What follows belongs to an exercise in optimizing a design on an open flow for small area and a short achievable clock period; a production flow would make more cautious choices.
At most, simulation tests tie the RTL to the original design; equivalence was not proved.
Some runs may be left out. An edit can pass the tests and still lose a function that they never use.
Function not checked in runs 2 to 7: the RTL went through the layout flow alone.

==> design.v <==
module ffd #( parameter WIDTH = 32)
            ( input                  CLK, 
              input                  RESET,
              input                  EN,
              input      [WIDTH-1:0] D,
              output reg [WIDTH-1:0] Q );
always_ff @(posedge CLK)
  if (RESET)  Q <= 0;
  else if(EN) Q <= D;
endmodule
module mux2 #(parameter WIDTH = 32)
             ( input             S,
               input [WIDTH-1:0] D0,
               input [WIDTH-1:0] D1,
               output[WIDTH-1:0] Y);
assign Y = S ? D1 : D0;
endmodule
module mux4 #(parameter WIDTH = 32)
             ( input [1:0] S,
               input [WIDTH-1:0] D0, D1, D2, D3,
               output[WIDTH-1:0] Y);
assign Y = S[1] ? (S[0] ? D3 : D2)
                : (S[0] ? D1 : D0);
endmodule
module mux8 #(parameter WIDTH = 32)
             ( input [2:0]       S,
               input [WIDTH-1:0] D0, D1, D2, D3, D4, D5, D6, D7,
               output[WIDTH-1:0] Y);
assign Y = S[2] ? (S[1] ? (S[0] ? D7 : D6) :
                          (S[0] ? D5 : D4)):
                  (S[1] ? (S[0] ? D3 : D2) :
                          (S[0] ? D1 : D0));
endmodule
module signext( input  [15:0] a,
                output [31:0] y );
assign y = {{16{a[15]}}, a};
endmodule
module counter #(parameter SIZE = 8) (  input             CLK,
                                        input             RESET,
                                        input             EN,
                                        output [SIZE-1:0] OUT );
logic [SIZE-1:0] cnt;
always_ff@ (posedge CLK)
  if(RESET)
    cnt <= '0;
  else if(EN) cnt <= cnt + 1'b1;
assign OUT = cnt;
endmodule
module shift_reg_lf #(parameter SIZE = 8) ( input             CLK,
                                            input             RESET,
                                            input             IN,
                                            input             EN,
                                            output [SIZE-1:0] OUT );
logic [SIZE-1:0] sreg;
always_ff@ (posedge CLK)
  if(RESET)   sreg <= '0;
  else if(EN) sreg <= {IN, sreg[SIZE-1:1]}; 
assign OUT = sreg;
endmodule
module fpu_mul( input         CLK,
                input         RESET,
                input         EN,
                input  [31:0] A,
                input  [31:0] B,
                output [31:0] Z );
wire        a_sign, b_sign;
wire  [7:0] a_expt, b_expt;
wire [22:0] a_sig_part, b_sig_part;
wire [31:0] abin = A;  
wire [31:0] bbin = B;  
ffd #(32) areg(CLK, RESET, EN, A, {a_sign, a_expt, a_sig_part});
ffd #(32) breg(CLK, RESET, EN, B, {b_sign, b_expt, b_sig_part});
wire [23:0] a_sigd  = {1'b1, a_sig_part};               
wire [23:0] b_sigd  = {1'b1, b_sig_part};               
wire zero = ({a_expt, a_sig_part} == '0) | 
            ({b_expt, b_sig_part} == '0) ;
wire        new_sign  = a_sign ^ b_sign;
wire  [9:0] new_expt  = a_expt + b_expt - 7'd127;
wire [47:0] new_sigd  = a_sigd * b_sigd;
wire        zero_alu;
wire        sign_alu;
wire  [9:0] expt_alu;
wire [47:0] sigd_alu;
ffd #(60) cmp_reg(CLK, RESET, 1'b1, { zero,        
                                      new_sign,    
                                      new_expt,    
                                      new_sigd },  
                                    { zero_alu,
                                      sign_alu,
                                      expt_alu,
                                      sigd_alu });
wire zero_rnd = zero_alu;
wire sign_rnd = sign_alu;
wire  [9:0] expt_rnd = expt_alu;
wire [24:0] sigd_rnd;
round_mul the_roundm(sigd_alu, sigd_rnd );
wire zero_nrm = zero_rnd;
wire sign_nrm = sign_rnd;
wire  [9:0] expt_nrm = sigd_rnd[24] ? ( expt_rnd + 1'b1 ) : expt_rnd;
wire [23:0] sigd_nrm = sigd_rnd[24] ? sigd_rnd[24:1] : sigd_rnd[23:0]; 
wire [30:0] ret_val;          
wire ret_sign = sign_rnd;    
wire ret_zero = expt_nrm[9] | zero_rnd;
wire ret_inf = (expt_nrm[9:8] == 2'b01);
assign ret_val = ret_zero ? 31'd0          :
                  ret_inf ? {8'hFF, 23'h0} :
                            {expt_nrm[7:0], sigd_nrm[22:0]};
ffd #(32) zreg(CLK, RESET, 1'b1, {ret_sign, ret_val}, Z);
endmodule
module round_mul( input  [47:0] S_IN,
                  output [24:0] S_OUT );
wire [22:0] rndbits = S_IN[22:0];
logic [24:0] new_sig;
always_comb
  if(rndbits[22])
    begin
    if(rndbits[21:0] == '0)                       
      begin
      if(S_IN[23]) new_sig = S_IN[47:23] + 1'b1;   
      else         new_sig = S_IN[47:23];  
      end
    else new_sig = S_IN[47:23] + 1'b1;             
    end
  else new_sig = S_IN[47:23];              
assign S_OUT = new_sig;
endmodule
==> run.sh <==
#!/bin/bash
# synth_recipe.tcl (not shown) runs the flow's synth.tcl, then flattens the netlist and writes it again
# the make line also repeats each setting of config.mk as NAME=value (left out here)
make -C /OpenROAD-flow-scripts/flow DESIGN_CONFIG=/design/flow/config.mk WORK_HOME=/design/flow/orfs CLKGATE_MAP_FILE= SYNTH_SCRIPT=/design/flow/synth_recipe.tcl finish
==> config.mk <==
export PLATFORM = sky130hd
export DESIGN_NAME = fpu_mul
export DESIGN_NICKNAME = fpu_mul
export VERILOG_FILES = /design/flow/design.v
export SDC_FILE = /design/flow/constraint.sdc
export NUM_CORES = 4
export LEC_CHECK = 0
export CAP_MARGIN = 20
export CORE_MARGIN = 2
export CORE_UTILIZATION = 40
export SLEW_MARGIN = 20
==> constraint.sdc <==
create_clock -name core_clock -period 10.0 [get_ports {CLK}]
set_input_delay 2.0000 -clock core_clock [delete_from_list [all_inputs] [get_ports {CLK}]]
set_output_delay 2.0000 -clock core_clock [all_outputs]
set_load 0.01 [all_outputs]
==> summary.txt, run 1 <==
clk_skew -> 17.1 ps
GRT overflow -> 0
H-tree Lvls -> 4
Adder-Cell Fraction of Synth Area -> 48.3%
Synth Instances -> 2798
clock root cell -> clkbuf_16
GRT Total Usage -> 23.0%
Post-Synth XOR/XNOR Area -> 2.59%
cts repair resizes -> 0
CTS tree -> yes
hold path start -> cmp_reg.Q[58]
placed cells -> 3636
io pins -> 99
R2R Path End -> cmp_reg.Q[46]
final wirelength -> 70.6 mm
CP Capture Point -> cmp_reg.Q[46]
post-route cell area -> 27300 um2
syn avg cell area -> 8.92 um2
Placement Setup Slack -> 1850 ps
ratio of final minimum period to clock period -> 81.9%
library cells used by synthesis -> 61
share of layout cells above drive strength 1 -> 3.46%
Hold WC Path Type -> reg -> reg
HPWL after DPL -> 54.8 mm
Final ANT Viol Nets -> 0
crit path from -> breg.Q[8]
Period minus WS final -> 8190 ps
max-cap violations -> 0
post-synthesis instance area -> 24900 um2
Area Growth Syn to Fin -> 9.64%
total CTS buffers -> 17
CP max stage delay -> 840 ps
sequential area share after synthesis -> 12.5%
TNS Setup -> 0 ps
mux share of post-synthesis cell area -> 2.88%
core box area -> 61700 um2
CP max FO -> 18
Num Clock Sinks -> 156
layout filler cell count -> 6062
hold slack -> 436 ps
initial drt markers -> 1133
CP delay by family, top -> adder cells
EDFF count, synth -> 0
area share of and/or/nand/nor cells after synthesis -> 17.3%
Vias/cell -> 5.05
arrival time of the worst setup path -> 8570 ps
Buf+Inv Stages, Crit Path -> 5
vias -> 18500
global placer's final weighted congestion -> 0.907
slowest CP cell -> dfxtp_1
number of inserted diodes -> 0
outcome -> finished clean
number of port buffers -> 98
syn nets -> 3538
WL/cell -> 19.3 um
Clock Tree Buf Depth -> 2
Clock Latency Late Sink -> 490 ps
worst-margin pin slew -> 1200 ps
Final Non-Filler Cells -> 3667
Hold Path Depth -> 1
main combinational cell family by area after synthesis -> adder cells
worst relative slew slack -> 20.0%
# DRC -> 0
most used cell, CP -> fa_1
Compound-Gate Fraction of Synth Area -> 5.12%
Slew Viols, Final -> 0
crit end category -> flop
reg2reg start -> breg.Q[8]
RSZ-0062 raised after global routing -> no
total setup buffers inserted after CTS -> 0
vias in the first global route -> 19900
# hold bufs at CTS -> 0
fraction of registers with async set/reset -> 0%
register-to-register setup slack -> 1810 ps
r2r worst-path depth -> 21
predominant post-synthesis flop cell -> dfxtp_1
f_max -> 122 MHz
initial antenna violation count -> 1
crit-path cells -> clkinv_1, nor2_1, fa_1, fa_1, inv_1, fa_1, inv_1, fa_1, fa_1, fa_1, inv_1, fa_1, inv_1, ha_1, o211ai_1, a31oi_1, a311o_2, a31oi_1, o41ai_1, a21oi_1, mux2_2
worst path required time -> 10380 ps
Yosys reg bits -> 156
CP Class -> reg -> reg
area post-placement -> 26700 um2
==> run 1: synth_stat cells, types with 9 or more instances <==
cell	n	area, um2
xnor2_1	44	385
nor3_1	17	85.1
nand4_1	16	100
inv_1	601	2260
nor2_1	196	736
o21bai_1	10	75.1
a31oi_1	9	56.3
mux2i_1	65	651
fa_1	483	9670
a21o_1	20	150
ha_1	190	2380
a21oi_1	70	350
and2_1	261	1630
nor4_1	21	131
clkbuf_1	120	450
nor2b_1	23	144
dfxtp_1	156	3120
o21ai_0	30	150
and3_1	10	62.6
nand2_1	294	1100
nand3_1	26	130
a211oi_1	18	135
xor2_1	28	245
==> run 1: flip-flops by register name (all words and copies together) (netlist names) <==
register   count
areg.Q        32
breg.Q        32
cmp_reg.Q     60
zreg.Q        32
==> run 1: placed cells by master (no fill, tap or decap), types with 5 or more instances in the layout <==
master | synthesis | layout
inv_1 | 601 | 601
fa_1 | 483 | 483
nand2_1 | 294 | 294
and2_1 | 261 | 261
nor2_1 | 196 | 196
ha_1 | 190 | 190
dfxtp_1 | 156 | 152
clkdlybuf4s50_1 | 0 | 96
a21oi_1 | 70 | 70
mux2i_1 | 65 | 65
xnor2_1 | 44 | 43
buf_4 | 0 | 41
o21ai_0 | 30 | 30
xor2_1 | 28 | 28
nand3_1 | 26 | 26
nor2b_1 | 23 | 23
nor4_1 | 21 | 21
a21o_1 | 20 | 20
a211oi_1 | 18 | 18
nor3_1 | 17 | 17
clkbuf_16 | 0 | 17
nand4_1 | 16 | 16
and3_1 | 10 | 10
o21bai_1 | 10 | 10
a31oi_1 | 9 | 9
or3_1 | 6 | 6
mux2_2 | 6 | 6
nand2b_1 | 6 | 6
and4_1 | 6 | 6
o211ai_1 | 5 | 5
a211oi_2 | 5 | 5
==> run 1: layout make-up <==
type                    count  area [um2]  area share (%)
clock buffers              17         425            1.56
clock inverters            14         178           0.650
inverters                 604        2270            8.29
multi-input cells        1902       19000            69.6
flip-flops and latches    156        3130            11.4
well taps                 837        1050            3.83
repair buffers            137        1270            4.64
==> run 1: per-layer routing <==
| layer | global-route usage, % | routed length, um | vias up |
|---|---|---|---|
| li1 | - | - | 8432 |
| met1 | 31.8 | 31600 | 9286 |
| met3 | 4.37 | 5410 | 113 |
| met2 | 36.0 | 31100 | 674 |
| met5 | 0 | 13 | - |
| met4 | 8.42 | 2490 | 2 |
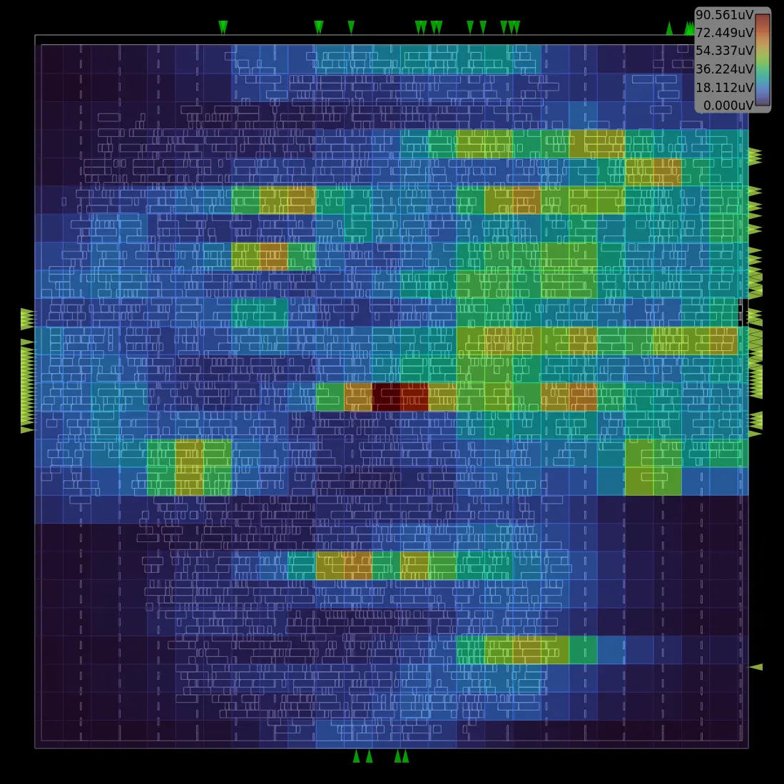
Fig. 1. IR drop map (run 1).

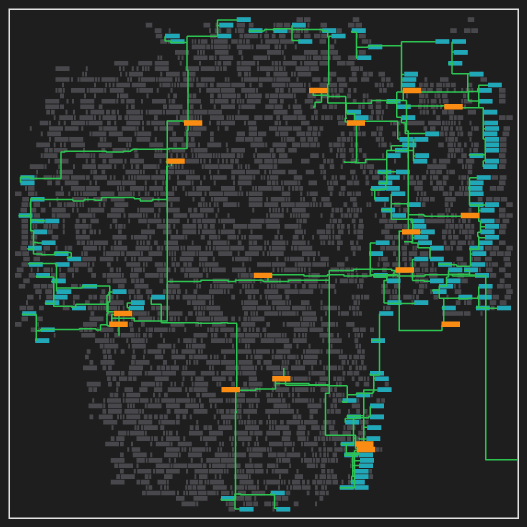
Fig. 2. Routed clock nets over the placement (run 1).
Scale: 2 px per um.
Cyan is flip-flops, count 156. Orange is clock-net drivers, count 17. Green is clock wires, length 2970 um.
There are 18 routed clock nets.

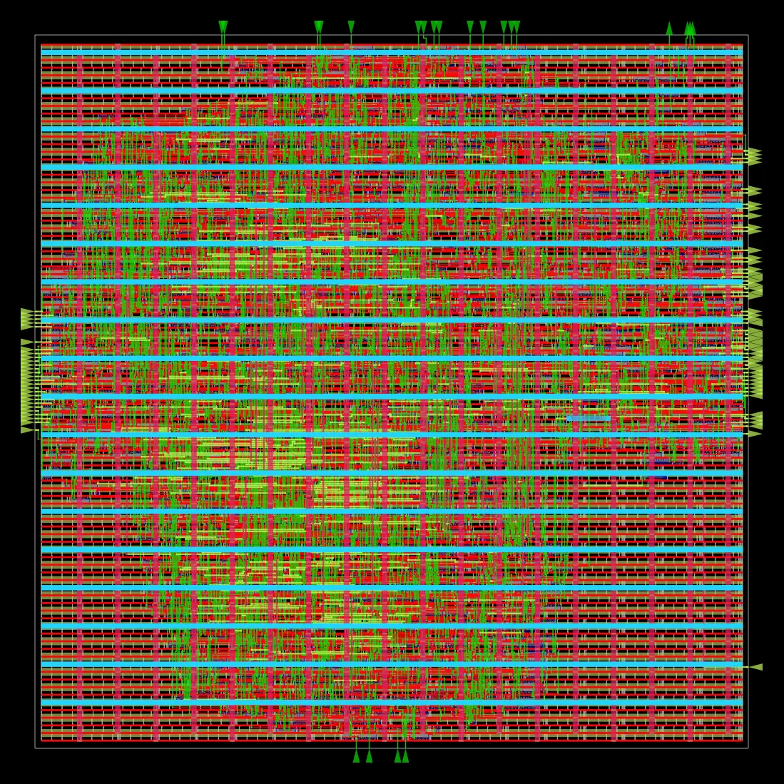
Fig. 3. Final layout (run 1).
num rows: 91
Die X: 254 um
Die Area: 64400 um2
Layout Utilization: 44.3%

## Run 2: large edit since run 1, in outline
design.v: 126 -> 1044 lines; modules unchanged: 0
  fa: new, 8 lines
  fpu_mul: edited, 50 -> 1036 lines
  removed: ffd, mux2, mux4, mux8, signext, counter, shift_reg_lf, round_mul
==> module fa as of run 2 <==
module fa ( input  a,
            input  b,
            input  ci,
            output s,
            output co );
assign s  = a ^ b ^ ci;
assign co = (a & b) | (ci & (a ^ b));
endmodule
==> summary.txt, run 2 <==
sequential area share after synthesis -> 15.2% (was 12.5%)
R2R Path End -> st2 (was cmp_reg.Q[46])
core box area -> 61700 um2 (unchanged)
initial drt markers -> 3147 (was 1133)
commonest non-fill, non-tap cell in the layout -> a21oi_1 (was inv_1)
final wirelength -> 90.1 mm (was 70.6 mm)
initial core utilization -> 40.5% (was 40.4%)
outcome -> finished clean (unchanged)
library cells used by synthesis -> 90 (was 61)
num rows -> 91 (unchanged)
Hold Path Depth -> 0 (was 1)
biggest registers after layout -> z_r (32), hA (26)
fraction of registers with async set/reset -> 0% (unchanged)
EDFF count, synth -> 62 (was 0)
most frequent cell after synthesis -> a21oi_1 (was inv_1)
Buf+Inv Stages, Crit Path -> 5 (unchanged)
first-pass GRT wire length -> 138 mm (was 112 mm)
r2r worst-path depth -> 25 (was 21)
# hold bufs at CTS -> 0 (unchanged)
vias -> 24500 (was 18500)
layout filler cell count -> 6207 (was 6062)
worst relative slew slack -> 28.2% (was 20.0%)
max-cap violations -> 0 (unchanged)
Vias/cell -> 6.28 (was 5.05)
global placer's final weighted congestion -> 0.935 (was 0.907)
Die X -> 254 um (about the same)
total setup buffers inserted after CTS -> 0 (unchanged)
CP max FO -> 26 (was 18)
io pins -> 99 (unchanged)
Final ANT Viol Nets -> 0 (unchanged)
worst path required time -> 10350 ps (was 10380 ps)
Clock Latency Late Sink -> 490 ps (about the same)
CTS tree -> yes (unchanged)
GRT Total Usage -> 27.8% (was 23.0%)
ratio of final minimum period to clock period -> 74.5% (was 81.9%)
cts repair resizes -> 0 (unchanged)
clk_skew -> 15.4 ps (was 17.1 ps)
Area Growth Syn to Fin -> 7.71% (was 9.64%)
Clock Tree Buf Depth -> 2 (unchanged)
number of port buffers -> 98 (unchanged)
predominant post-synthesis flop cell -> dfxtp_1 (unchanged)
most used cell, CP -> fa_1 (unchanged)
Post-synth top cells -> a21oi_1 (340), nor2_1 (297), inv_1 (292) (was inv_1 (601), fa_1 (483), nand2_1 (294))
yosys warns -> 1 (was 3)
Hold WC Path Type -> reg -> reg (unchanged)
hold path start -> sign_r (was cmp_reg.Q[58])
Synth area leaders -> fa_1 (21%), dfxtp_1 (7.7%), edfxtp_1 (7.5%) (was fa_1 (39%), dfxtp_1 (13%), ha_1 (9.5%))
Yosys reg bits -> 158 (was 156)
WL/cell -> 23.1 um (was 19.3 um)
HPWL after DPL -> 62.8 mm (was 54.8 mm)
max reg flops -> 32 (was 60)
clock root cell -> clkbuf_16 (unchanged)
reg2reg start -> mb[2] (was breg.Q[8])
Num Clock Sinks -> 158 (was 156)
crit end category -> flop (unchanged)
CP delay by family, top -> adder cells (unchanged)
Layout Nets -> 3467 (was 3558)
H-tree Lvls -> 4 (unchanged)
Synth top area share -> 21.5% (was 38.8%)
Slew Viols, Final -> 0 (unchanged)
worst-margin pin slew -> 1080 ps (was 1200 ps)
Die Area -> 64400 um2 (about the same)
register-to-register setup slack -> 2550 ps (was 1810 ps)
post-synthesis instance area -> 25000 um2 (was 24900 um2)
slowest CP cell -> edfxtp_1 (was dfxtp_1)
most frequent cells in the layout -> a21oi_1 (340), nor2_1 (295), inv_1 (292) (was inv_1 (601), fa_1 (483), nand2_1 (294))
RSZ-0062 raised after global routing -> no (unchanged)
initial antenna violation count -> 0 (was 1)
placed cells -> 3869 (was 3636)
Synth Instances -> 3200 (was 2798)
# DRC -> 0 (unchanged)
arrival time of the worst setup path -> 7800 ps (was 8570 ps)
f_max -> 134 MHz (was 122 MHz)
CP Class -> reg -> reg (unchanged)
post-synth top area cell -> fa_1 (unchanged)
TNS Setup -> 0 ps (unchanged)
CP max stage delay -> 920 ps (was 840 ps)
total CTS buffers -> 17 (unchanged)
most flop-heavy register -> z_r (was cmp_reg.Q)
GRT overflow -> 0 (unchanged)
syn avg cell area -> 7.80 um2 (was 8.92 um2)
## run 2: cell types whose count changed in the layout (fill, tap and decap cells not counted), sizes merged, moves of 94 or more
| cell | delta |
|---|---|
| a211oi | +94 |
| and2 | -243 |
| inv | -305 |
| nor2 | +101 |
| a21oi | +272 |
| o22ai | +98 |
| ha | -110 |
| o21ai | +143 |
| fa | -215 |
## run 2: per-layer routing
layer  vias to the layer above  global-route usage [%]  part of all wire [%]
met5                         -                       0                     0
met4                         0                    10.9                   3.7
met3                       211                    6.47                    11
met2                      1494                    41.2                    43
met1                     11800                    39.0                    42
li1                      11000                       -                     -
## run 2: final cells by class
type	instances	area [um2]	share of cell area, %
Antenna cell	1	2.50	0.00931
Clock buffer	17	425	1.58
Clock inverter	15	173	0.642
Inverter	313	1170	4.37
Multi-Input combinational cell	2384	18700	69.5
Sequential cell	158	3780	14.1
Tap cell	837	1050	3.89
Timing Repair Buffer	178	1580	5.89
## run 2: worst max path at each step
| stage | to | cells past startpoint | from | slack [ps] |
|---|---|---|---|---|
| 3_3_place_gp | st2 | 25 | mb[2] | 3020 |
| 3_5_place_dp | st2 | 25 | mb[2] | 2690 |
| 6_report | st2 | 25 | mb[2] | 2550 |
| 5_1_grt | st2 | 25 | mb[2] | 2110 |
| 4_1_cts | st2 | 25 | mb[2] | 2690 |
| 2_1_floorplan | st2 | 26 | mb[1] | 3920 |
## run 2: stage by stage
stage | cell area [um2] | setup WS (ps) | hold slack, ps | utilization [%]
floorplan | 25000 | 3920 | 326 | -
global placement | 26300 | 3020 | 337 | 42.6
detailed placement | 26300 | 2690 | 341 | 42.6
CTS | 26900 | 2690 | 357 | 43.5
global route | 26900 | 2110 | 366 | 43.6
finish | 26900 | 2550 | 356 | 43.6
## run 2: cell families (layout without fill, tap and decap cells)
| group | count (synthesis) | after routing | share of synthesized area (%) |
|---|---|---|---|
| compound gates | 1098 | 1098 | 28.7 |
| simple gates | 770 | 770 | 14.2 |
| buf+inv | 658 | 523 | 10.1 |
| fa+ha+maj | 408 | 408 | 27.9 |
| flops | 158 | 158 | 15.2 |
| xor+xnor | 93 | 93 | 3.32 |
| mux | 15 | 15 | 0.611 |
| other cells | 0 | 1 | 0 |
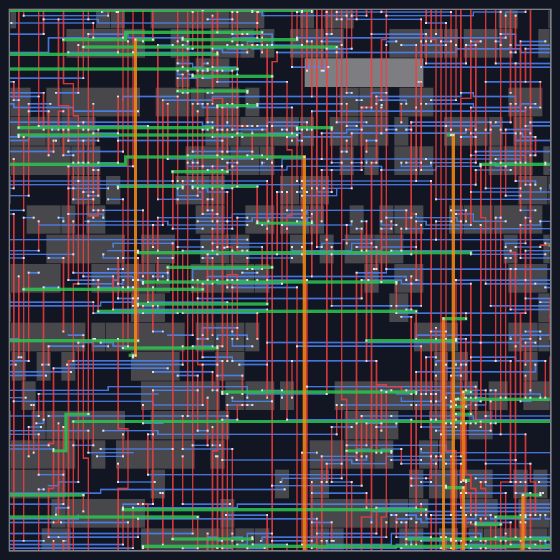
Fig. 4. Layout detail (run 2).
Region (102, 153) to (152, 203) um. Cells in gray, sequential cells in the stronger gray; small squares are vias.
Orange is M4. Blue is M1. Green is M3. Red is M2.
177 logic cells have their middle in the window. Sequential cells in the window: 1. Most frequent: nor2_1 (36), inv_1 (20), a211oi_1 (20). Netlist names of flops here include mb (1).

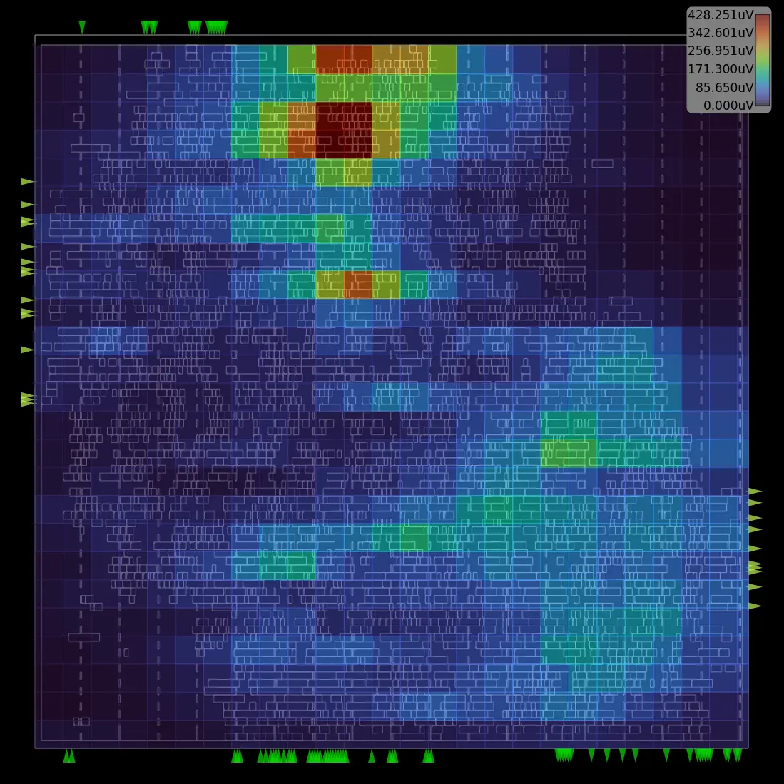
Fig. 5. IR drop map (run 2).

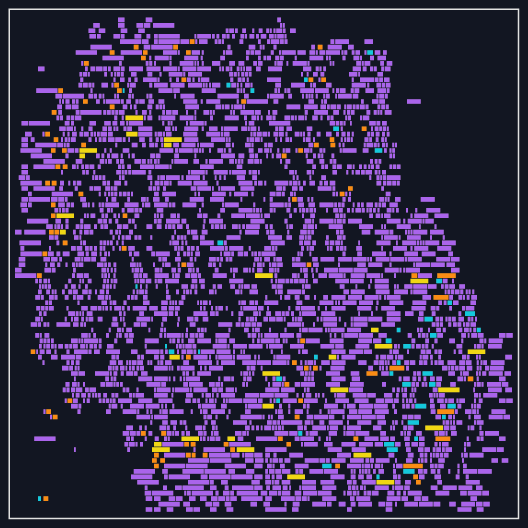
Fig. 6. Sizing map (run 2).
Scale: 2 px per um.
Purple is x1 and smaller, cells 2906, share 95%. Cyan is x2, cells 41, share 1.3%. Yellow is x6 and larger, cells 28, share 0.91%. Orange is x3 and x4, cells 90, share 2.9%.

==> run 3: changes to the inputs <==
--- a/config.mk
+++ b/config.mk
@@ -6,6 +6,9 @@
 export NUM_CORES = 4
 export LEC_CHECK = 0
+export ABC_CLOCK_PERIOD_IN_PS = 4000
 export CAP_MARGIN = 20
 export CORE_MARGIN = 2
 export CORE_UTILIZATION = 40
+export SETUP_SLACK_MARGIN = 5
 export SLEW_MARGIN = 20
+export SYNTH_HIERARCHICAL = 1
==> summary.txt, run 3 <==
# hold bufs at CTS -> 0 (unchanged)
fraction of registers with async set/reset -> 0% (unchanged)
initial antenna violation count -> 1 (was 0)
hold slack -> 354 ps (was 356 ps)
area share of and/or/nand/nor cells after synthesis -> 14.7% (was 14.2%)
Yosys reg bits -> 158 (unchanged)
library cells used by synthesis -> 92 (was 90)
CP Class -> reg -> reg (unchanged)
Synth top area share -> 22.1% (was 21.5%)
first-pass GRT wire length -> 145 mm (was 138 mm)
io pins -> 99 (unchanged)
initial core utilization -> 40.4% (was 40.5%)
Area Growth Syn to Fin -> 20.7% (was 7.71%)
Clock Tree Buf Depth -> 2 (unchanged)
main combinational cell family by area after synthesis -> adder cells (was compound AO/OA/AOI/OAI gates)
# DRC -> 0 (unchanged)
post-synth top area cell -> fa_1 (unchanged)
Adder-Cell Fraction of Synth Area -> 30.5% (was 27.9%)
TNS Setup -> 0 ps (unchanged)
commonest non-fill, non-tap cell in the layout -> a21oi_1 (unchanged)
num rows -> 90 (was 91)
GRT overflow -> 0 (unchanged)
CP delay by family, top -> adder cells (unchanged)
syn avg cell area -> 8.16 um2 (was 7.80 um2)
register-to-register setup slack -> 3930 ps (was 2550 ps)
predominant post-synthesis flop cell -> dfxtp_1 (unchanged)
Placement Setup Slack -> 2990 ps (was 2690 ps)
worst path required time -> 10330 ps (was 10350 ps)
f_max -> 165 MHz (was 134 MHz)
EDFF count, synth -> 62 (unchanged)
H-tree Lvls -> 4 (unchanged)
syn nets -> 3399 (was 3615)
final wirelength -> 97.6 mm (was 90.1 mm)
Num Clock Sinks -> 158 (unchanged)
Final Non-Filler Cells -> 3783 (was 3903)
worst relative slew slack -> 36.2% (was 28.2%)
Final ANT Viol Nets -> 0 (unchanged)
hold path start -> sign_r (unchanged)
WL/cell -> 25.8 um (was 23.1 um)
vias in the first global route -> 23200 (was 22900)
Hold WC Path Type -> reg -> reg (unchanged)
crit path from -> ma[3] (was mb[2])
most flop-heavy register -> z_r (unchanged)
most frequent cell after synthesis -> a21oi_1 (unchanged)
post-synthesis instance area -> 24300 um2 (was 25000 um2)
biggest registers after layout -> z_r (32), hA (26) (unchanged)
yosys warns -> 7 (was 1)
slowest CP cell -> fa_1 (was edfxtp_1)
Buf+Inv Stages, Crit Path -> 1 (was 5)
vias -> 24800 (was 24500)
most frequent cells in the layout -> a21oi_1 (291), nand2_1 (258), nor2_1 (241) (was a21oi_1 (340), nor2_1 (295), inv_1 (292))
number of port buffers -> 98 (unchanged)
clk_skew -> 18.0 ps (was 15.4 ps)
Clock Latency Late Sink -> 460 ps (was 490 ps)
worst-margin pin slew -> 952 ps (was 1080 ps)
Slew Viols, Final -> 0 (unchanged)
reg2reg start -> ma[3] (was mb[2])
arrival time of the worst setup path -> 6400 ps (was 7800 ps)
core box area -> 60200 um2 (was 61700 um2)
CP max stage delay -> 500 ps (was 920 ps)
max-cap violations -> 0 (unchanged)
outcome -> finished clean (unchanged)
global placer's final weighted congestion -> 0.989 (was 0.935)
Vias/cell -> 6.56 (was 6.28)
Synth area leaders -> fa_1 (22%), dfxtp_1 (7.9%), edfxtp_1 (7.6%) (was fa_1 (21%), dfxtp_1 (7.7%), edfxtp_1 (7.5%))
Die Area -> 62800 um2 (was 64400 um2)
Post-synth top cells -> a21oi_1 (302), clkbuf_1 (277), nand2_1 (272) (was a21oi_1 (340), nor2_1 (297), inv_1 (292))
mux share of post-synthesis cell area -> 1.58% (was 0.611%)
total CTS buffers -> 17 (unchanged)
clock root cell -> clkbuf_16 (unchanged)
crit-path cells -> clkbuf_8, nor2_1, a211oi_1, nor2_1, a221oi_4, fa_1, fa_2, fa_1, fa_1, ha_2, fa_2, fa_2, ha_4, and3_1, o21ai_0, a32oi_1, nand4_1, nor4b_2, nand3_1, a2111oi_2, o2111ai_1
Compound-Gate Fraction of Synth Area -> 28.0% (was 28.7%)
CTS tree -> yes (unchanged)
initial drt markers -> 3384 (was 3147)
final worst setup slack -> 3930 ps (was 2550 ps)
Post-Synth XOR/XNOR Area -> 2.84% (was 3.32%)
Die X -> 251 um (was 254 um)
Layout Nets -> 3404 (was 3467)
sequential area share after synthesis -> 15.5% (was 15.2%)
max reg flops -> 32 (unchanged)
HPWL after DPL -> 61.9 mm (was 62.8 mm)
RSZ-0062 raised after global routing -> yes (was no)
number of inserted diodes -> 0 (was 1)
CP max FO -> 46 (was 26)
## run 3: stage by stage
stage / utilization (%) / cell area, um2
2_1_floorplan: - / 24800
3_3_place_gp: 42.6 / 25700
3_5_place_dp: 42.6 / 25700
4_1_cts: 48.0 / 28900
5_1_grt: 48.8 / 29400
6_report: 48.8 / 29400
## run 3: path summary, 6_finish.rpt
path	to	depth (start not counted)
setup / recovery	st2	21
hold reg to reg	sign2	0
setup reg to reg	st2	21
hold / removal	sign2	0
## run 3: layout make-up
type,instances,area [um2]
clock buffers,17,425
clock inverters,15,204
fillers,5564,30900
inverters,83,393
multi-input cells,2391,19600
flip-flops and latches,158,3780
well taps,782,978
repair buffers,331,4010
repair inverters,6,32.5
## run 3: routing by layer
layer | part of all wire [%] | up-vias | track usage (%)
met5 | 0.010 | - | 0
met4 | 6.7 | 2 | 16.8
met3 | 11 | 369 | 6.70
met2 | 43 | 1563 | 45.6
met1 | 39 | 12000 | 40.4
li1 | - | 10900 | -
## run 3: repair_timing
| action | 4_1_cts | 5_1_grt |
|---|---|---|
| setup buffers | 106 | 22 |
| pin swaps | 32 | 28 |
| gates resized for setup | 238 | 60 |
| gates cloned | 31 | 4 |
| setup endpoints to repair | 26 | 12 |
## run 3: cell families after synthesis
kind of cell / count (synthesis)
flops: 158
mux: 38
xor+xnor: 78
fa+ha+maj: 453
buf+inv: 435
simple gates: 786
compound gates: 1035
## run 3: worst reg2reg max path: stages, from the launching register on
cell,delay (ps)
edfxtp_1,350
clkbuf_8,390
nor2_1,170
a211oi_1,230
nor2_1,110
a221oi_4,260
fa_1,500
fa_2,370
fa_1,500
fa_1,420
ha_2,190
fa_2,340
fa_2,370
ha_4,300
and3_1,170
o21ai_0,90
a32oi_1,250
nand4_1,150
nor4b_2,290
nand3_1,130
a2111oi_2,220
o2111ai_1,150
## run 3: Yosys stat by module, one instance, submodules excluded
module | flops+latches | cells inside
fpu_mul | 158 | 2716
fa | 0 | 1
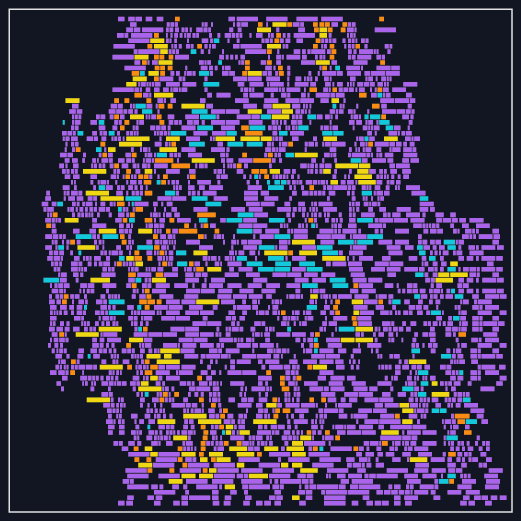
Fig. 7. Sizing map (run 3).
Scale: 2 px per um.
Purple is x1 and smaller, cells 2540, share 85%. Orange is x3 and x4, cells 200, share 6.7%. Cyan is x2, cells 133, share 4.4%. Yellow is x6 and larger, cells 128, share 4.3%.

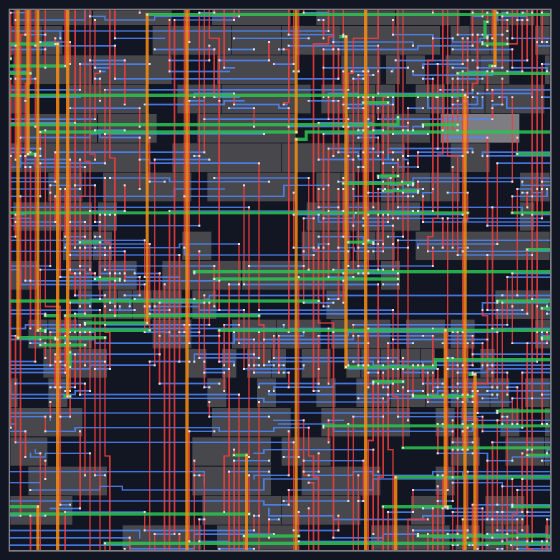
Fig. 8. Layout detail (run 3).
Region (100, 150) to (150, 200) um. Cells in gray, sequential cells in the stronger gray; small squares are vias.
Red is M2. Orange is M4. Blue is M1. Green is M3.
Netlist names of flops here include st2 (1). Sequential cells in the window: 1. Most frequent: fa_1 (22), a21oi_1 (19), nand2_1 (15). 152 logic cells have their middle in the window.

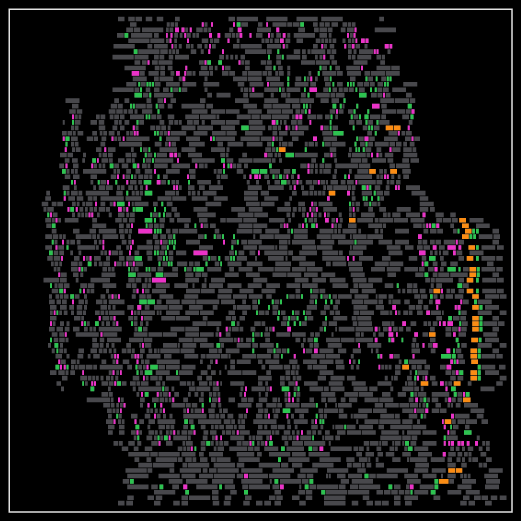
Fig. 9. Gate families picked out (run 3).
Scale: 2 px per um.
Green is nor cells, cells 366, where spread over the die. Magenta is nand cells, cells 344, where spread over the die. Orange is mux cells, cells 38.

==> run 4: changes to the inputs <==
--- a/config.mk
+++ b/config.mk
@@ -6,5 +6,5 @@
 export NUM_CORES = 4
 export LEC_CHECK = 0
-export ABC_CLOCK_PERIOD_IN_PS = 4000
+export ABC_AREA = 1
 export CAP_MARGIN = 20
 export CORE_MARGIN = 2
==> summary.txt, run 4 <==
outcome -> finished clean (unchanged)
most frequent cells in the layout -> nand2_1 (326), xor2_1 (288), o22ai_1 (244) (was a21oi_1 (291), nand2_1 (258), nor2_1 (241))
slowest CP cell -> fa_2 (was fa_1)
endpoints failing setup -> 0 (unchanged)
library cells used by synthesis -> 40 (was 92)
number of inserted diodes -> 0 (unchanged)
yosys warns -> 7 (unchanged)
CP delay by family, top -> adder cells (unchanged)
f_max -> 186 MHz (was 165 MHz)
Hold WC Path Type -> reg -> reg (unchanged)
initial core utilization -> 40.4% (about the same)
Slew Viols, Final -> 0 (unchanged)
placed cells -> 2800 (was 3588)
HPWL after DPL -> 42.8 mm (was 61.9 mm)
H-tree Lvls -> 4 (unchanged)
num rows -> 80 (was 90)
Layout Nets -> 2732 (was 3404)
initial antenna violation count -> 0 (was 1)
crit end category -> flop (unchanged)
first-pass GRT wire length -> 96.2 mm (was 145 mm)
Synth top area share -> 27.9% (was 22.1%)
most frequent cell after synthesis -> nand2_1 (was a21oi_1)
vias in the first global route -> 16600 (was 23200)
Synth Instances -> 2188 (was 2983)
hold slack -> 351 ps (was 354 ps)
max reg flops -> 32 (unchanged)
most flop-heavy register -> z_r (unchanged)
register-to-register setup slack -> 4640 ps (was 3930 ps)
io pins -> 99 (unchanged)
Hold Path Depth -> 0 (unchanged)
CP Launch Type -> flop (unchanged)
Synth area leaders -> fa_1 (28%), xor2_1 (13%), dfxtp_1 (10%) (was fa_1 (22%), dfxtp_1 (7.9%), edfxtp_1 (7.6%))
Most Crowded Layer GR -> met2 (unchanged)
global placer's final weighted congestion -> 0.872 (was 0.989)
Die X -> 223 um (was 251 um)
Post-synth top cells -> nand2_1 (338), xor2_1 (296), fa_1 (269) (was a21oi_1 (302), clkbuf_1 (277), nand2_1 (272))
area post-placement -> 20900 um2 (was 25700 um2)
hold path start -> zero_r (was sign_r)
TNS Setup -> 0 ps (unchanged)
number of port buffers -> 98 (unchanged)
Die Y-Extent -> 223 um (was 251 um)
vias -> 16700 (was 24800)
clk_skew -> 22.9 ps (was 18.0 ps)
Vias/cell -> 5.67 (was 6.56)
# hold bufs at CTS -> 0 (unchanged)
CTS tree -> yes (unchanged)
met1 usage -> 34.2% (was 40.4%)
post-synthesis instance area -> 19300 um2 (was 24300 um2)
Area Growth Syn to Fin -> 21.8% (was 20.7%)
Period minus WS final -> 5360 ps (was 6070 ps)
r2r worst-path depth -> 18 (was 21)
largest net degree at the start of global routing -> 66 (was 56)
initial drt markers -> 1812 (was 3384)
met2 Use GR -> 37.5% (was 45.6%)
Final ANT Viol Nets -> 0 (unchanged)
post-synth top area cell -> fa_1 (unchanged)
most used cell, CP -> fa_2
Buf+Inv Stages, Crit Path -> 1 (unchanged)
grt met3 use -> 7.64% (was 6.70%)
total CTS buffers -> 17 (unchanged)
CP max stage delay -> 560 ps (was 500 ps)
syn avg cell area -> 8.81 um2 (was 8.16 um2)
reg2reg start -> ma[6] (was ma[3])
CP Class -> reg -> reg (unchanged)
post-route cell area -> 23500 um2 (was 29400 um2)
ratio of final minimum period to clock period -> 53.6% (was 60.7%)
# DRC -> 0 (unchanged)
Clock Tree Buf Depth -> 2 (unchanged)
Num Clock Sinks -> 158 (unchanged)
predominant post-synthesis flop cell -> dfxtp_1 (unchanged)
Clock Latency Late Sink -> 480 ps (was 460 ps)
worst-margin pin slew -> 924 ps (was 952 ps)
GRT overflow -> 0 (unchanged)
layout filler cell count -> 4404 (was 5564)
worst path required time -> 10360 ps (was 10330 ps)
EDFF count, synth -> 62 (unchanged)
Die Area -> 49900 um2 (was 62800 um2)
Worst-path clk slew -> 80 ps (about the same)
crit-path cells -> inv_2, o22ai_1, xor2_1, fa_2, fa_2, fa_1, fa_1, fa_2, ha_4, nand4_1, nor2_2, nand4_1, nand3_2, nand3_2, xnor2_1, or2_2, nor2_2, nand3_1 (was clkbuf_8, nor2_1, a211oi_1, nor2_1, a221oi_4, fa_1, fa_2, fa_1, fa_1, ha_2, fa_2, fa_2, ha_4, and3_1, o21ai_0, a32oi_1, nand4_1, nor4b_2, nand3_1, a2111oi_2, o2111ai_1)
flip-flop and latch area -> 3780 um2 (unchanged)
Yosys reg bits -> 158 (unchanged)
R2R Path End -> st2 (unchanged)
sequential area share after synthesis -> 19.6% (was 15.5%)
max-cap violations -> 0 (unchanged)
commonest non-fill, non-tap cell in the layout -> nand2_1 (was a21oi_1)
syn nets -> 2604 (was 3399)
core box area -> 47600 um2 (was 60200 um2)
fraction of registers with async set/reset -> 0% (unchanged)
clock root cell -> clkbuf_16 (unchanged)
share of layout cells above drive strength 1 -> 16.0% (was 15.4%)
CP max FO -> 25 (was 46)
GRT Total Usage -> 25.3% (was 30.3%)
Final Hold Vio Count -> 0 (unchanged)
arrival time of the worst setup path -> 5730 ps (was 6400 ps)
biggest registers after layout -> z_r (32), hA (26) (unchanged)
worst relative slew slack -> 38.2% (was 36.2%)
RSZ-0062 raised after global routing -> yes (unchanged)
WL/cell -> 21.7 um (was 25.8 um)
Hold EP -> zero2 (was sign2)
multi-input logic area -> 14700 um2 (was 19600 um2)
final wirelength -> 63.9 mm (was 97.6 mm)
drt pass-1 iters -> 6 (was 8)
## run 4: changes by cell type after synthesis, sizes merged, moves of 121 or more
cell / delta
o21ai: -121
inv: +161
clkbuf: -177
a21oi: -268
xor2: +261
o22ai: +150
## run 4: worst max-delay path by stage
stage	slack, ps	start	depth (start not counted)	endpoint
CTS	4690	mb[3]	22	st2
global placement	3880	mb[0]	21	st2
global route	4390	mb[7]	23	st2
detailed placement	3760	mb[0]	20	st2
floorplan	4940	mb[13]	25	st2
finish	4640	ma[6]	18	st2
## run 4: routing by layer
layer | wire (um) | vias up | part of all wire [%]
li1 | - | 7447 | -
met1 | 26500 | 8038 | 41
met2 | 27600 | 1005 | 43
met3 | 7060 | 197 | 11
met4 | 2730 | 0 | 4.3
met5 | 0 | - | 0
## run 4: kinds of logic after synthesis
family / after synthesis / synth area share, %
DFF: 158 / 19.6
buffers and inverters: 379 / 7.60
AOI/OAI and AO/OA: 357 / 11.1
and+or+nand+nor: 630 / 14.2
xor gates and xnor gates: 315 / 14.4
adders and majority gates: 349 / 33.1
## run 4: final cells by class
class	instances	share of cell area, %
Multi-Input combinational cell	1657	62.5
Sequential cell	158	16.1
Timing Repair Buffer	229	11.3
Inverter	243	4.13
Tap cell	615	3.28
Clock buffer	20	1.90
Clock inverter	12	0.421
Timing Repair inverter	10	0.277
## run 4: modules after synthesis (local to each module, per instance)
module | cell area [um2] | copies in the design | cells | flip-flops and latches
fpu_mul | 13900 | 1 | 1921 | 158
fa | 20.0 | 267 | 1 | 0
## run 4: stage by stage
stage               utilization, %  worst slack [ps]
finish                        49.3              4640
global route                  49.3              4390
CTS                           47.8              4690
detailed placement            43.8              3760
global placement              43.8              3880
floorplan                        -              4940
## run 4: timing repair
action	4_1_cts	5_1_grt
setup endpoints to repair	17	10
buffers inserted	50	29
endpoints found under the hold margin	0	0
cloned	26	7
resized for setup	127	83
pin swaps	33	56
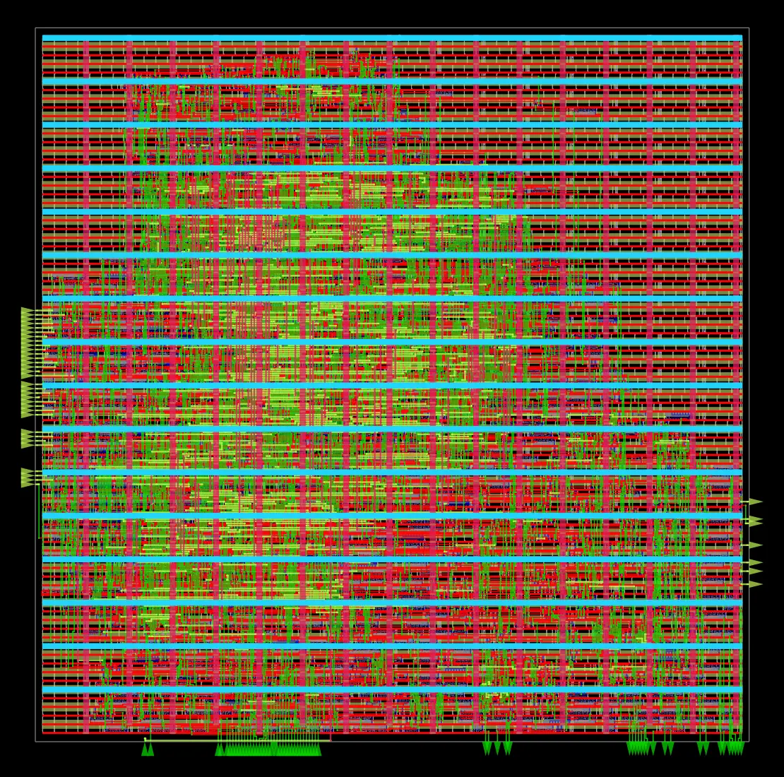
Fig. 10. Final layout (run 4).
Final Non-Filler Cells: 2944
Layout Utilization: 49.3%

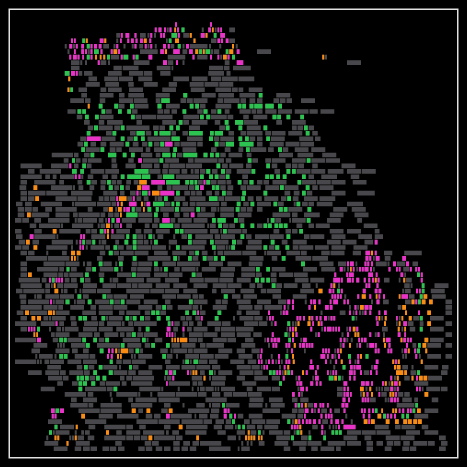
Fig. 11. Gate families picked out (run 4).
Scale: 2 px per um.
Orange is nor cells, cells 179, where spread over the die. Green is aoi and oai cells, cells 357. Magenta is nand cells, cells 446, where spread over the die.

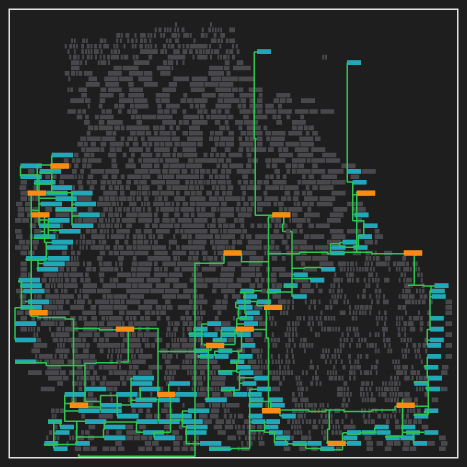
Fig. 12. Routed clock nets over the placement (run 4).
Scale: 2 px per um.
Orange is clock-net drivers, count 17. Green is clock wires, length 2370 um. Cyan is flip-flops, count 158.
There are 18 routed clock nets.

--- run 5: outline of the changes from run 4 ---
design.v: 1044 -> 1040 lines; modules unchanged: 1
  fpu_mul: edited, 1036 -> 1032 lines
==> summary.txt, run 5 <==
CP delay by family, top -> adder cells (unchanged)
Clock Latency Late Sink -> 470 ps (was 480 ps)
Synth area leaders -> fa_1 (24%), xor2_1 (13%), dfxtp_1 (12%) (was fa_1 (28%), xor2_1 (13%), dfxtp_1 (10%))
most used cell, CP -> fa_1 (was fa_2)
H-tree Lvls -> 4 (unchanged)
outcome -> finished clean (unchanged)
vias -> 16600 (was 16700)
Buf+Inv Stages, Crit Path -> 1 (unchanged)
worst-margin pin slew -> 1070 ps (was 924 ps)
area post-placement -> 22000 um2 (was 20900 um2)
ratio of final minimum period to clock period -> 45.6% (was 53.6%)
initial antenna violation count -> 1 (was 0)
Die Area -> 53200 um2 (was 49900 um2)
# DRC -> 0 (unchanged)
Post-synth top cells -> nand2_1 (363), xor2_1 (302), inv_1 (278) (was nand2_1 (338), xor2_1 (296), fa_1 (269))
max-cap violations -> 0 (unchanged)
global placer's final weighted congestion -> 0.925 (was 0.872)
io pins -> 99 (unchanged)
syn avg cell area -> 8.81 um2 (about the same)
Final ANT Viol Nets -> 0 (unchanged)
WL/cell -> 20.2 um (was 21.7 um)
clock root cell -> clkbuf_16 (unchanged)
yosys warns -> 7 (unchanged)
total CTS buffers -> 17 (unchanged)
syn nets -> 2757 (was 2604)
Yosys reg bits -> 188 (was 158)
Synth top area share -> 24.4% (was 27.9%)
clk_skew -> 10.4 ps (was 22.9 ps)
slowest CP cell -> inv_1 (was fa_2)
Layout Nets -> 2767 (was 2732)
Num Clock Sinks -> 188 (was 158)
f_max -> 219 MHz (was 186 MHz)
most frequent cell after synthesis -> nand2_1 (unchanged)
post-synthesis instance area -> 20600 um2 (was 19300 um2)
commonest non-fill, non-tap cell in the layout -> nand2_1 (unchanged)
largest net degree at the start of global routing -> 71 (was 66)
CP Class -> reg -> reg (unchanged)
HPWL after DPL -> 45.1 mm (was 42.8 mm)
GRT overflow -> 0 (unchanged)
CP Launch Type -> flop (unchanged)
Vias/cell -> 5.47 (was 5.67)
endpoints failing setup -> 0 (unchanged)
Synth Instances -> 2333 (was 2188)
uppermost layer routed -> met4 (unchanged)
share of layout cells above drive strength 1 -> 6.79% (was 16.0%)
multi-input logic area -> 14400 um2 (was 14700 um2)
layout filler cell count -> 4996 (was 4404)
DR WL met3 -> 5.62 mm (was 7.06 mm)
final wirelength -> 61.4 mm (was 63.9 mm)
core box area -> 51100 um2 (was 47600 um2)
arrival time of the worst setup path -> 4900 ps (was 5730 ps)
EDFF count, synth -> 68 (was 62)
post-synth top area cell -> fa_1 (unchanged)
total setup buffers inserted after CTS -> 0 (was 50)
CTS tree -> yes (unchanged)
TNS Setup -> 0 ps (unchanged)
number of inserted diodes -> 0 (unchanged)
worst path required time -> 10340 ps (was 10360 ps)
Final Hold Vio Count -> 0 (unchanged)
crit end category -> flop (unchanged)
post-route cell area -> 22700 um2 (was 23500 um2)
drt pass-1 iters -> 5 (was 6)
wire length on met1 -> 25.4 mm (was 26.5 mm)
initial drt markers -> 1494 (was 1812)
RSZ-0062 raised after global routing -> no (was yes)
cts repair resizes -> 0 (was 127)
Slew Viols, Final -> 0 (unchanged)
crit-path cells -> inv_1, o22ai_1, xor2_1, fa_1, fa_1, fa_1, fa_1, fa_1, fa_1 (was inv_2, o22ai_1, xor2_1, fa_2, fa_2, fa_1, fa_1, fa_2, ha_4, nand4_1, nor2_2, nand4_1, nand3_2, nand3_2, xnor2_1, or2_2, nor2_2, nand3_1)
vias in the first global route -> 17200 (was 16600)
Period minus WS final -> 4560 ps (was 5360 ps)
num rows -> 83 (was 80)
[run 5: path summary, 6_finish.rpt]
kind           from  endpoint  slack, ps  depth (start not counted)
max          ma[13]    hB[24]       5440                          9
min           sign2   z_r[31]        410                          2
min reg2reg   sign2   z_r[31]        410                          2
max reg2reg  ma[13]    hB[24]       5440                          9
[run 5: tightest hold or removal path, stage by stage, from the launching register on]
cell	delay, ps
dfxtp_1	300
inv_1	40
nor2_1	30
[run 5: cell type report]
class | instances | area share (%)
sequential | 188 | 19.6
timing repair buffer | 126 | 5.24
inverter | 296 | 4.90
clock buffer | 23 | 2.35
clock inverter | 9 | 0.387
tap | 680 | 3.76
multi-input combinational | 1714 | 63.8
[run 5: per-layer routing]
| metal | GRT usage [%] | up-vias |
|---|---|---|
| li1 | - | 7645 |
| met1 | 30.5 | 7956 |
| met2 | 36.9 | 833 |
| met3 | 6.00 | 185 |
| met4 | 12.2 | 0 |
| met5 | 0 | - |
[run 5: cells by family after synthesis]
logic type | synth area share [%]
AO/OA/AOI/OAI | 11.7
XOR/XNOR | 13.5
adder cells (fa/ha/maj) | 30.9
buffers and inverters | 8.13
flip-flops | 21.6
multiplexers | 0.274
AND/OR/NAND/NOR | 13.9
[run 5: modules after synthesis, one instance, submodules excluded]
module / times used / flops+latches
fa: 250 / 0
fpu_mul: 1 / 188
[run 5: through the flow]
| stage | hold WS [ps] | util (%) | cells | setup slack [ps] |
|---|---|---|---|---|
| 3_5_place_dp | 399 | 43.1 | 3004 | 5480 |
| 3_3_place_gp | 396 | 43.1 | 3004 | 5430 |
| 2_1_floorplan | 323 | - | 2333 | 5940 |
| 5_1_grt | 429 | 44.3 | 3036 | 5260 |
| 4_1_cts | 410 | 44.3 | 3036 | 5490 |
| 6_report | 408 | 44.3 | 3036 | 5440 |
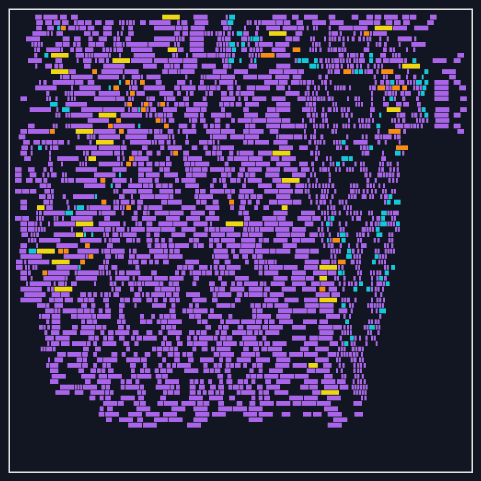
Fig. 13. Sizing map (run 5).
Scale: 2 px per um.
Orange is x3 and x4, cells 42, share 1.8%. Cyan is x2, cells 90, share 3.8%. Yellow is x6 and larger, cells 28, share 1.2%. Purple is x1 and smaller, cells 2196, share 93%.

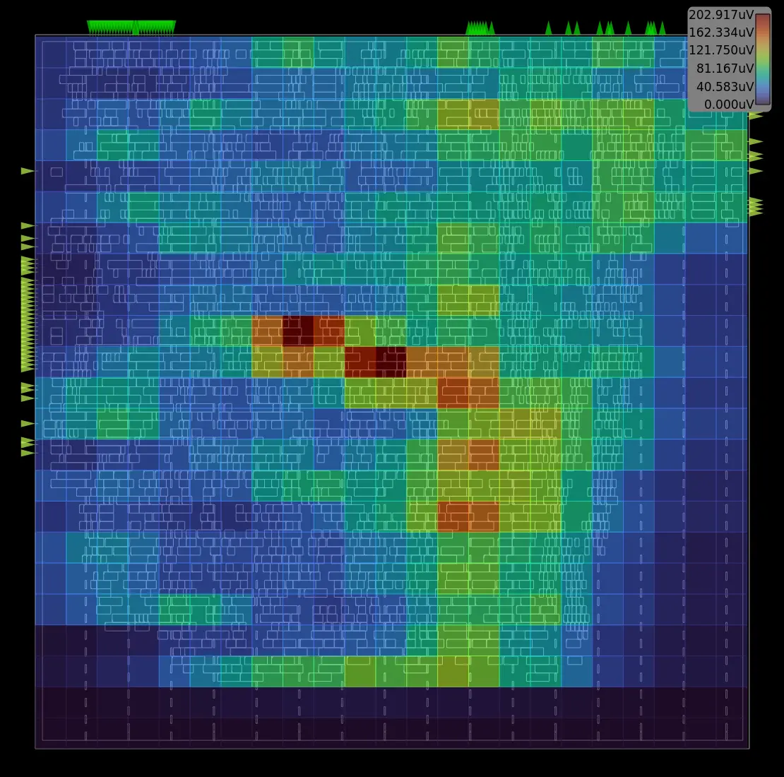
Fig. 14. IR drop map (run 5).

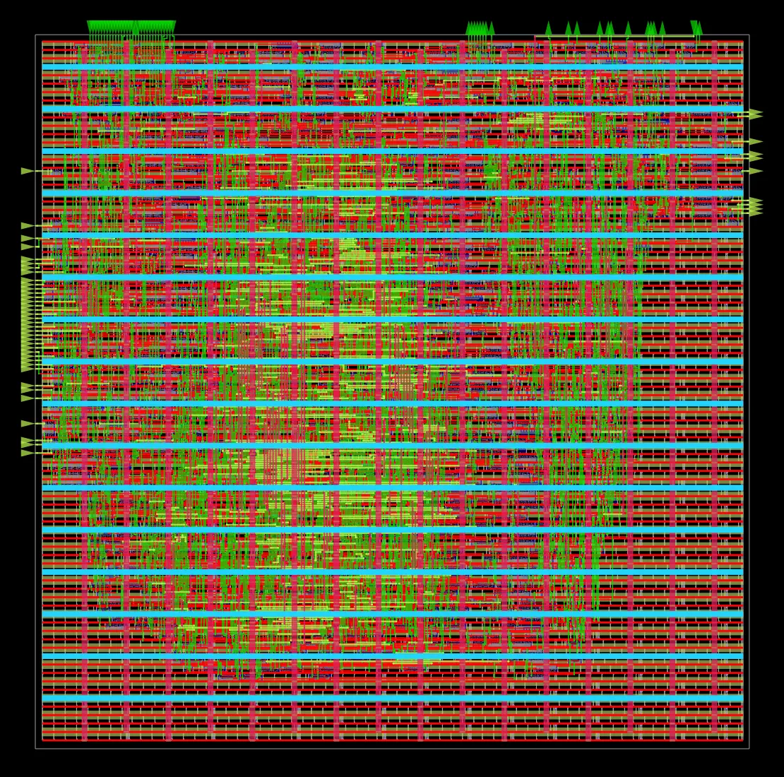
Fig. 15. Final layout (run 5).
Layout Utilization: 44.3%
Final Non-Filler Cells: 3036

==> run 6: changes to the inputs <==
==> flow/run.sh (new file) <==
#!/bin/bash
set -euo pipefail
MARGIN=$(cat flow/margin.txt 2>/dev/null || echo 6)
sed -E "s/SETUP_SLACK_MARGIN=[0-9.+-]+/SETUP_SLACK_MARGIN=${MARGIN}/" standard.sh > standard_margin.sh
grep -q "SETUP_SLACK_MARGIN=${MARGIN} " standard_margin.sh
bash standard_margin.sh > standard.log 2>&1
==> flow/margin.txt (new file) <==
6.5
==> standard.sh (new file) <==
#!/bin/bash
# synth_recipe.tcl (not shown) runs the flow's synth.tcl, then flattens the netlist and writes it again
# the make line also repeats each setting of config.mk as NAME=value (left out here)
make -C /OpenROAD-flow-scripts/flow DESIGN_CONFIG=/design/flow/config.mk WORK_HOME=/design/flow/orfs CLKGATE_MAP_FILE= SYNTH_SCRIPT=/design/flow/synth_recipe.tcl "${@:-finish}"
removed: run.sh
==> summary.txt, run 6 <==
library cells used by synthesis -> 53 (unchanged)
TNS Setup -> 0 ps (unchanged)
commonest non-fill, non-tap cell in the layout -> nand2_1 (unchanged)
area share of and/or/nand/nor cells after synthesis -> 13.9% (unchanged)
main combinational cell family by area after synthesis -> adder cells (unchanged)
Synth Instances -> 2333 (unchanged)
hold slack -> 406 ps (was 408 ps)
CP max FO -> 5 (was 24)
Layout Nets -> 2974 (was 2767)
first-pass GRT wire length -> 109 mm (was 96.9 mm)
Synth top area share -> 24.4% (unchanged)
HPWL after DPL -> 44.7 mm (was 45.1 mm)
fraction of registers with async set/reset -> 0% (unchanged)
Hold Path Depth -> 2 (unchanged)
Compound-Gate Fraction of Synth Area -> 11.7% (unchanged)
drt pass-1 iters -> 7 (was 5)
register-to-register setup slack -> 6110 ps (was 5440 ps)
WL/cell -> 22.5 um (was 20.2 um)
Synth area leaders -> fa_1 (24%), xor2_1 (13%), dfxtp_1 (12%) (unchanged)
area post-placement -> 22100 um2 (was 22000 um2)
ratio of final minimum period to clock period -> 38.9% (was 45.6%)
worst-margin pin slew -> 938 ps (was 1070 ps)
largest net degree at the start of global routing -> 71 (unchanged)
post-synthesis instance area -> 20600 um2 (unchanged)
f_max -> 257 MHz (was 219 MHz)
initial core utilization -> 40.2% (unchanged)
initial drt markers -> 2302 (was 1494)
crit end category -> flop (unchanged)
CTS tree -> yes (unchanged)
Slew Viols, Final -> 0 (unchanged)
RSZ-0062 raised after global routing -> yes (was no)
endpoints failing setup -> 0 (unchanged)
R2R Path End -> hB[29] (was hB[24])
most used cell, CP -> fa_2 (was fa_1)
Hold WC Path Type -> reg -> reg (unchanged)
clk_skew -> 16.7 ps (was 10.4 ps)
post-synth top area cell -> fa_1 (unchanged)
number of port buffers -> 98 (unchanged)
max-cap violations -> 0 (unchanged)
# DRC -> 0 (unchanged)
total CTS buffers -> 17 (unchanged)
final wirelength -> 72.9 mm (was 61.4 mm)
Die Area -> 53200 um2 (unchanged)
mux share of post-synthesis cell area -> 0.274% (unchanged)
num rows -> 83 (unchanged)
yosys warns -> 7 (unchanged)
Hold EP -> z_r[31] (unchanged)
GRT overflow -> 0 (unchanged)
predominant post-synthesis flop cell -> dfxtp_1 (unchanged)
CP max stage delay -> 550 ps (was 790 ps)
Die Y-Extent -> 231 um (unchanged)
worst relative slew slack -> 37.4% (was 28.9%)
final worst setup slack -> 6110 ps (was 5440 ps)
biggest registers after layout -> hA (36), hB (36), z_r (32) (unchanged)
hold path start -> sign2 (unchanged)
reg2reg start -> two_r[2] (was ma[13])
Vias/cell -> 5.66 (was 5.47)
Adder-Cell Fraction of Synth Area -> 30.9% (unchanged)
Clock Latency Late Sink -> 480 ps (was 470 ps)
Worst-path clk slew -> 70 ps (about the same)
most frequent cells in the layout -> nand2_1 (347), xor2_1 (278), inv_1 (241) (was nand2_1 (363), xor2_1 (302), inv_1 (278))
crit path from -> two_r[2] (was ma[13])
Num Clock Sinks -> 188 (unchanged)
Post-synth top cells -> nand2_1 (363), xor2_1 (302), inv_1 (278) (unchanged)
Final Non-Filler Cells -> 3243 (was 3036)
crit-path cells -> buf_4, inv_4, o22ai_2, xor2_1, fa_2, fa_2, fa_2, fa_1, fa_2, fa_2 (was inv_1, o22ai_1, xor2_1, fa_1, fa_1, fa_1, fa_1, fa_1, fa_1)
syn nets -> 2757 (unchanged)
slowest CP cell -> edfxtp_1 (was inv_1)
Final ANT Viol Nets -> 0 (unchanged)
CP Class -> reg -> reg (unchanged)
CP Launch Type -> flop (unchanged)
vias -> 18300 (was 16600)
outcome -> finished clean (unchanged)
placed cells -> 2989 (was 3004)
GRT Total Usage -> 27.3% (was 23.7%)
vias in the first global route -> 18600 (was 17200)
core box area -> 51100 um2 (unchanged)
worst path required time -> 10410 ps (was 10340 ps)
Yosys reg bits -> 188 (unchanged)
io pins -> 99 (unchanged)
global placer's final weighted congestion -> 0.917 (was 0.925)
Placement Setup Slack -> 5620 ps (was 5480 ps)
sequential area share after synthesis -> 21.6% (unchanged)
share of layout cells above drive strength 1 -> 25.9% (was 6.79%)
H-tree Lvls -> 4 (unchanged)
most frequent cell after synthesis -> nand2_1 (unchanged)
Clock Tree Buf Depth -> 2 (unchanged)
clock root cell -> clkbuf_16 (unchanged)
Die X -> 231 um (unchanged)
syn avg cell area -> 8.81 um2 (unchanged)
Area Growth Syn to Fin -> 26.8% (was 10.2%)
Final Hold Vio Count -> 0 (unchanged)
Period minus WS final -> 3890 ps (was 4560 ps)
Post-Synth XOR/XNOR Area -> 13.5% (unchanged)
arrival time of the worst setup path -> 4300 ps (was 4900 ps)
post-route cell area -> 26100 um2 (was 22700 um2)
EDFF count, synth -> 68 (unchanged)
Layout Utilization -> 51.0% (was 44.3%)
number of inserted diodes -> 0 (unchanged)
initial antenna violation count -> 2 (was 1)
r2r worst-path depth -> 10 (was 9)
run 6: Yosys stat by module (local to each module, per instance):
module / area [um2] / flip-flops and latches
fa: 20.0 / 0
fpu_mul: 15600 / 188
run 6: timing repair:
item / in CTS / in global routing
gates resized for setup: 302 / 141
pin swaps: 56 / 55
endpoints found under the setup margin: 92 / 88
gates cloned: 44 / 4
hold buffers: 0 / 0
buffers inserted: 137 / 37
run 6: metal layers:
metal / up-vias / wire length (um) / track usage, %
li1: 8084 / - / -
met1: 8652 / 27000 / 33.4
met2: 1252 / 31600 / 41.9
met3: 357 / 8670 / 8.15
met4: 0 / 5520 / 17.6
met5: - / 0 / 0
run 6: worst max-delay path by stage:
stage                     cells past startpoint  slack [ps]       end
final                                        10        6110    hB[29]
after global routing                          9        6050    hB[24]
after CTS                                    10        6230    hB[27]
after detailed placement                     10        5620  sticky_r
after global placement                       10        5620  sticky_r
after floorplan                              10        6410    hB[27]
run 6: area by class of cell:
type / count / area, um2
Fill cell: 4651 / 25000
Timing Repair Buffer: 286 / 2700
Sequential cell: 188 / 4440
Inverter: 296 / 1400
Clock inverter: 14 / 144
Clock buffer: 18 / 439
Tap cell: 680 / 851
Multi-Input combinational cell: 1719 / 15800
Timing Repair inverter: 42 / 288
run 6: cell families (layout without fill, tap and decap cells):
logic type	count (synthesis)	in the layout
simple gates	641	646
buf+inv	431	656
compound gates	394	394
fa+ha+maj	357	357
xor+xnor	317	317
flops	188	188
mux	5	5
run 6: worst max-delay path, delay by kind of cell (launching register included):
| family | cells | cell delay [ps] |
|---|---|---|
| compound gates | 1 | 80 |
| xor+xnor | 1 | 220 |
| fa+ha+maj | 6 | 2640 |
| buf+inv | 2 | 310 |
| flops | 1 | 550 |
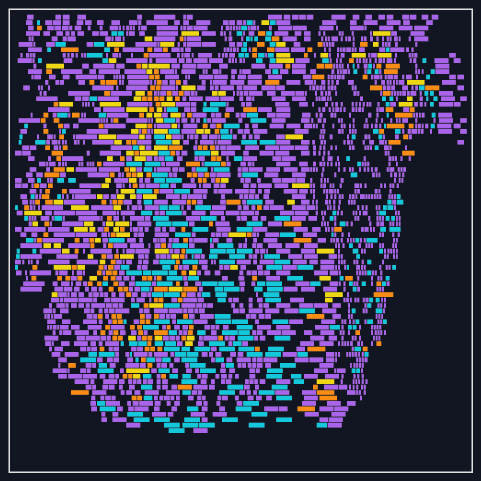
Fig. 16. Sizing map (run 6).
Scale: 2 px per um.
Cyan is x2, cells 310, share 12%. Yellow is x6 and larger, cells 110, share 4.3%. Orange is x3 and x4, cells 244, share 9.5%. Purple is x1 and smaller, cells 1899, share 74%.

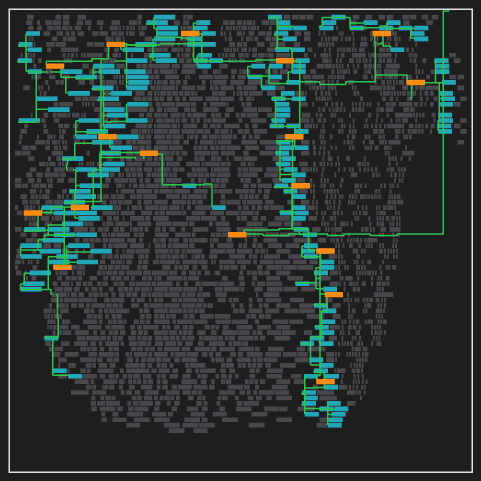
Fig. 17. Routed clock nets over the placement (run 6).
Scale: 2 px per um.
Green is clock wires, length 2260 um. Cyan is flip-flops, count 188. Orange is clock-net drivers, count 17.
Position of the flops: spread over the die.

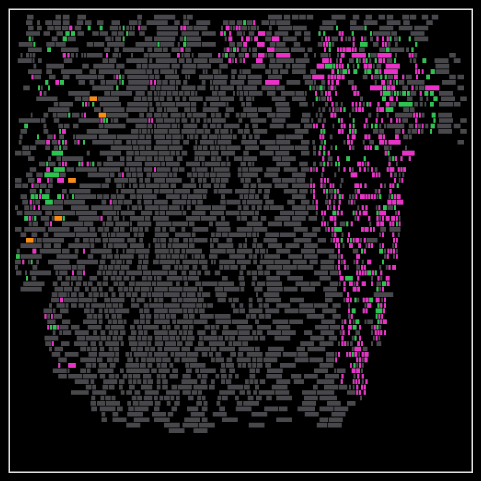
Fig. 18. Gate families picked out (run 6).
Scale: 2 px per um.
Magenta is nand cells, cells 467. Orange is mux cells, cells 5. Green is nor cells, cells 173.

--- run 7: outline of the changes from run 6 ---
design.v: 1040 -> 1028 lines; modules unchanged: 1
  fpu_mul: edited, 1032 -> 1020 lines
==> flow/margin.txt (replaced) <==
6.0
==> summary.txt, run 7 <==
outcome -> finished clean (unchanged)
biggest registers after layout -> hA (34), hB (34), z_r (32) (was hA (36), hB (36), z_r (32))
# hold bufs at CTS -> 0 (unchanged)
global placer's final weighted congestion -> 0.952 (was 0.917)
CP max FO -> 11 (was 5)
reg2reg start -> two_r[7] (was two_r[2])
Clock Latency Late Sink -> 470 ps (was 480 ps)
Worst-path clk slew -> 80 ps (was 70 ps)
Hold WC Path Type -> reg -> reg (unchanged)
ratio of final minimum period to clock period -> 40.9% (was 38.9%)
CP max stage delay -> 690 ps (was 550 ps)
Area Growth Syn to Fin -> 16.0% (was 26.8%)
slowest CP cell -> clkinvlp_2 (was edfxtp_1)
Buf+Inv Stages, Crit Path -> 1 (was 2)
worst-margin pin slew -> 965 ps (was 938 ps)
arrival time of the worst setup path -> 4420 ps (was 4300 ps)
WL met2 -> 30.2 mm (was 31.6 mm)
f_max -> 245 MHz (was 257 MHz)
TNS Setup -> 0 ps (unchanged)
CP Launch Type -> flop (unchanged)
crit end category -> flop (unchanged)
Synth Instances -> 2299 (was 2333)
CP delay by family, top -> adder cells (unchanged)
clock root cell -> clkbuf_16 (unchanged)
layout filler cell count -> 4789 (was 4651)
crit-path cells -> clkinvlp_2, o22ai_1, xor2_1, fa_1, fa_1, fa_1, fa_1 (was buf_4, inv_4, o22ai_2, xor2_1, fa_2, fa_2, fa_2, fa_1, fa_2, fa_2)
number of port buffers -> 98 (unchanged)
CTS tree -> yes (unchanged)
most frequent cells in the layout -> nand2_1 (345), xor2_1 (297), o22ai_1 (262) (was nand2_1 (347), xor2_1 (278), inv_1 (241))
Period minus WS final -> 4090 ps (was 3890 ps)
commonest non-fill, non-tap cell in the layout -> nand2_1 (unchanged)
flip-flop and latch area -> 4360 um2 (was 4440 um2)
initial core utilization -> 40.4% (was 40.2%)
core box area -> 50000 um2 (was 51100 um2)
Synth top area share -> 25.5% (was 24.4%)
crit path from -> two_r[7] (was two_r[2])
Most Crowded Layer GR -> met2 (unchanged)
worst relative slew slack -> 35.6% (was 37.4%)
drt pass-1 iters -> 6 (was 7)
post-synthesis instance area -> 20200 um2 (was 20600 um2)
Final ANT Viol Nets -> 0 (unchanged)
max-cap violations -> 0 (unchanged)
HPWL after DPL -> 44.7 mm (about the same)
initial drt markers -> 1810 (was 2302)
DR WL met3 -> 6.62 mm (was 8.67 mm)
sequential area share after synthesis -> 21.6% (about the same)
syn nets -> 2716 (was 2757)
GRT Total Usage -> 24.6% (was 27.3%)
met1 usage -> 31.1% (was 33.4%)
worst path required time -> 10330 ps (was 10410 ps)
Clock Tree Buf Depth -> 2 (unchanged)
total CTS buffers -> 17 (unchanged)
clk_skew -> 31.4 ps (was 16.7 ps)
num rows -> 82 (was 83)
fraction of registers with async set/reset -> 0% (unchanged)
Num Clock Sinks -> 184 (was 188)
# DRC -> 0 (unchanged)
predominant post-synthesis flop cell -> dfxtp_1 (unchanged)
share of layout cells above drive strength 1 -> 11.5% (was 25.9%)
largest net degree at the start of global routing -> 71 (unchanged)
Yosys reg bits -> 184 (was 188)
Post-synth top cells -> nand2_1 (354), xor2_1 (299), inv_1 (265) (was nand2_1 (363), xor2_1 (302), inv_1 (278))
vias -> 17300 (was 18300)
CP Class -> reg -> reg (unchanged)
WL/cell -> 21.5 um (was 22.5 um)
most used cell, CP -> fa_1 (was fa_2)
EDFF count, synth -> 68 (unchanged)
grt met3 use -> 5.85% (was 8.15%)
number of inserted diodes -> 0 (unchanged)
library cells used by synthesis -> 44 (was 53)
endpoints failing setup -> 0 (unchanged)
uppermost layer routed -> met4 (unchanged)
Slew Viols, Final -> 0 (unchanged)
H-tree Lvls -> 4 (unchanged)
vias in the first global route -> 17300 (was 18600)
most frequent cell after synthesis -> nand2_1 (unchanged)
io pins -> 99 (unchanged)
hold path start -> sign2 (unchanged)
Layout Utilization -> 46.9% (was 51.0%)
yosys warns -> 7 (unchanged)
post-synth top area cell -> fa_1 (unchanged)
Final Hold Vio Count -> 0 (unchanged)
Synth area leaders -> fa_1 (25%), xor2_1 (13%), dfxtp_1 (12%) (was fa_1 (24%), xor2_1 (13%), dfxtp_1 (12%))
met2 Use GR -> 39.4% (was 41.9%)
initial antenna violation count -> 0 (was 2)
RSZ-0062 raised after global routing -> yes (unchanged)
GRT overflow -> 0 (unchanged)
Layout Nets -> 2831 (was 2974)
first-pass GRT wire length -> 99.4 mm (was 109 mm)
syn avg cell area -> 8.78 um2 (was 8.81 um2)
Vias/cell -> 5.58 (was 5.66)
multi-input logic area -> 14500 um2 (was 15800 um2)
wire length on met1 -> 26.6 mm (was 27.0 mm)
[run 7: cell types whose count changed after synthesis, moves of 13 or more]
cell / before / now
ha_1: 106 / 93
nor2_1: 124 / 109
nand2_2: 25 / 7
inv_1: 278 / 265
nand3_1: 40 / 76
[run 7: area by class of cell]
| class | count | area share (%) |
|---|---|---|
| timing repair buffer | 207 | 7.88 |
| multi-input combinational | 1706 | 61.9 |
| tap | 672 | 3.59 |
| sequential | 184 | 18.6 |
| timing repair inverter | 19 | 0.545 |
| clock inverter | 13 | 0.662 |
| clock buffer | 19 | 1.89 |
| inverter | 279 | 4.92 |
[run 7: tightest hold or removal path, delay by kind of cell (launching register included)]
kind / cells / cell delay (ps)
buffers and inverters: 1 / 40
flip-flops: 1 / 300
AND/OR/NAND/NOR: 1 / 30
[run 7: worst paths after layout]
kind              endpoint  slack, ps  cells past startpoint
hold / removal     z_r[31]        410                      2
setup reg to reg    hB[33]       5910                      7
hold reg to reg    z_r[31]        410                      2
setup / recovery    hB[33]       5910                      7
[run 7: modules after synthesis, one instance, submodules excluded]
module   flops+latches  cell area [um2]  copies in the design  cells inside
fpu_mul            184            15100                     1          2043
fa                   0             20.0                   256             1
[run 7: cells by family after synthesis]
kind of cell	share of synthesized area, %
compound gates	11.7
xor+xnor	13.9
fa+ha+maj	31.3
buf+inv	7.91
flops	21.6
mux	0.167
simple gates	13.4
[run 7: metrics by stage]
stage	area [um2]	hold WS [ps]	cells	worst slack [ps]
6_report	23400	411	3099	5910
3_3_place_gp	21700	391	2962	5430
4_1_cts	22500	411	3014	5950
2_1_floorplan	20200	323	2299	6290
3_5_place_dp	21700	400	2962	5390
5_1_grt	23400	434	3099	5960
[run 7: repair_timing]
action / 4_1_cts / 5_1_grt
resized for setup: 38 / 65
pin swaps: 1 / 8
cloned: 11 / 13
buffers inserted: 9 / 72
endpoints found under the setup margin: 64 / 65
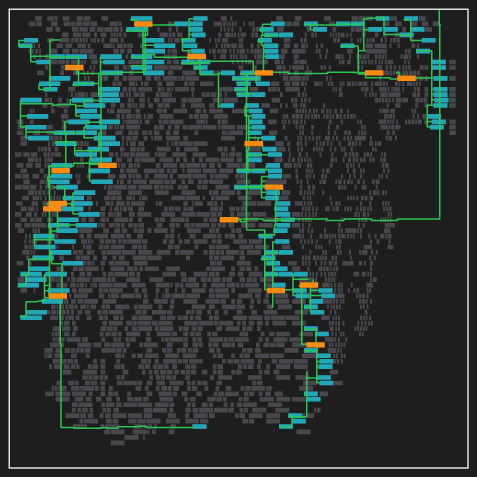
Fig. 19. Routed clock nets over the placement (run 7).
Scale: 2 px per um.
Green is clock wires, length 2330 um. Cyan is flip-flops, count 184. Orange is clock-net drivers, count 17.
There are 18 routed clock nets.

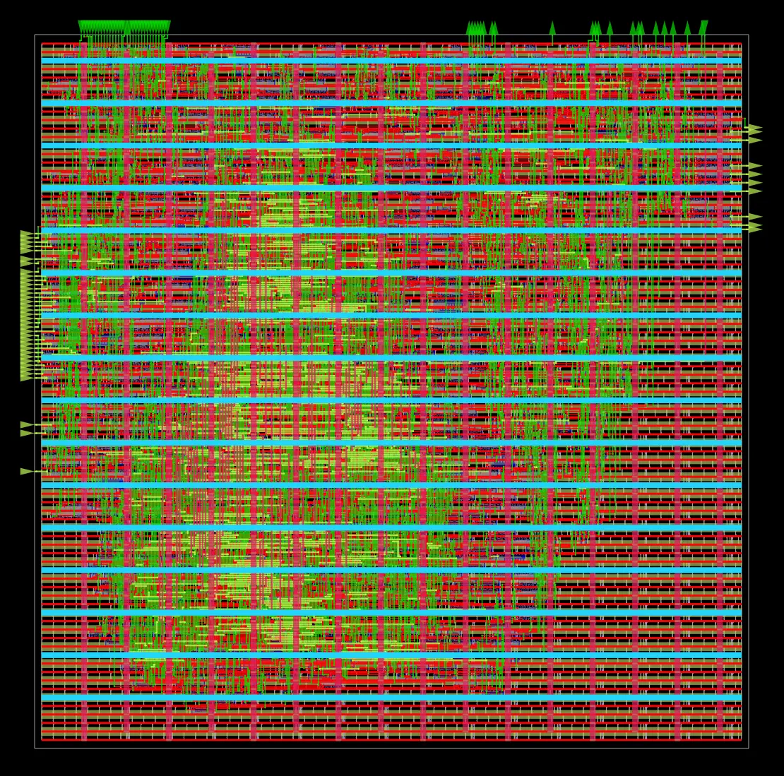
Fig. 20. Final layout (run 7).
Die X: 229 um
final wirelength: 66.8 mm
Die Y-Extent: 229 um
Die Area: 52300 um2
post-route cell area: 23400 um2

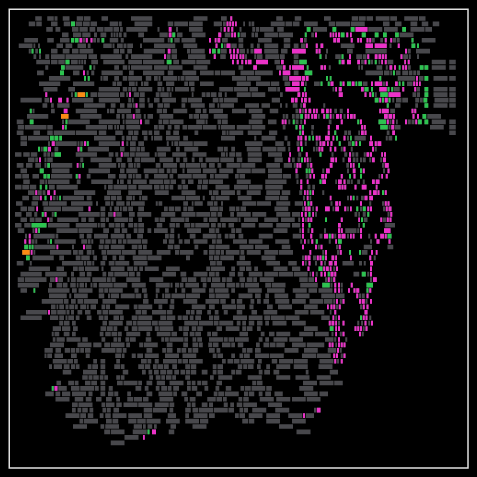
Fig. 21. Gate families picked out (run 7).
Scale: 2 px per um.
Orange is mux cells, cells 3. Magenta is nand cells, cells 464. Green is nor cells, cells 165.

==> run 8: changes to the inputs <==
--- a/design.v
+++ b/design.v
@@ -999,9 +999,9 @@
 wire [47:0] rowA = {fc262, fc261, fc260, fc259, fc258, fc257, fc256, fc255, fc254, fc253, fc252, fc251, fc250, fc249, fc248, fc247, fc246, fc245, fc244, fc243, fc242, fc241, fc240, fc239, fc238, fc237, fc236, fc235, fc234, fc233, fc232, fc231, fc230, fc229, fc228, fc227, fc226, fc225, fc224, fc223, fc222, fc221, fc220, hc31, hc30, hs30, t0[1], neg_r[0]};
 wire [47:0] rowB = {hs32, fs262, fs261, fs260, fs259, fs258, fs257, fs256, fs255, fs254, fs253, fs252, fs251, fs250, fs249, fs248, fs247, fs246, fs245, fs244, fs243, fs242, fs241, fs240, fs239, fs238, fs237, fs236, fs235, fs234, fs233, fs232, fs231, fs230, fs229, fs228, fs227, fs226, fs225, fs224, fs223, fs222, fs221, fs220, hs31, t1[0], 1'b0, t0[0]};
-wire [14:0] lowsum = {1'b0, rowA[13:0]} + {1'b0, rowB[13:0]};
+wire [16:0] lowsum = {1'b0, rowA[15:0]} + {1'b0, rowB[15:0]};
 wire [9:0] e1 = {1'b0, esum_r} - 10'd127;
 reg        zero2, sign2, cl2, st2;
 reg  [9:0] e2;
-reg [47:14] hA, hB;
+reg [47:16] hA, hB;
 always_ff @(posedge CLK) begin
   if (RESET) begin
@@ -1010,8 +1010,8 @@
     zero2 <= zero_r; sign2 <= sign_r;
   end
-  e2 <= e1; cl2 <= lowsum[14]; st2 <= sticky_r;
-  hA <= rowA[47:14]; hB <= rowB[47:14];
+  e2 <= e1; cl2 <= lowsum[16]; st2 <= sticky_r;
+  hA <= rowA[47:16]; hB <= rowB[47:16];
 end
-wire [47:14] p = hA + hB + cl2;
+wire [47:16] p = hA + hB + cl2;
 wire up = p[22] & (p[23] | st2);
 wire [24:0] r = p[47:23] + up;
==> summary.txt, run 8 <==
reg2reg start -> one_r[8] (was two_r[7])
Layout Utilization -> 46.5% (was 46.9%)
total CTS buffers -> 17 (unchanged)
Final Hold Vio Count -> 0 (unchanged)
global placer's final weighted congestion -> 0.935 (was 0.952)
CP Class -> reg -> reg (unchanged)
Hold WC Path Type -> reg -> reg (unchanged)
Period minus WS final -> 4020 ps (was 4090 ps)
sequential area share after synthesis -> 21.4% (was 21.6%)
TNS Setup -> 0 ps (unchanged)
crit path from -> one_r[8] (was two_r[7])
Clock Latency Late Sink -> 490 ps (was 470 ps)
slowest CP cell -> clkinvlp_2 (unchanged)
f_max -> 248 MHz (was 245 MHz)
first-pass GRT wire length -> 94.4 mm (was 99.4 mm)
commonest non-fill, non-tap cell in the layout -> nand2_1 (unchanged)
CTS tree -> yes (unchanged)
predominant post-synthesis flop cell -> dfxtp_1 (unchanged)
endpoints failing setup -> 0 (unchanged)
Worst-path clk slew -> 70 ps (was 80 ps)
initial core utilization -> 40.7% (was 40.4%)
WL/cell -> 20.8 um (was 21.5 um)
vias -> 16900 (was 17300)
Area Growth Syn to Fin -> 14.2% (was 16.0%)
Final ANT Viol Nets -> 0 (unchanged)
outcome -> finished clean (unchanged)
EDFF count, synth -> 68 (unchanged)
HPWL after DPL -> 44.0 mm (was 44.7 mm)
Die Area -> 51900 um2 (was 52300 um2)
Die X -> 228 um (was 229 um)
library cells used by synthesis -> 46 (was 44)
number of inserted diodes -> 0 (unchanged)
layout filler cell count -> 4690 (was 4789)
CP max stage delay -> 690 ps (about the same)
Die Y-Extent -> 228 um (was 229 um)
GRT overflow -> 0 (unchanged)
Yosys reg bits -> 180 (was 184)
Final Non-Filler Cells -> 3038 (was 3099)
fraction of registers with async set/reset -> 0% (unchanged)
CP max FO -> 11 (unchanged)
Slew Viols, Final -> 0 (unchanged)
number of port buffers -> 98 (unchanged)
post-synthesis instance area -> 20000 um2 (was 20200 um2)
Buf+Inv Stages, Crit Path -> 1 (unchanged)
Layout Nets -> 2778 (was 2831)
Num Clock Sinks -> 180 (was 184)
final wirelength -> 63.2 mm (was 66.8 mm)
syn nets -> 2694 (was 2716)
final worst setup slack -> 5980 ps (was 5910 ps)
GRT Total Usage -> 23.4% (was 24.6%)
core box area -> 49200 um2 (was 50000 um2)
vias in the first global route -> 16600 (was 17300)
max-cap violations -> 0 (unchanged)
CP Launch Type -> flop (unchanged)
initial antenna violation count -> 0 (unchanged)
arrival time of the worst setup path -> 4370 ps (was 4420 ps)
placed cells -> 2936 (was 2962)
RSZ-0062 raised after global routing -> yes (unchanged)
crit end category -> flop (unchanged)
Placement Setup Slack -> 5530 ps (was 5390 ps)
CP delay by family, top -> adder cells (unchanged)
most frequent cells in the layout -> nand2_1 (359), xor2_1 (297), o22ai_1 (259) (was nand2_1 (345), xor2_1 (297), o22ai_1 (262))
Synth top area share -> 25.7% (was 25.5%)
most frequent cell after synthesis -> nand2_1 (unchanged)
hold path start -> sign2 (unchanged)
worst path required time -> 10350 ps (was 10330 ps)
syn avg cell area -> 8.80 um2 (was 8.78 um2)
share of layout cells above drive strength 1 -> 9.86% (was 11.5%)
biggest registers after layout -> hA (32), hB (32), z_r (32) (was hA (34), hB (34), z_r (32))
post-synth top area cell -> fa_1 (unchanged)
Synth Instances -> 2277 (was 2299)
Vias/cell -> 5.56 (was 5.58)
initial drt markers -> 1772 (was 1810)
largest net degree at the start of global routing -> 71 (unchanged)
clk_skew -> 20.3 ps (was 31.4 ps)
most used cell, CP -> fa_1 (unchanged)
drt pass-1 iters -> 8 (was 6)
Synth area leaders -> fa_1 (26%), xor2_1 (13%), dfxtp_1 (11%) (was fa_1 (25%), xor2_1 (13%), dfxtp_1 (12%))
clock root cell -> clkbuf_16 (unchanged)
Post-synth top cells -> nand2_1 (363), xor2_1 (298), inv_1 (268) (was nand2_1 (354), xor2_1 (299), inv_1 (265))
yosys warns -> 7 (unchanged)
Clock Tree Buf Depth -> 2 (unchanged)
worst relative slew slack -> 42.1% (was 35.6%)
ratio of final minimum period to clock period -> 40.2% (was 40.9%)
H-tree Lvls -> 4 (unchanged)
worst-margin pin slew -> 868 ps (was 965 ps)
# DRC -> 0 (unchanged)
crit-path cells -> clkinvlp_2, o22ai_1, xor2_1, fa_1, fa_1, fa_1, fa_1 (unchanged)
[run 8: final cells by class]
type                            count  area (um2)  share of cell area (%)
Timing Repair Buffer              179        1600                    6.98
Inverter                          284        1140                    4.99
Tap cell                          664         831                    3.63
Clock inverter                     11         131                   0.574
Sequential cell                   180        4280                    18.7
Clock buffer                       21         503                    2.20
Multi-Input combinational cell   1680       14300                    62.4
Timing Repair inverter             19         123                   0.536
[run 8: worst paths after layout]
check                  to  slack (ps)  cells past startpoint
hold / removal    z_r[31]         410                      2
setup reg to reg   hB[33]        5980                      7
hold reg to reg   z_r[31]         410                      2
setup / recovery   hB[33]        5980                      7
[run 8: kinds of logic after synthesis]
kind of cell	after synthesis	synth area share (%)
XOR/XNOR	324	14.2
flip-flops	180	21.4
adder cells (fa/ha/maj)	350	31.5
buffers and inverters	419	8.05
AO/OA/AOI/OAI	374	11.2
AND/OR/NAND/NOR	626	13.4
multiplexers	4	0.225
[run 8: per-module statistics from Yosys, one instance, submodules excluded]
module	cells inside	copies in the design
fpu_mul	2021	1
fa	1	256
[run 8: what timing repair did]
item                                    CTS  global route
resized for setup                        19            41
pin swaps                                 1             6
endpoints found under the setup margin   57            62
buffers inserted                          4            45
hold buffers                              0             0
gates cloned                              4            17
[run 8: routing by layer]
metal / track usage, % / up-vias / share of wire [%]
met5: 0 / - / 0
li1: - / 7614 / -
met1: 30.1 / 7988 / 40
met4: 11.4 / 0 / 4.9
met3: 5.31 / 230 / 10
met2: 37.1 / 1046 / 45
[run 8: worst register-to-register path: stages, from the launching register on]
cell	delay, ps
edfxtp_1	550
clkinvlp_2	690
o22ai_1	430
xor2_1	240
fa_1	470
fa_1	500
fa_1	600
fa_1	420
[run 8: per-stage QoR]
| stage | area [um2] | hold slack (ps) |
|---|---|---|
| 2_1_floorplan | 20000 | 323 |
| 3_3_place_gp | 21500 | 400 |
| 3_5_place_dp | 21500 | 403 |
| 4_1_cts | 22300 | 415 |
| 5_1_grt | 22900 | 450 |
| 6_report | 22900 | 412 |
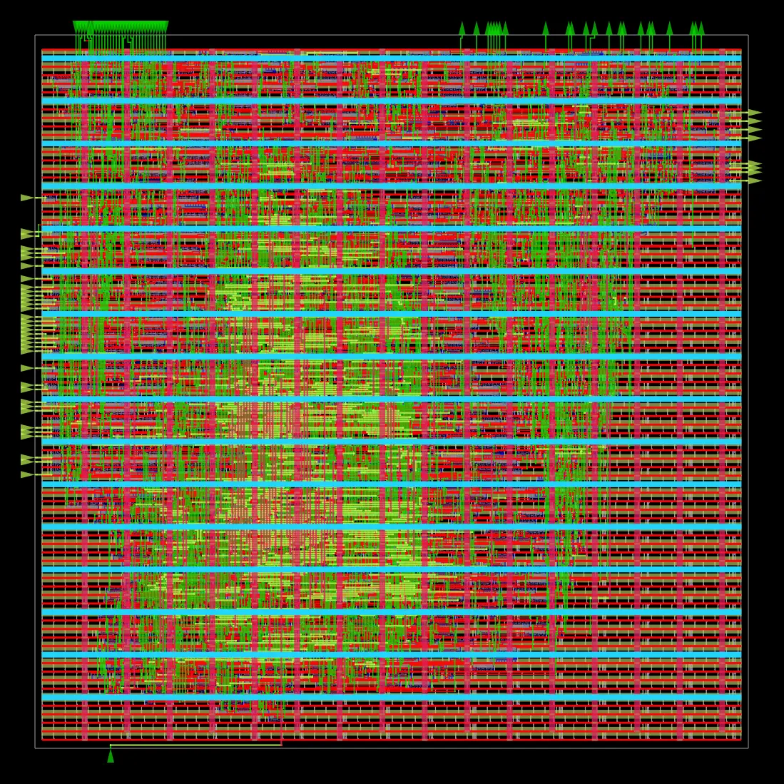
Fig. 22. Final layout (run 8).
io pins: 99
num rows: 81

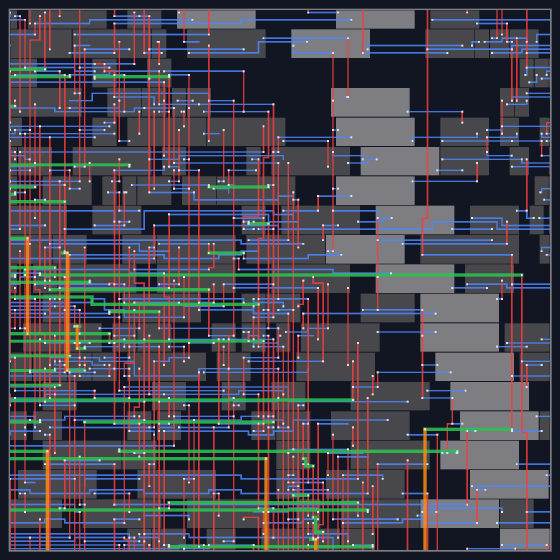
Fig. 23. Layout detail (run 8).
Region (89, 134) to (139, 184) um. Cells in gray, sequential cells in the stronger gray; small squares are vias.
Blue is M1. Green is M3. Red is M2. Orange is M4.
Sequential cells in the window: 19. Netlist names of flops here include hA (10), hB (9). 131 logic cells have their middle in the window. Most frequent: fa_1 (35), o22ai_1 (23), xor2_1 (20).

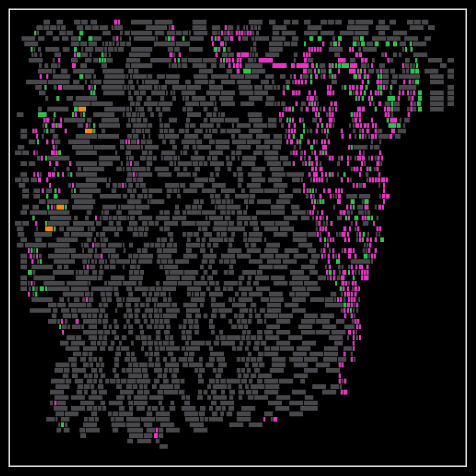
Fig. 24. Gate families picked out (run 8).
Scale: 2 px per um.
Green is nor cells, cells 163. Orange is mux cells, cells 4. Magenta is nand cells, cells 460.


==> gallery <==
Final layout.
Plate I
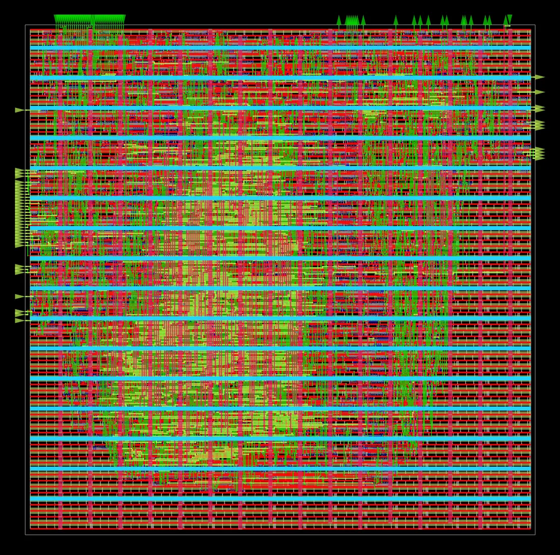
Plate II
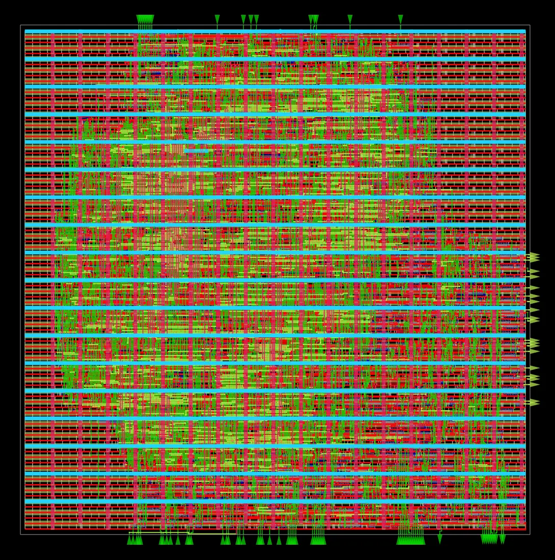
- most wire: Plate II
- most cells: Plate II
run 6: Plate I
run 3: Plate II


==> layout pictures side by side <==
Layout detail.
(a)
Region (102, 153) to (152, 203) um. Cells in gray, sequential cells in the stronger gray; small squares are vias.
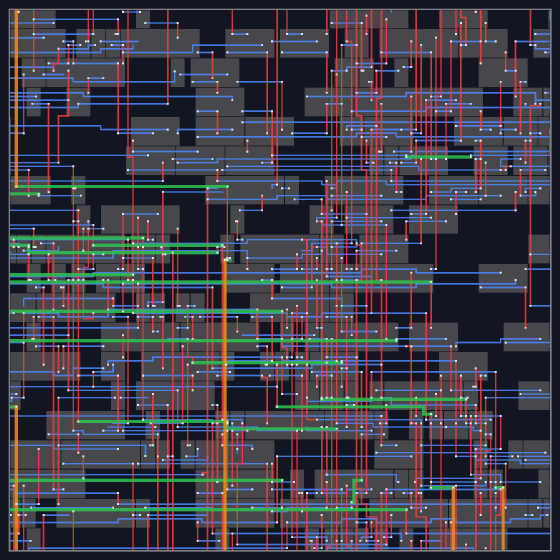
(b)
Region (89, 135) to (139, 185) um. Cells in gray, sequential cells in the stronger gray; small squares are vias.
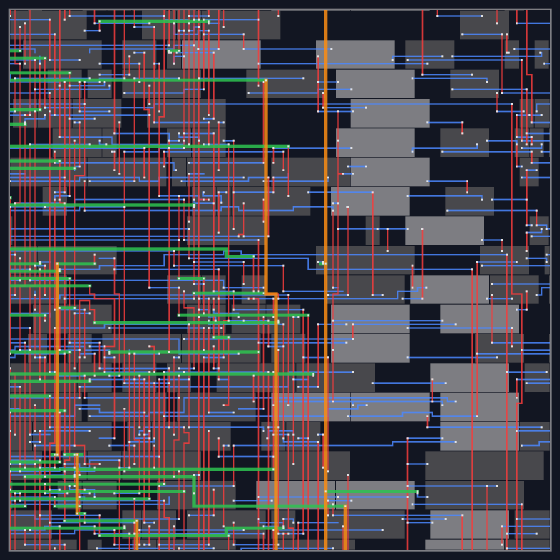
(c)
Region (90, 136) to (140, 186) um. Cells in gray, sequential cells in the stronger gray; small squares are vias.
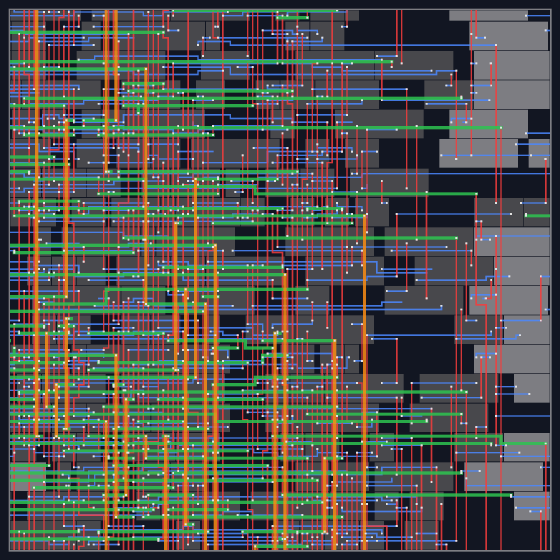
(d)
Region (90, 136) to (140, 186) um. Cells in gray, sequential cells in the stronger gray; small squares are vias.
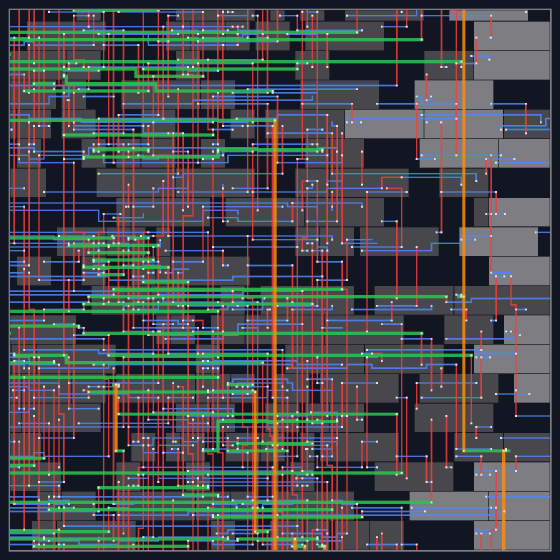
(e)
Region (87, 131) to (137, 181) um. Cells in gray, sequential cells in the stronger gray; small squares are vias.
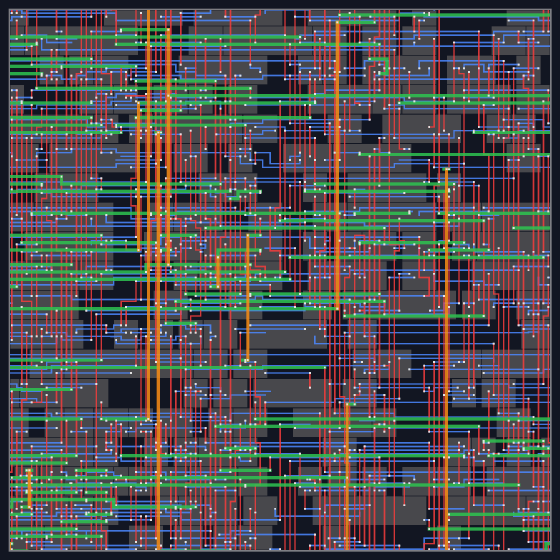
(c): run 6
(d): run 5
(e): run 4
(b): run 7
(a): run 1

Key to (d):
Green is M3. Orange is M4. Blue is M1. Red is M2.
Sequential cells in the window: 16. 129 logic cells have their middle in the window. Netlist names of flops here include hA (8), hB (8). Most frequent: fa_1 (34), o22ai_1 (33), xor2_1 (27).

## what the ideal ports hide
The results above use ideal ports. As a check the final layouts listed here were re-extracted and re-timed, cells and wires unchanged. Step 1 assumes that a clkbuf_16 drives the clock port and a buf_2 every other input. Step 2 times the ports against the registers' clock, not the clock port: input delays grow and output delays shrink by t, the midpoint of the rising clock arrivals with the driver on. Three values: ideal ports, drivers, drivers and shift; two values: the first two.
run	t, ns	slack for setup (ns)	hold slack, ns	clock arrival spread, ns	pins driven straight from the clock port
run 1	0.542	1.807 / 1.807 / 1.807	0.436 / 0.436 / 0.436	0.018 / 0.018	1
run 2	0.540	2.555 / 2.555 / 2.555	0.356 / 0.356 / 0.356	0.016 / 0.017	1
run 3	0.516	3.925 / 3.925 / 3.925	0.354 / 0.354 / 0.354	0.019 / 0.019	1
run 4	0.517	4.636 / 4.636 / 4.636	0.351 / 0.351 / 0.351	0.026 / 0.026	1
run 5	0.522	5.437 / 5.437 / 5.437	0.408 / 0.408 / 0.408	0.011 / 0.011	1
run 6	0.526	6.113 / 6.113 / 6.045	0.406 / 0.406 / 0.406	0.018 / 0.018	1
run 7	0.516	5.912 / 5.912 / 5.683	0.411 / 0.411 / 0.411	0.033 / 0.033	1
run 8	0.532	5.976 / 5.976 / 5.758	0.412 / 0.412 / 0.412	0.021 / 0.021	1
After both steps every run listed still meets setup and hold. For run 7, which loses most, drivers alone change the setup slack by 0.000 ns; drivers and shift together by -0.229 ns.
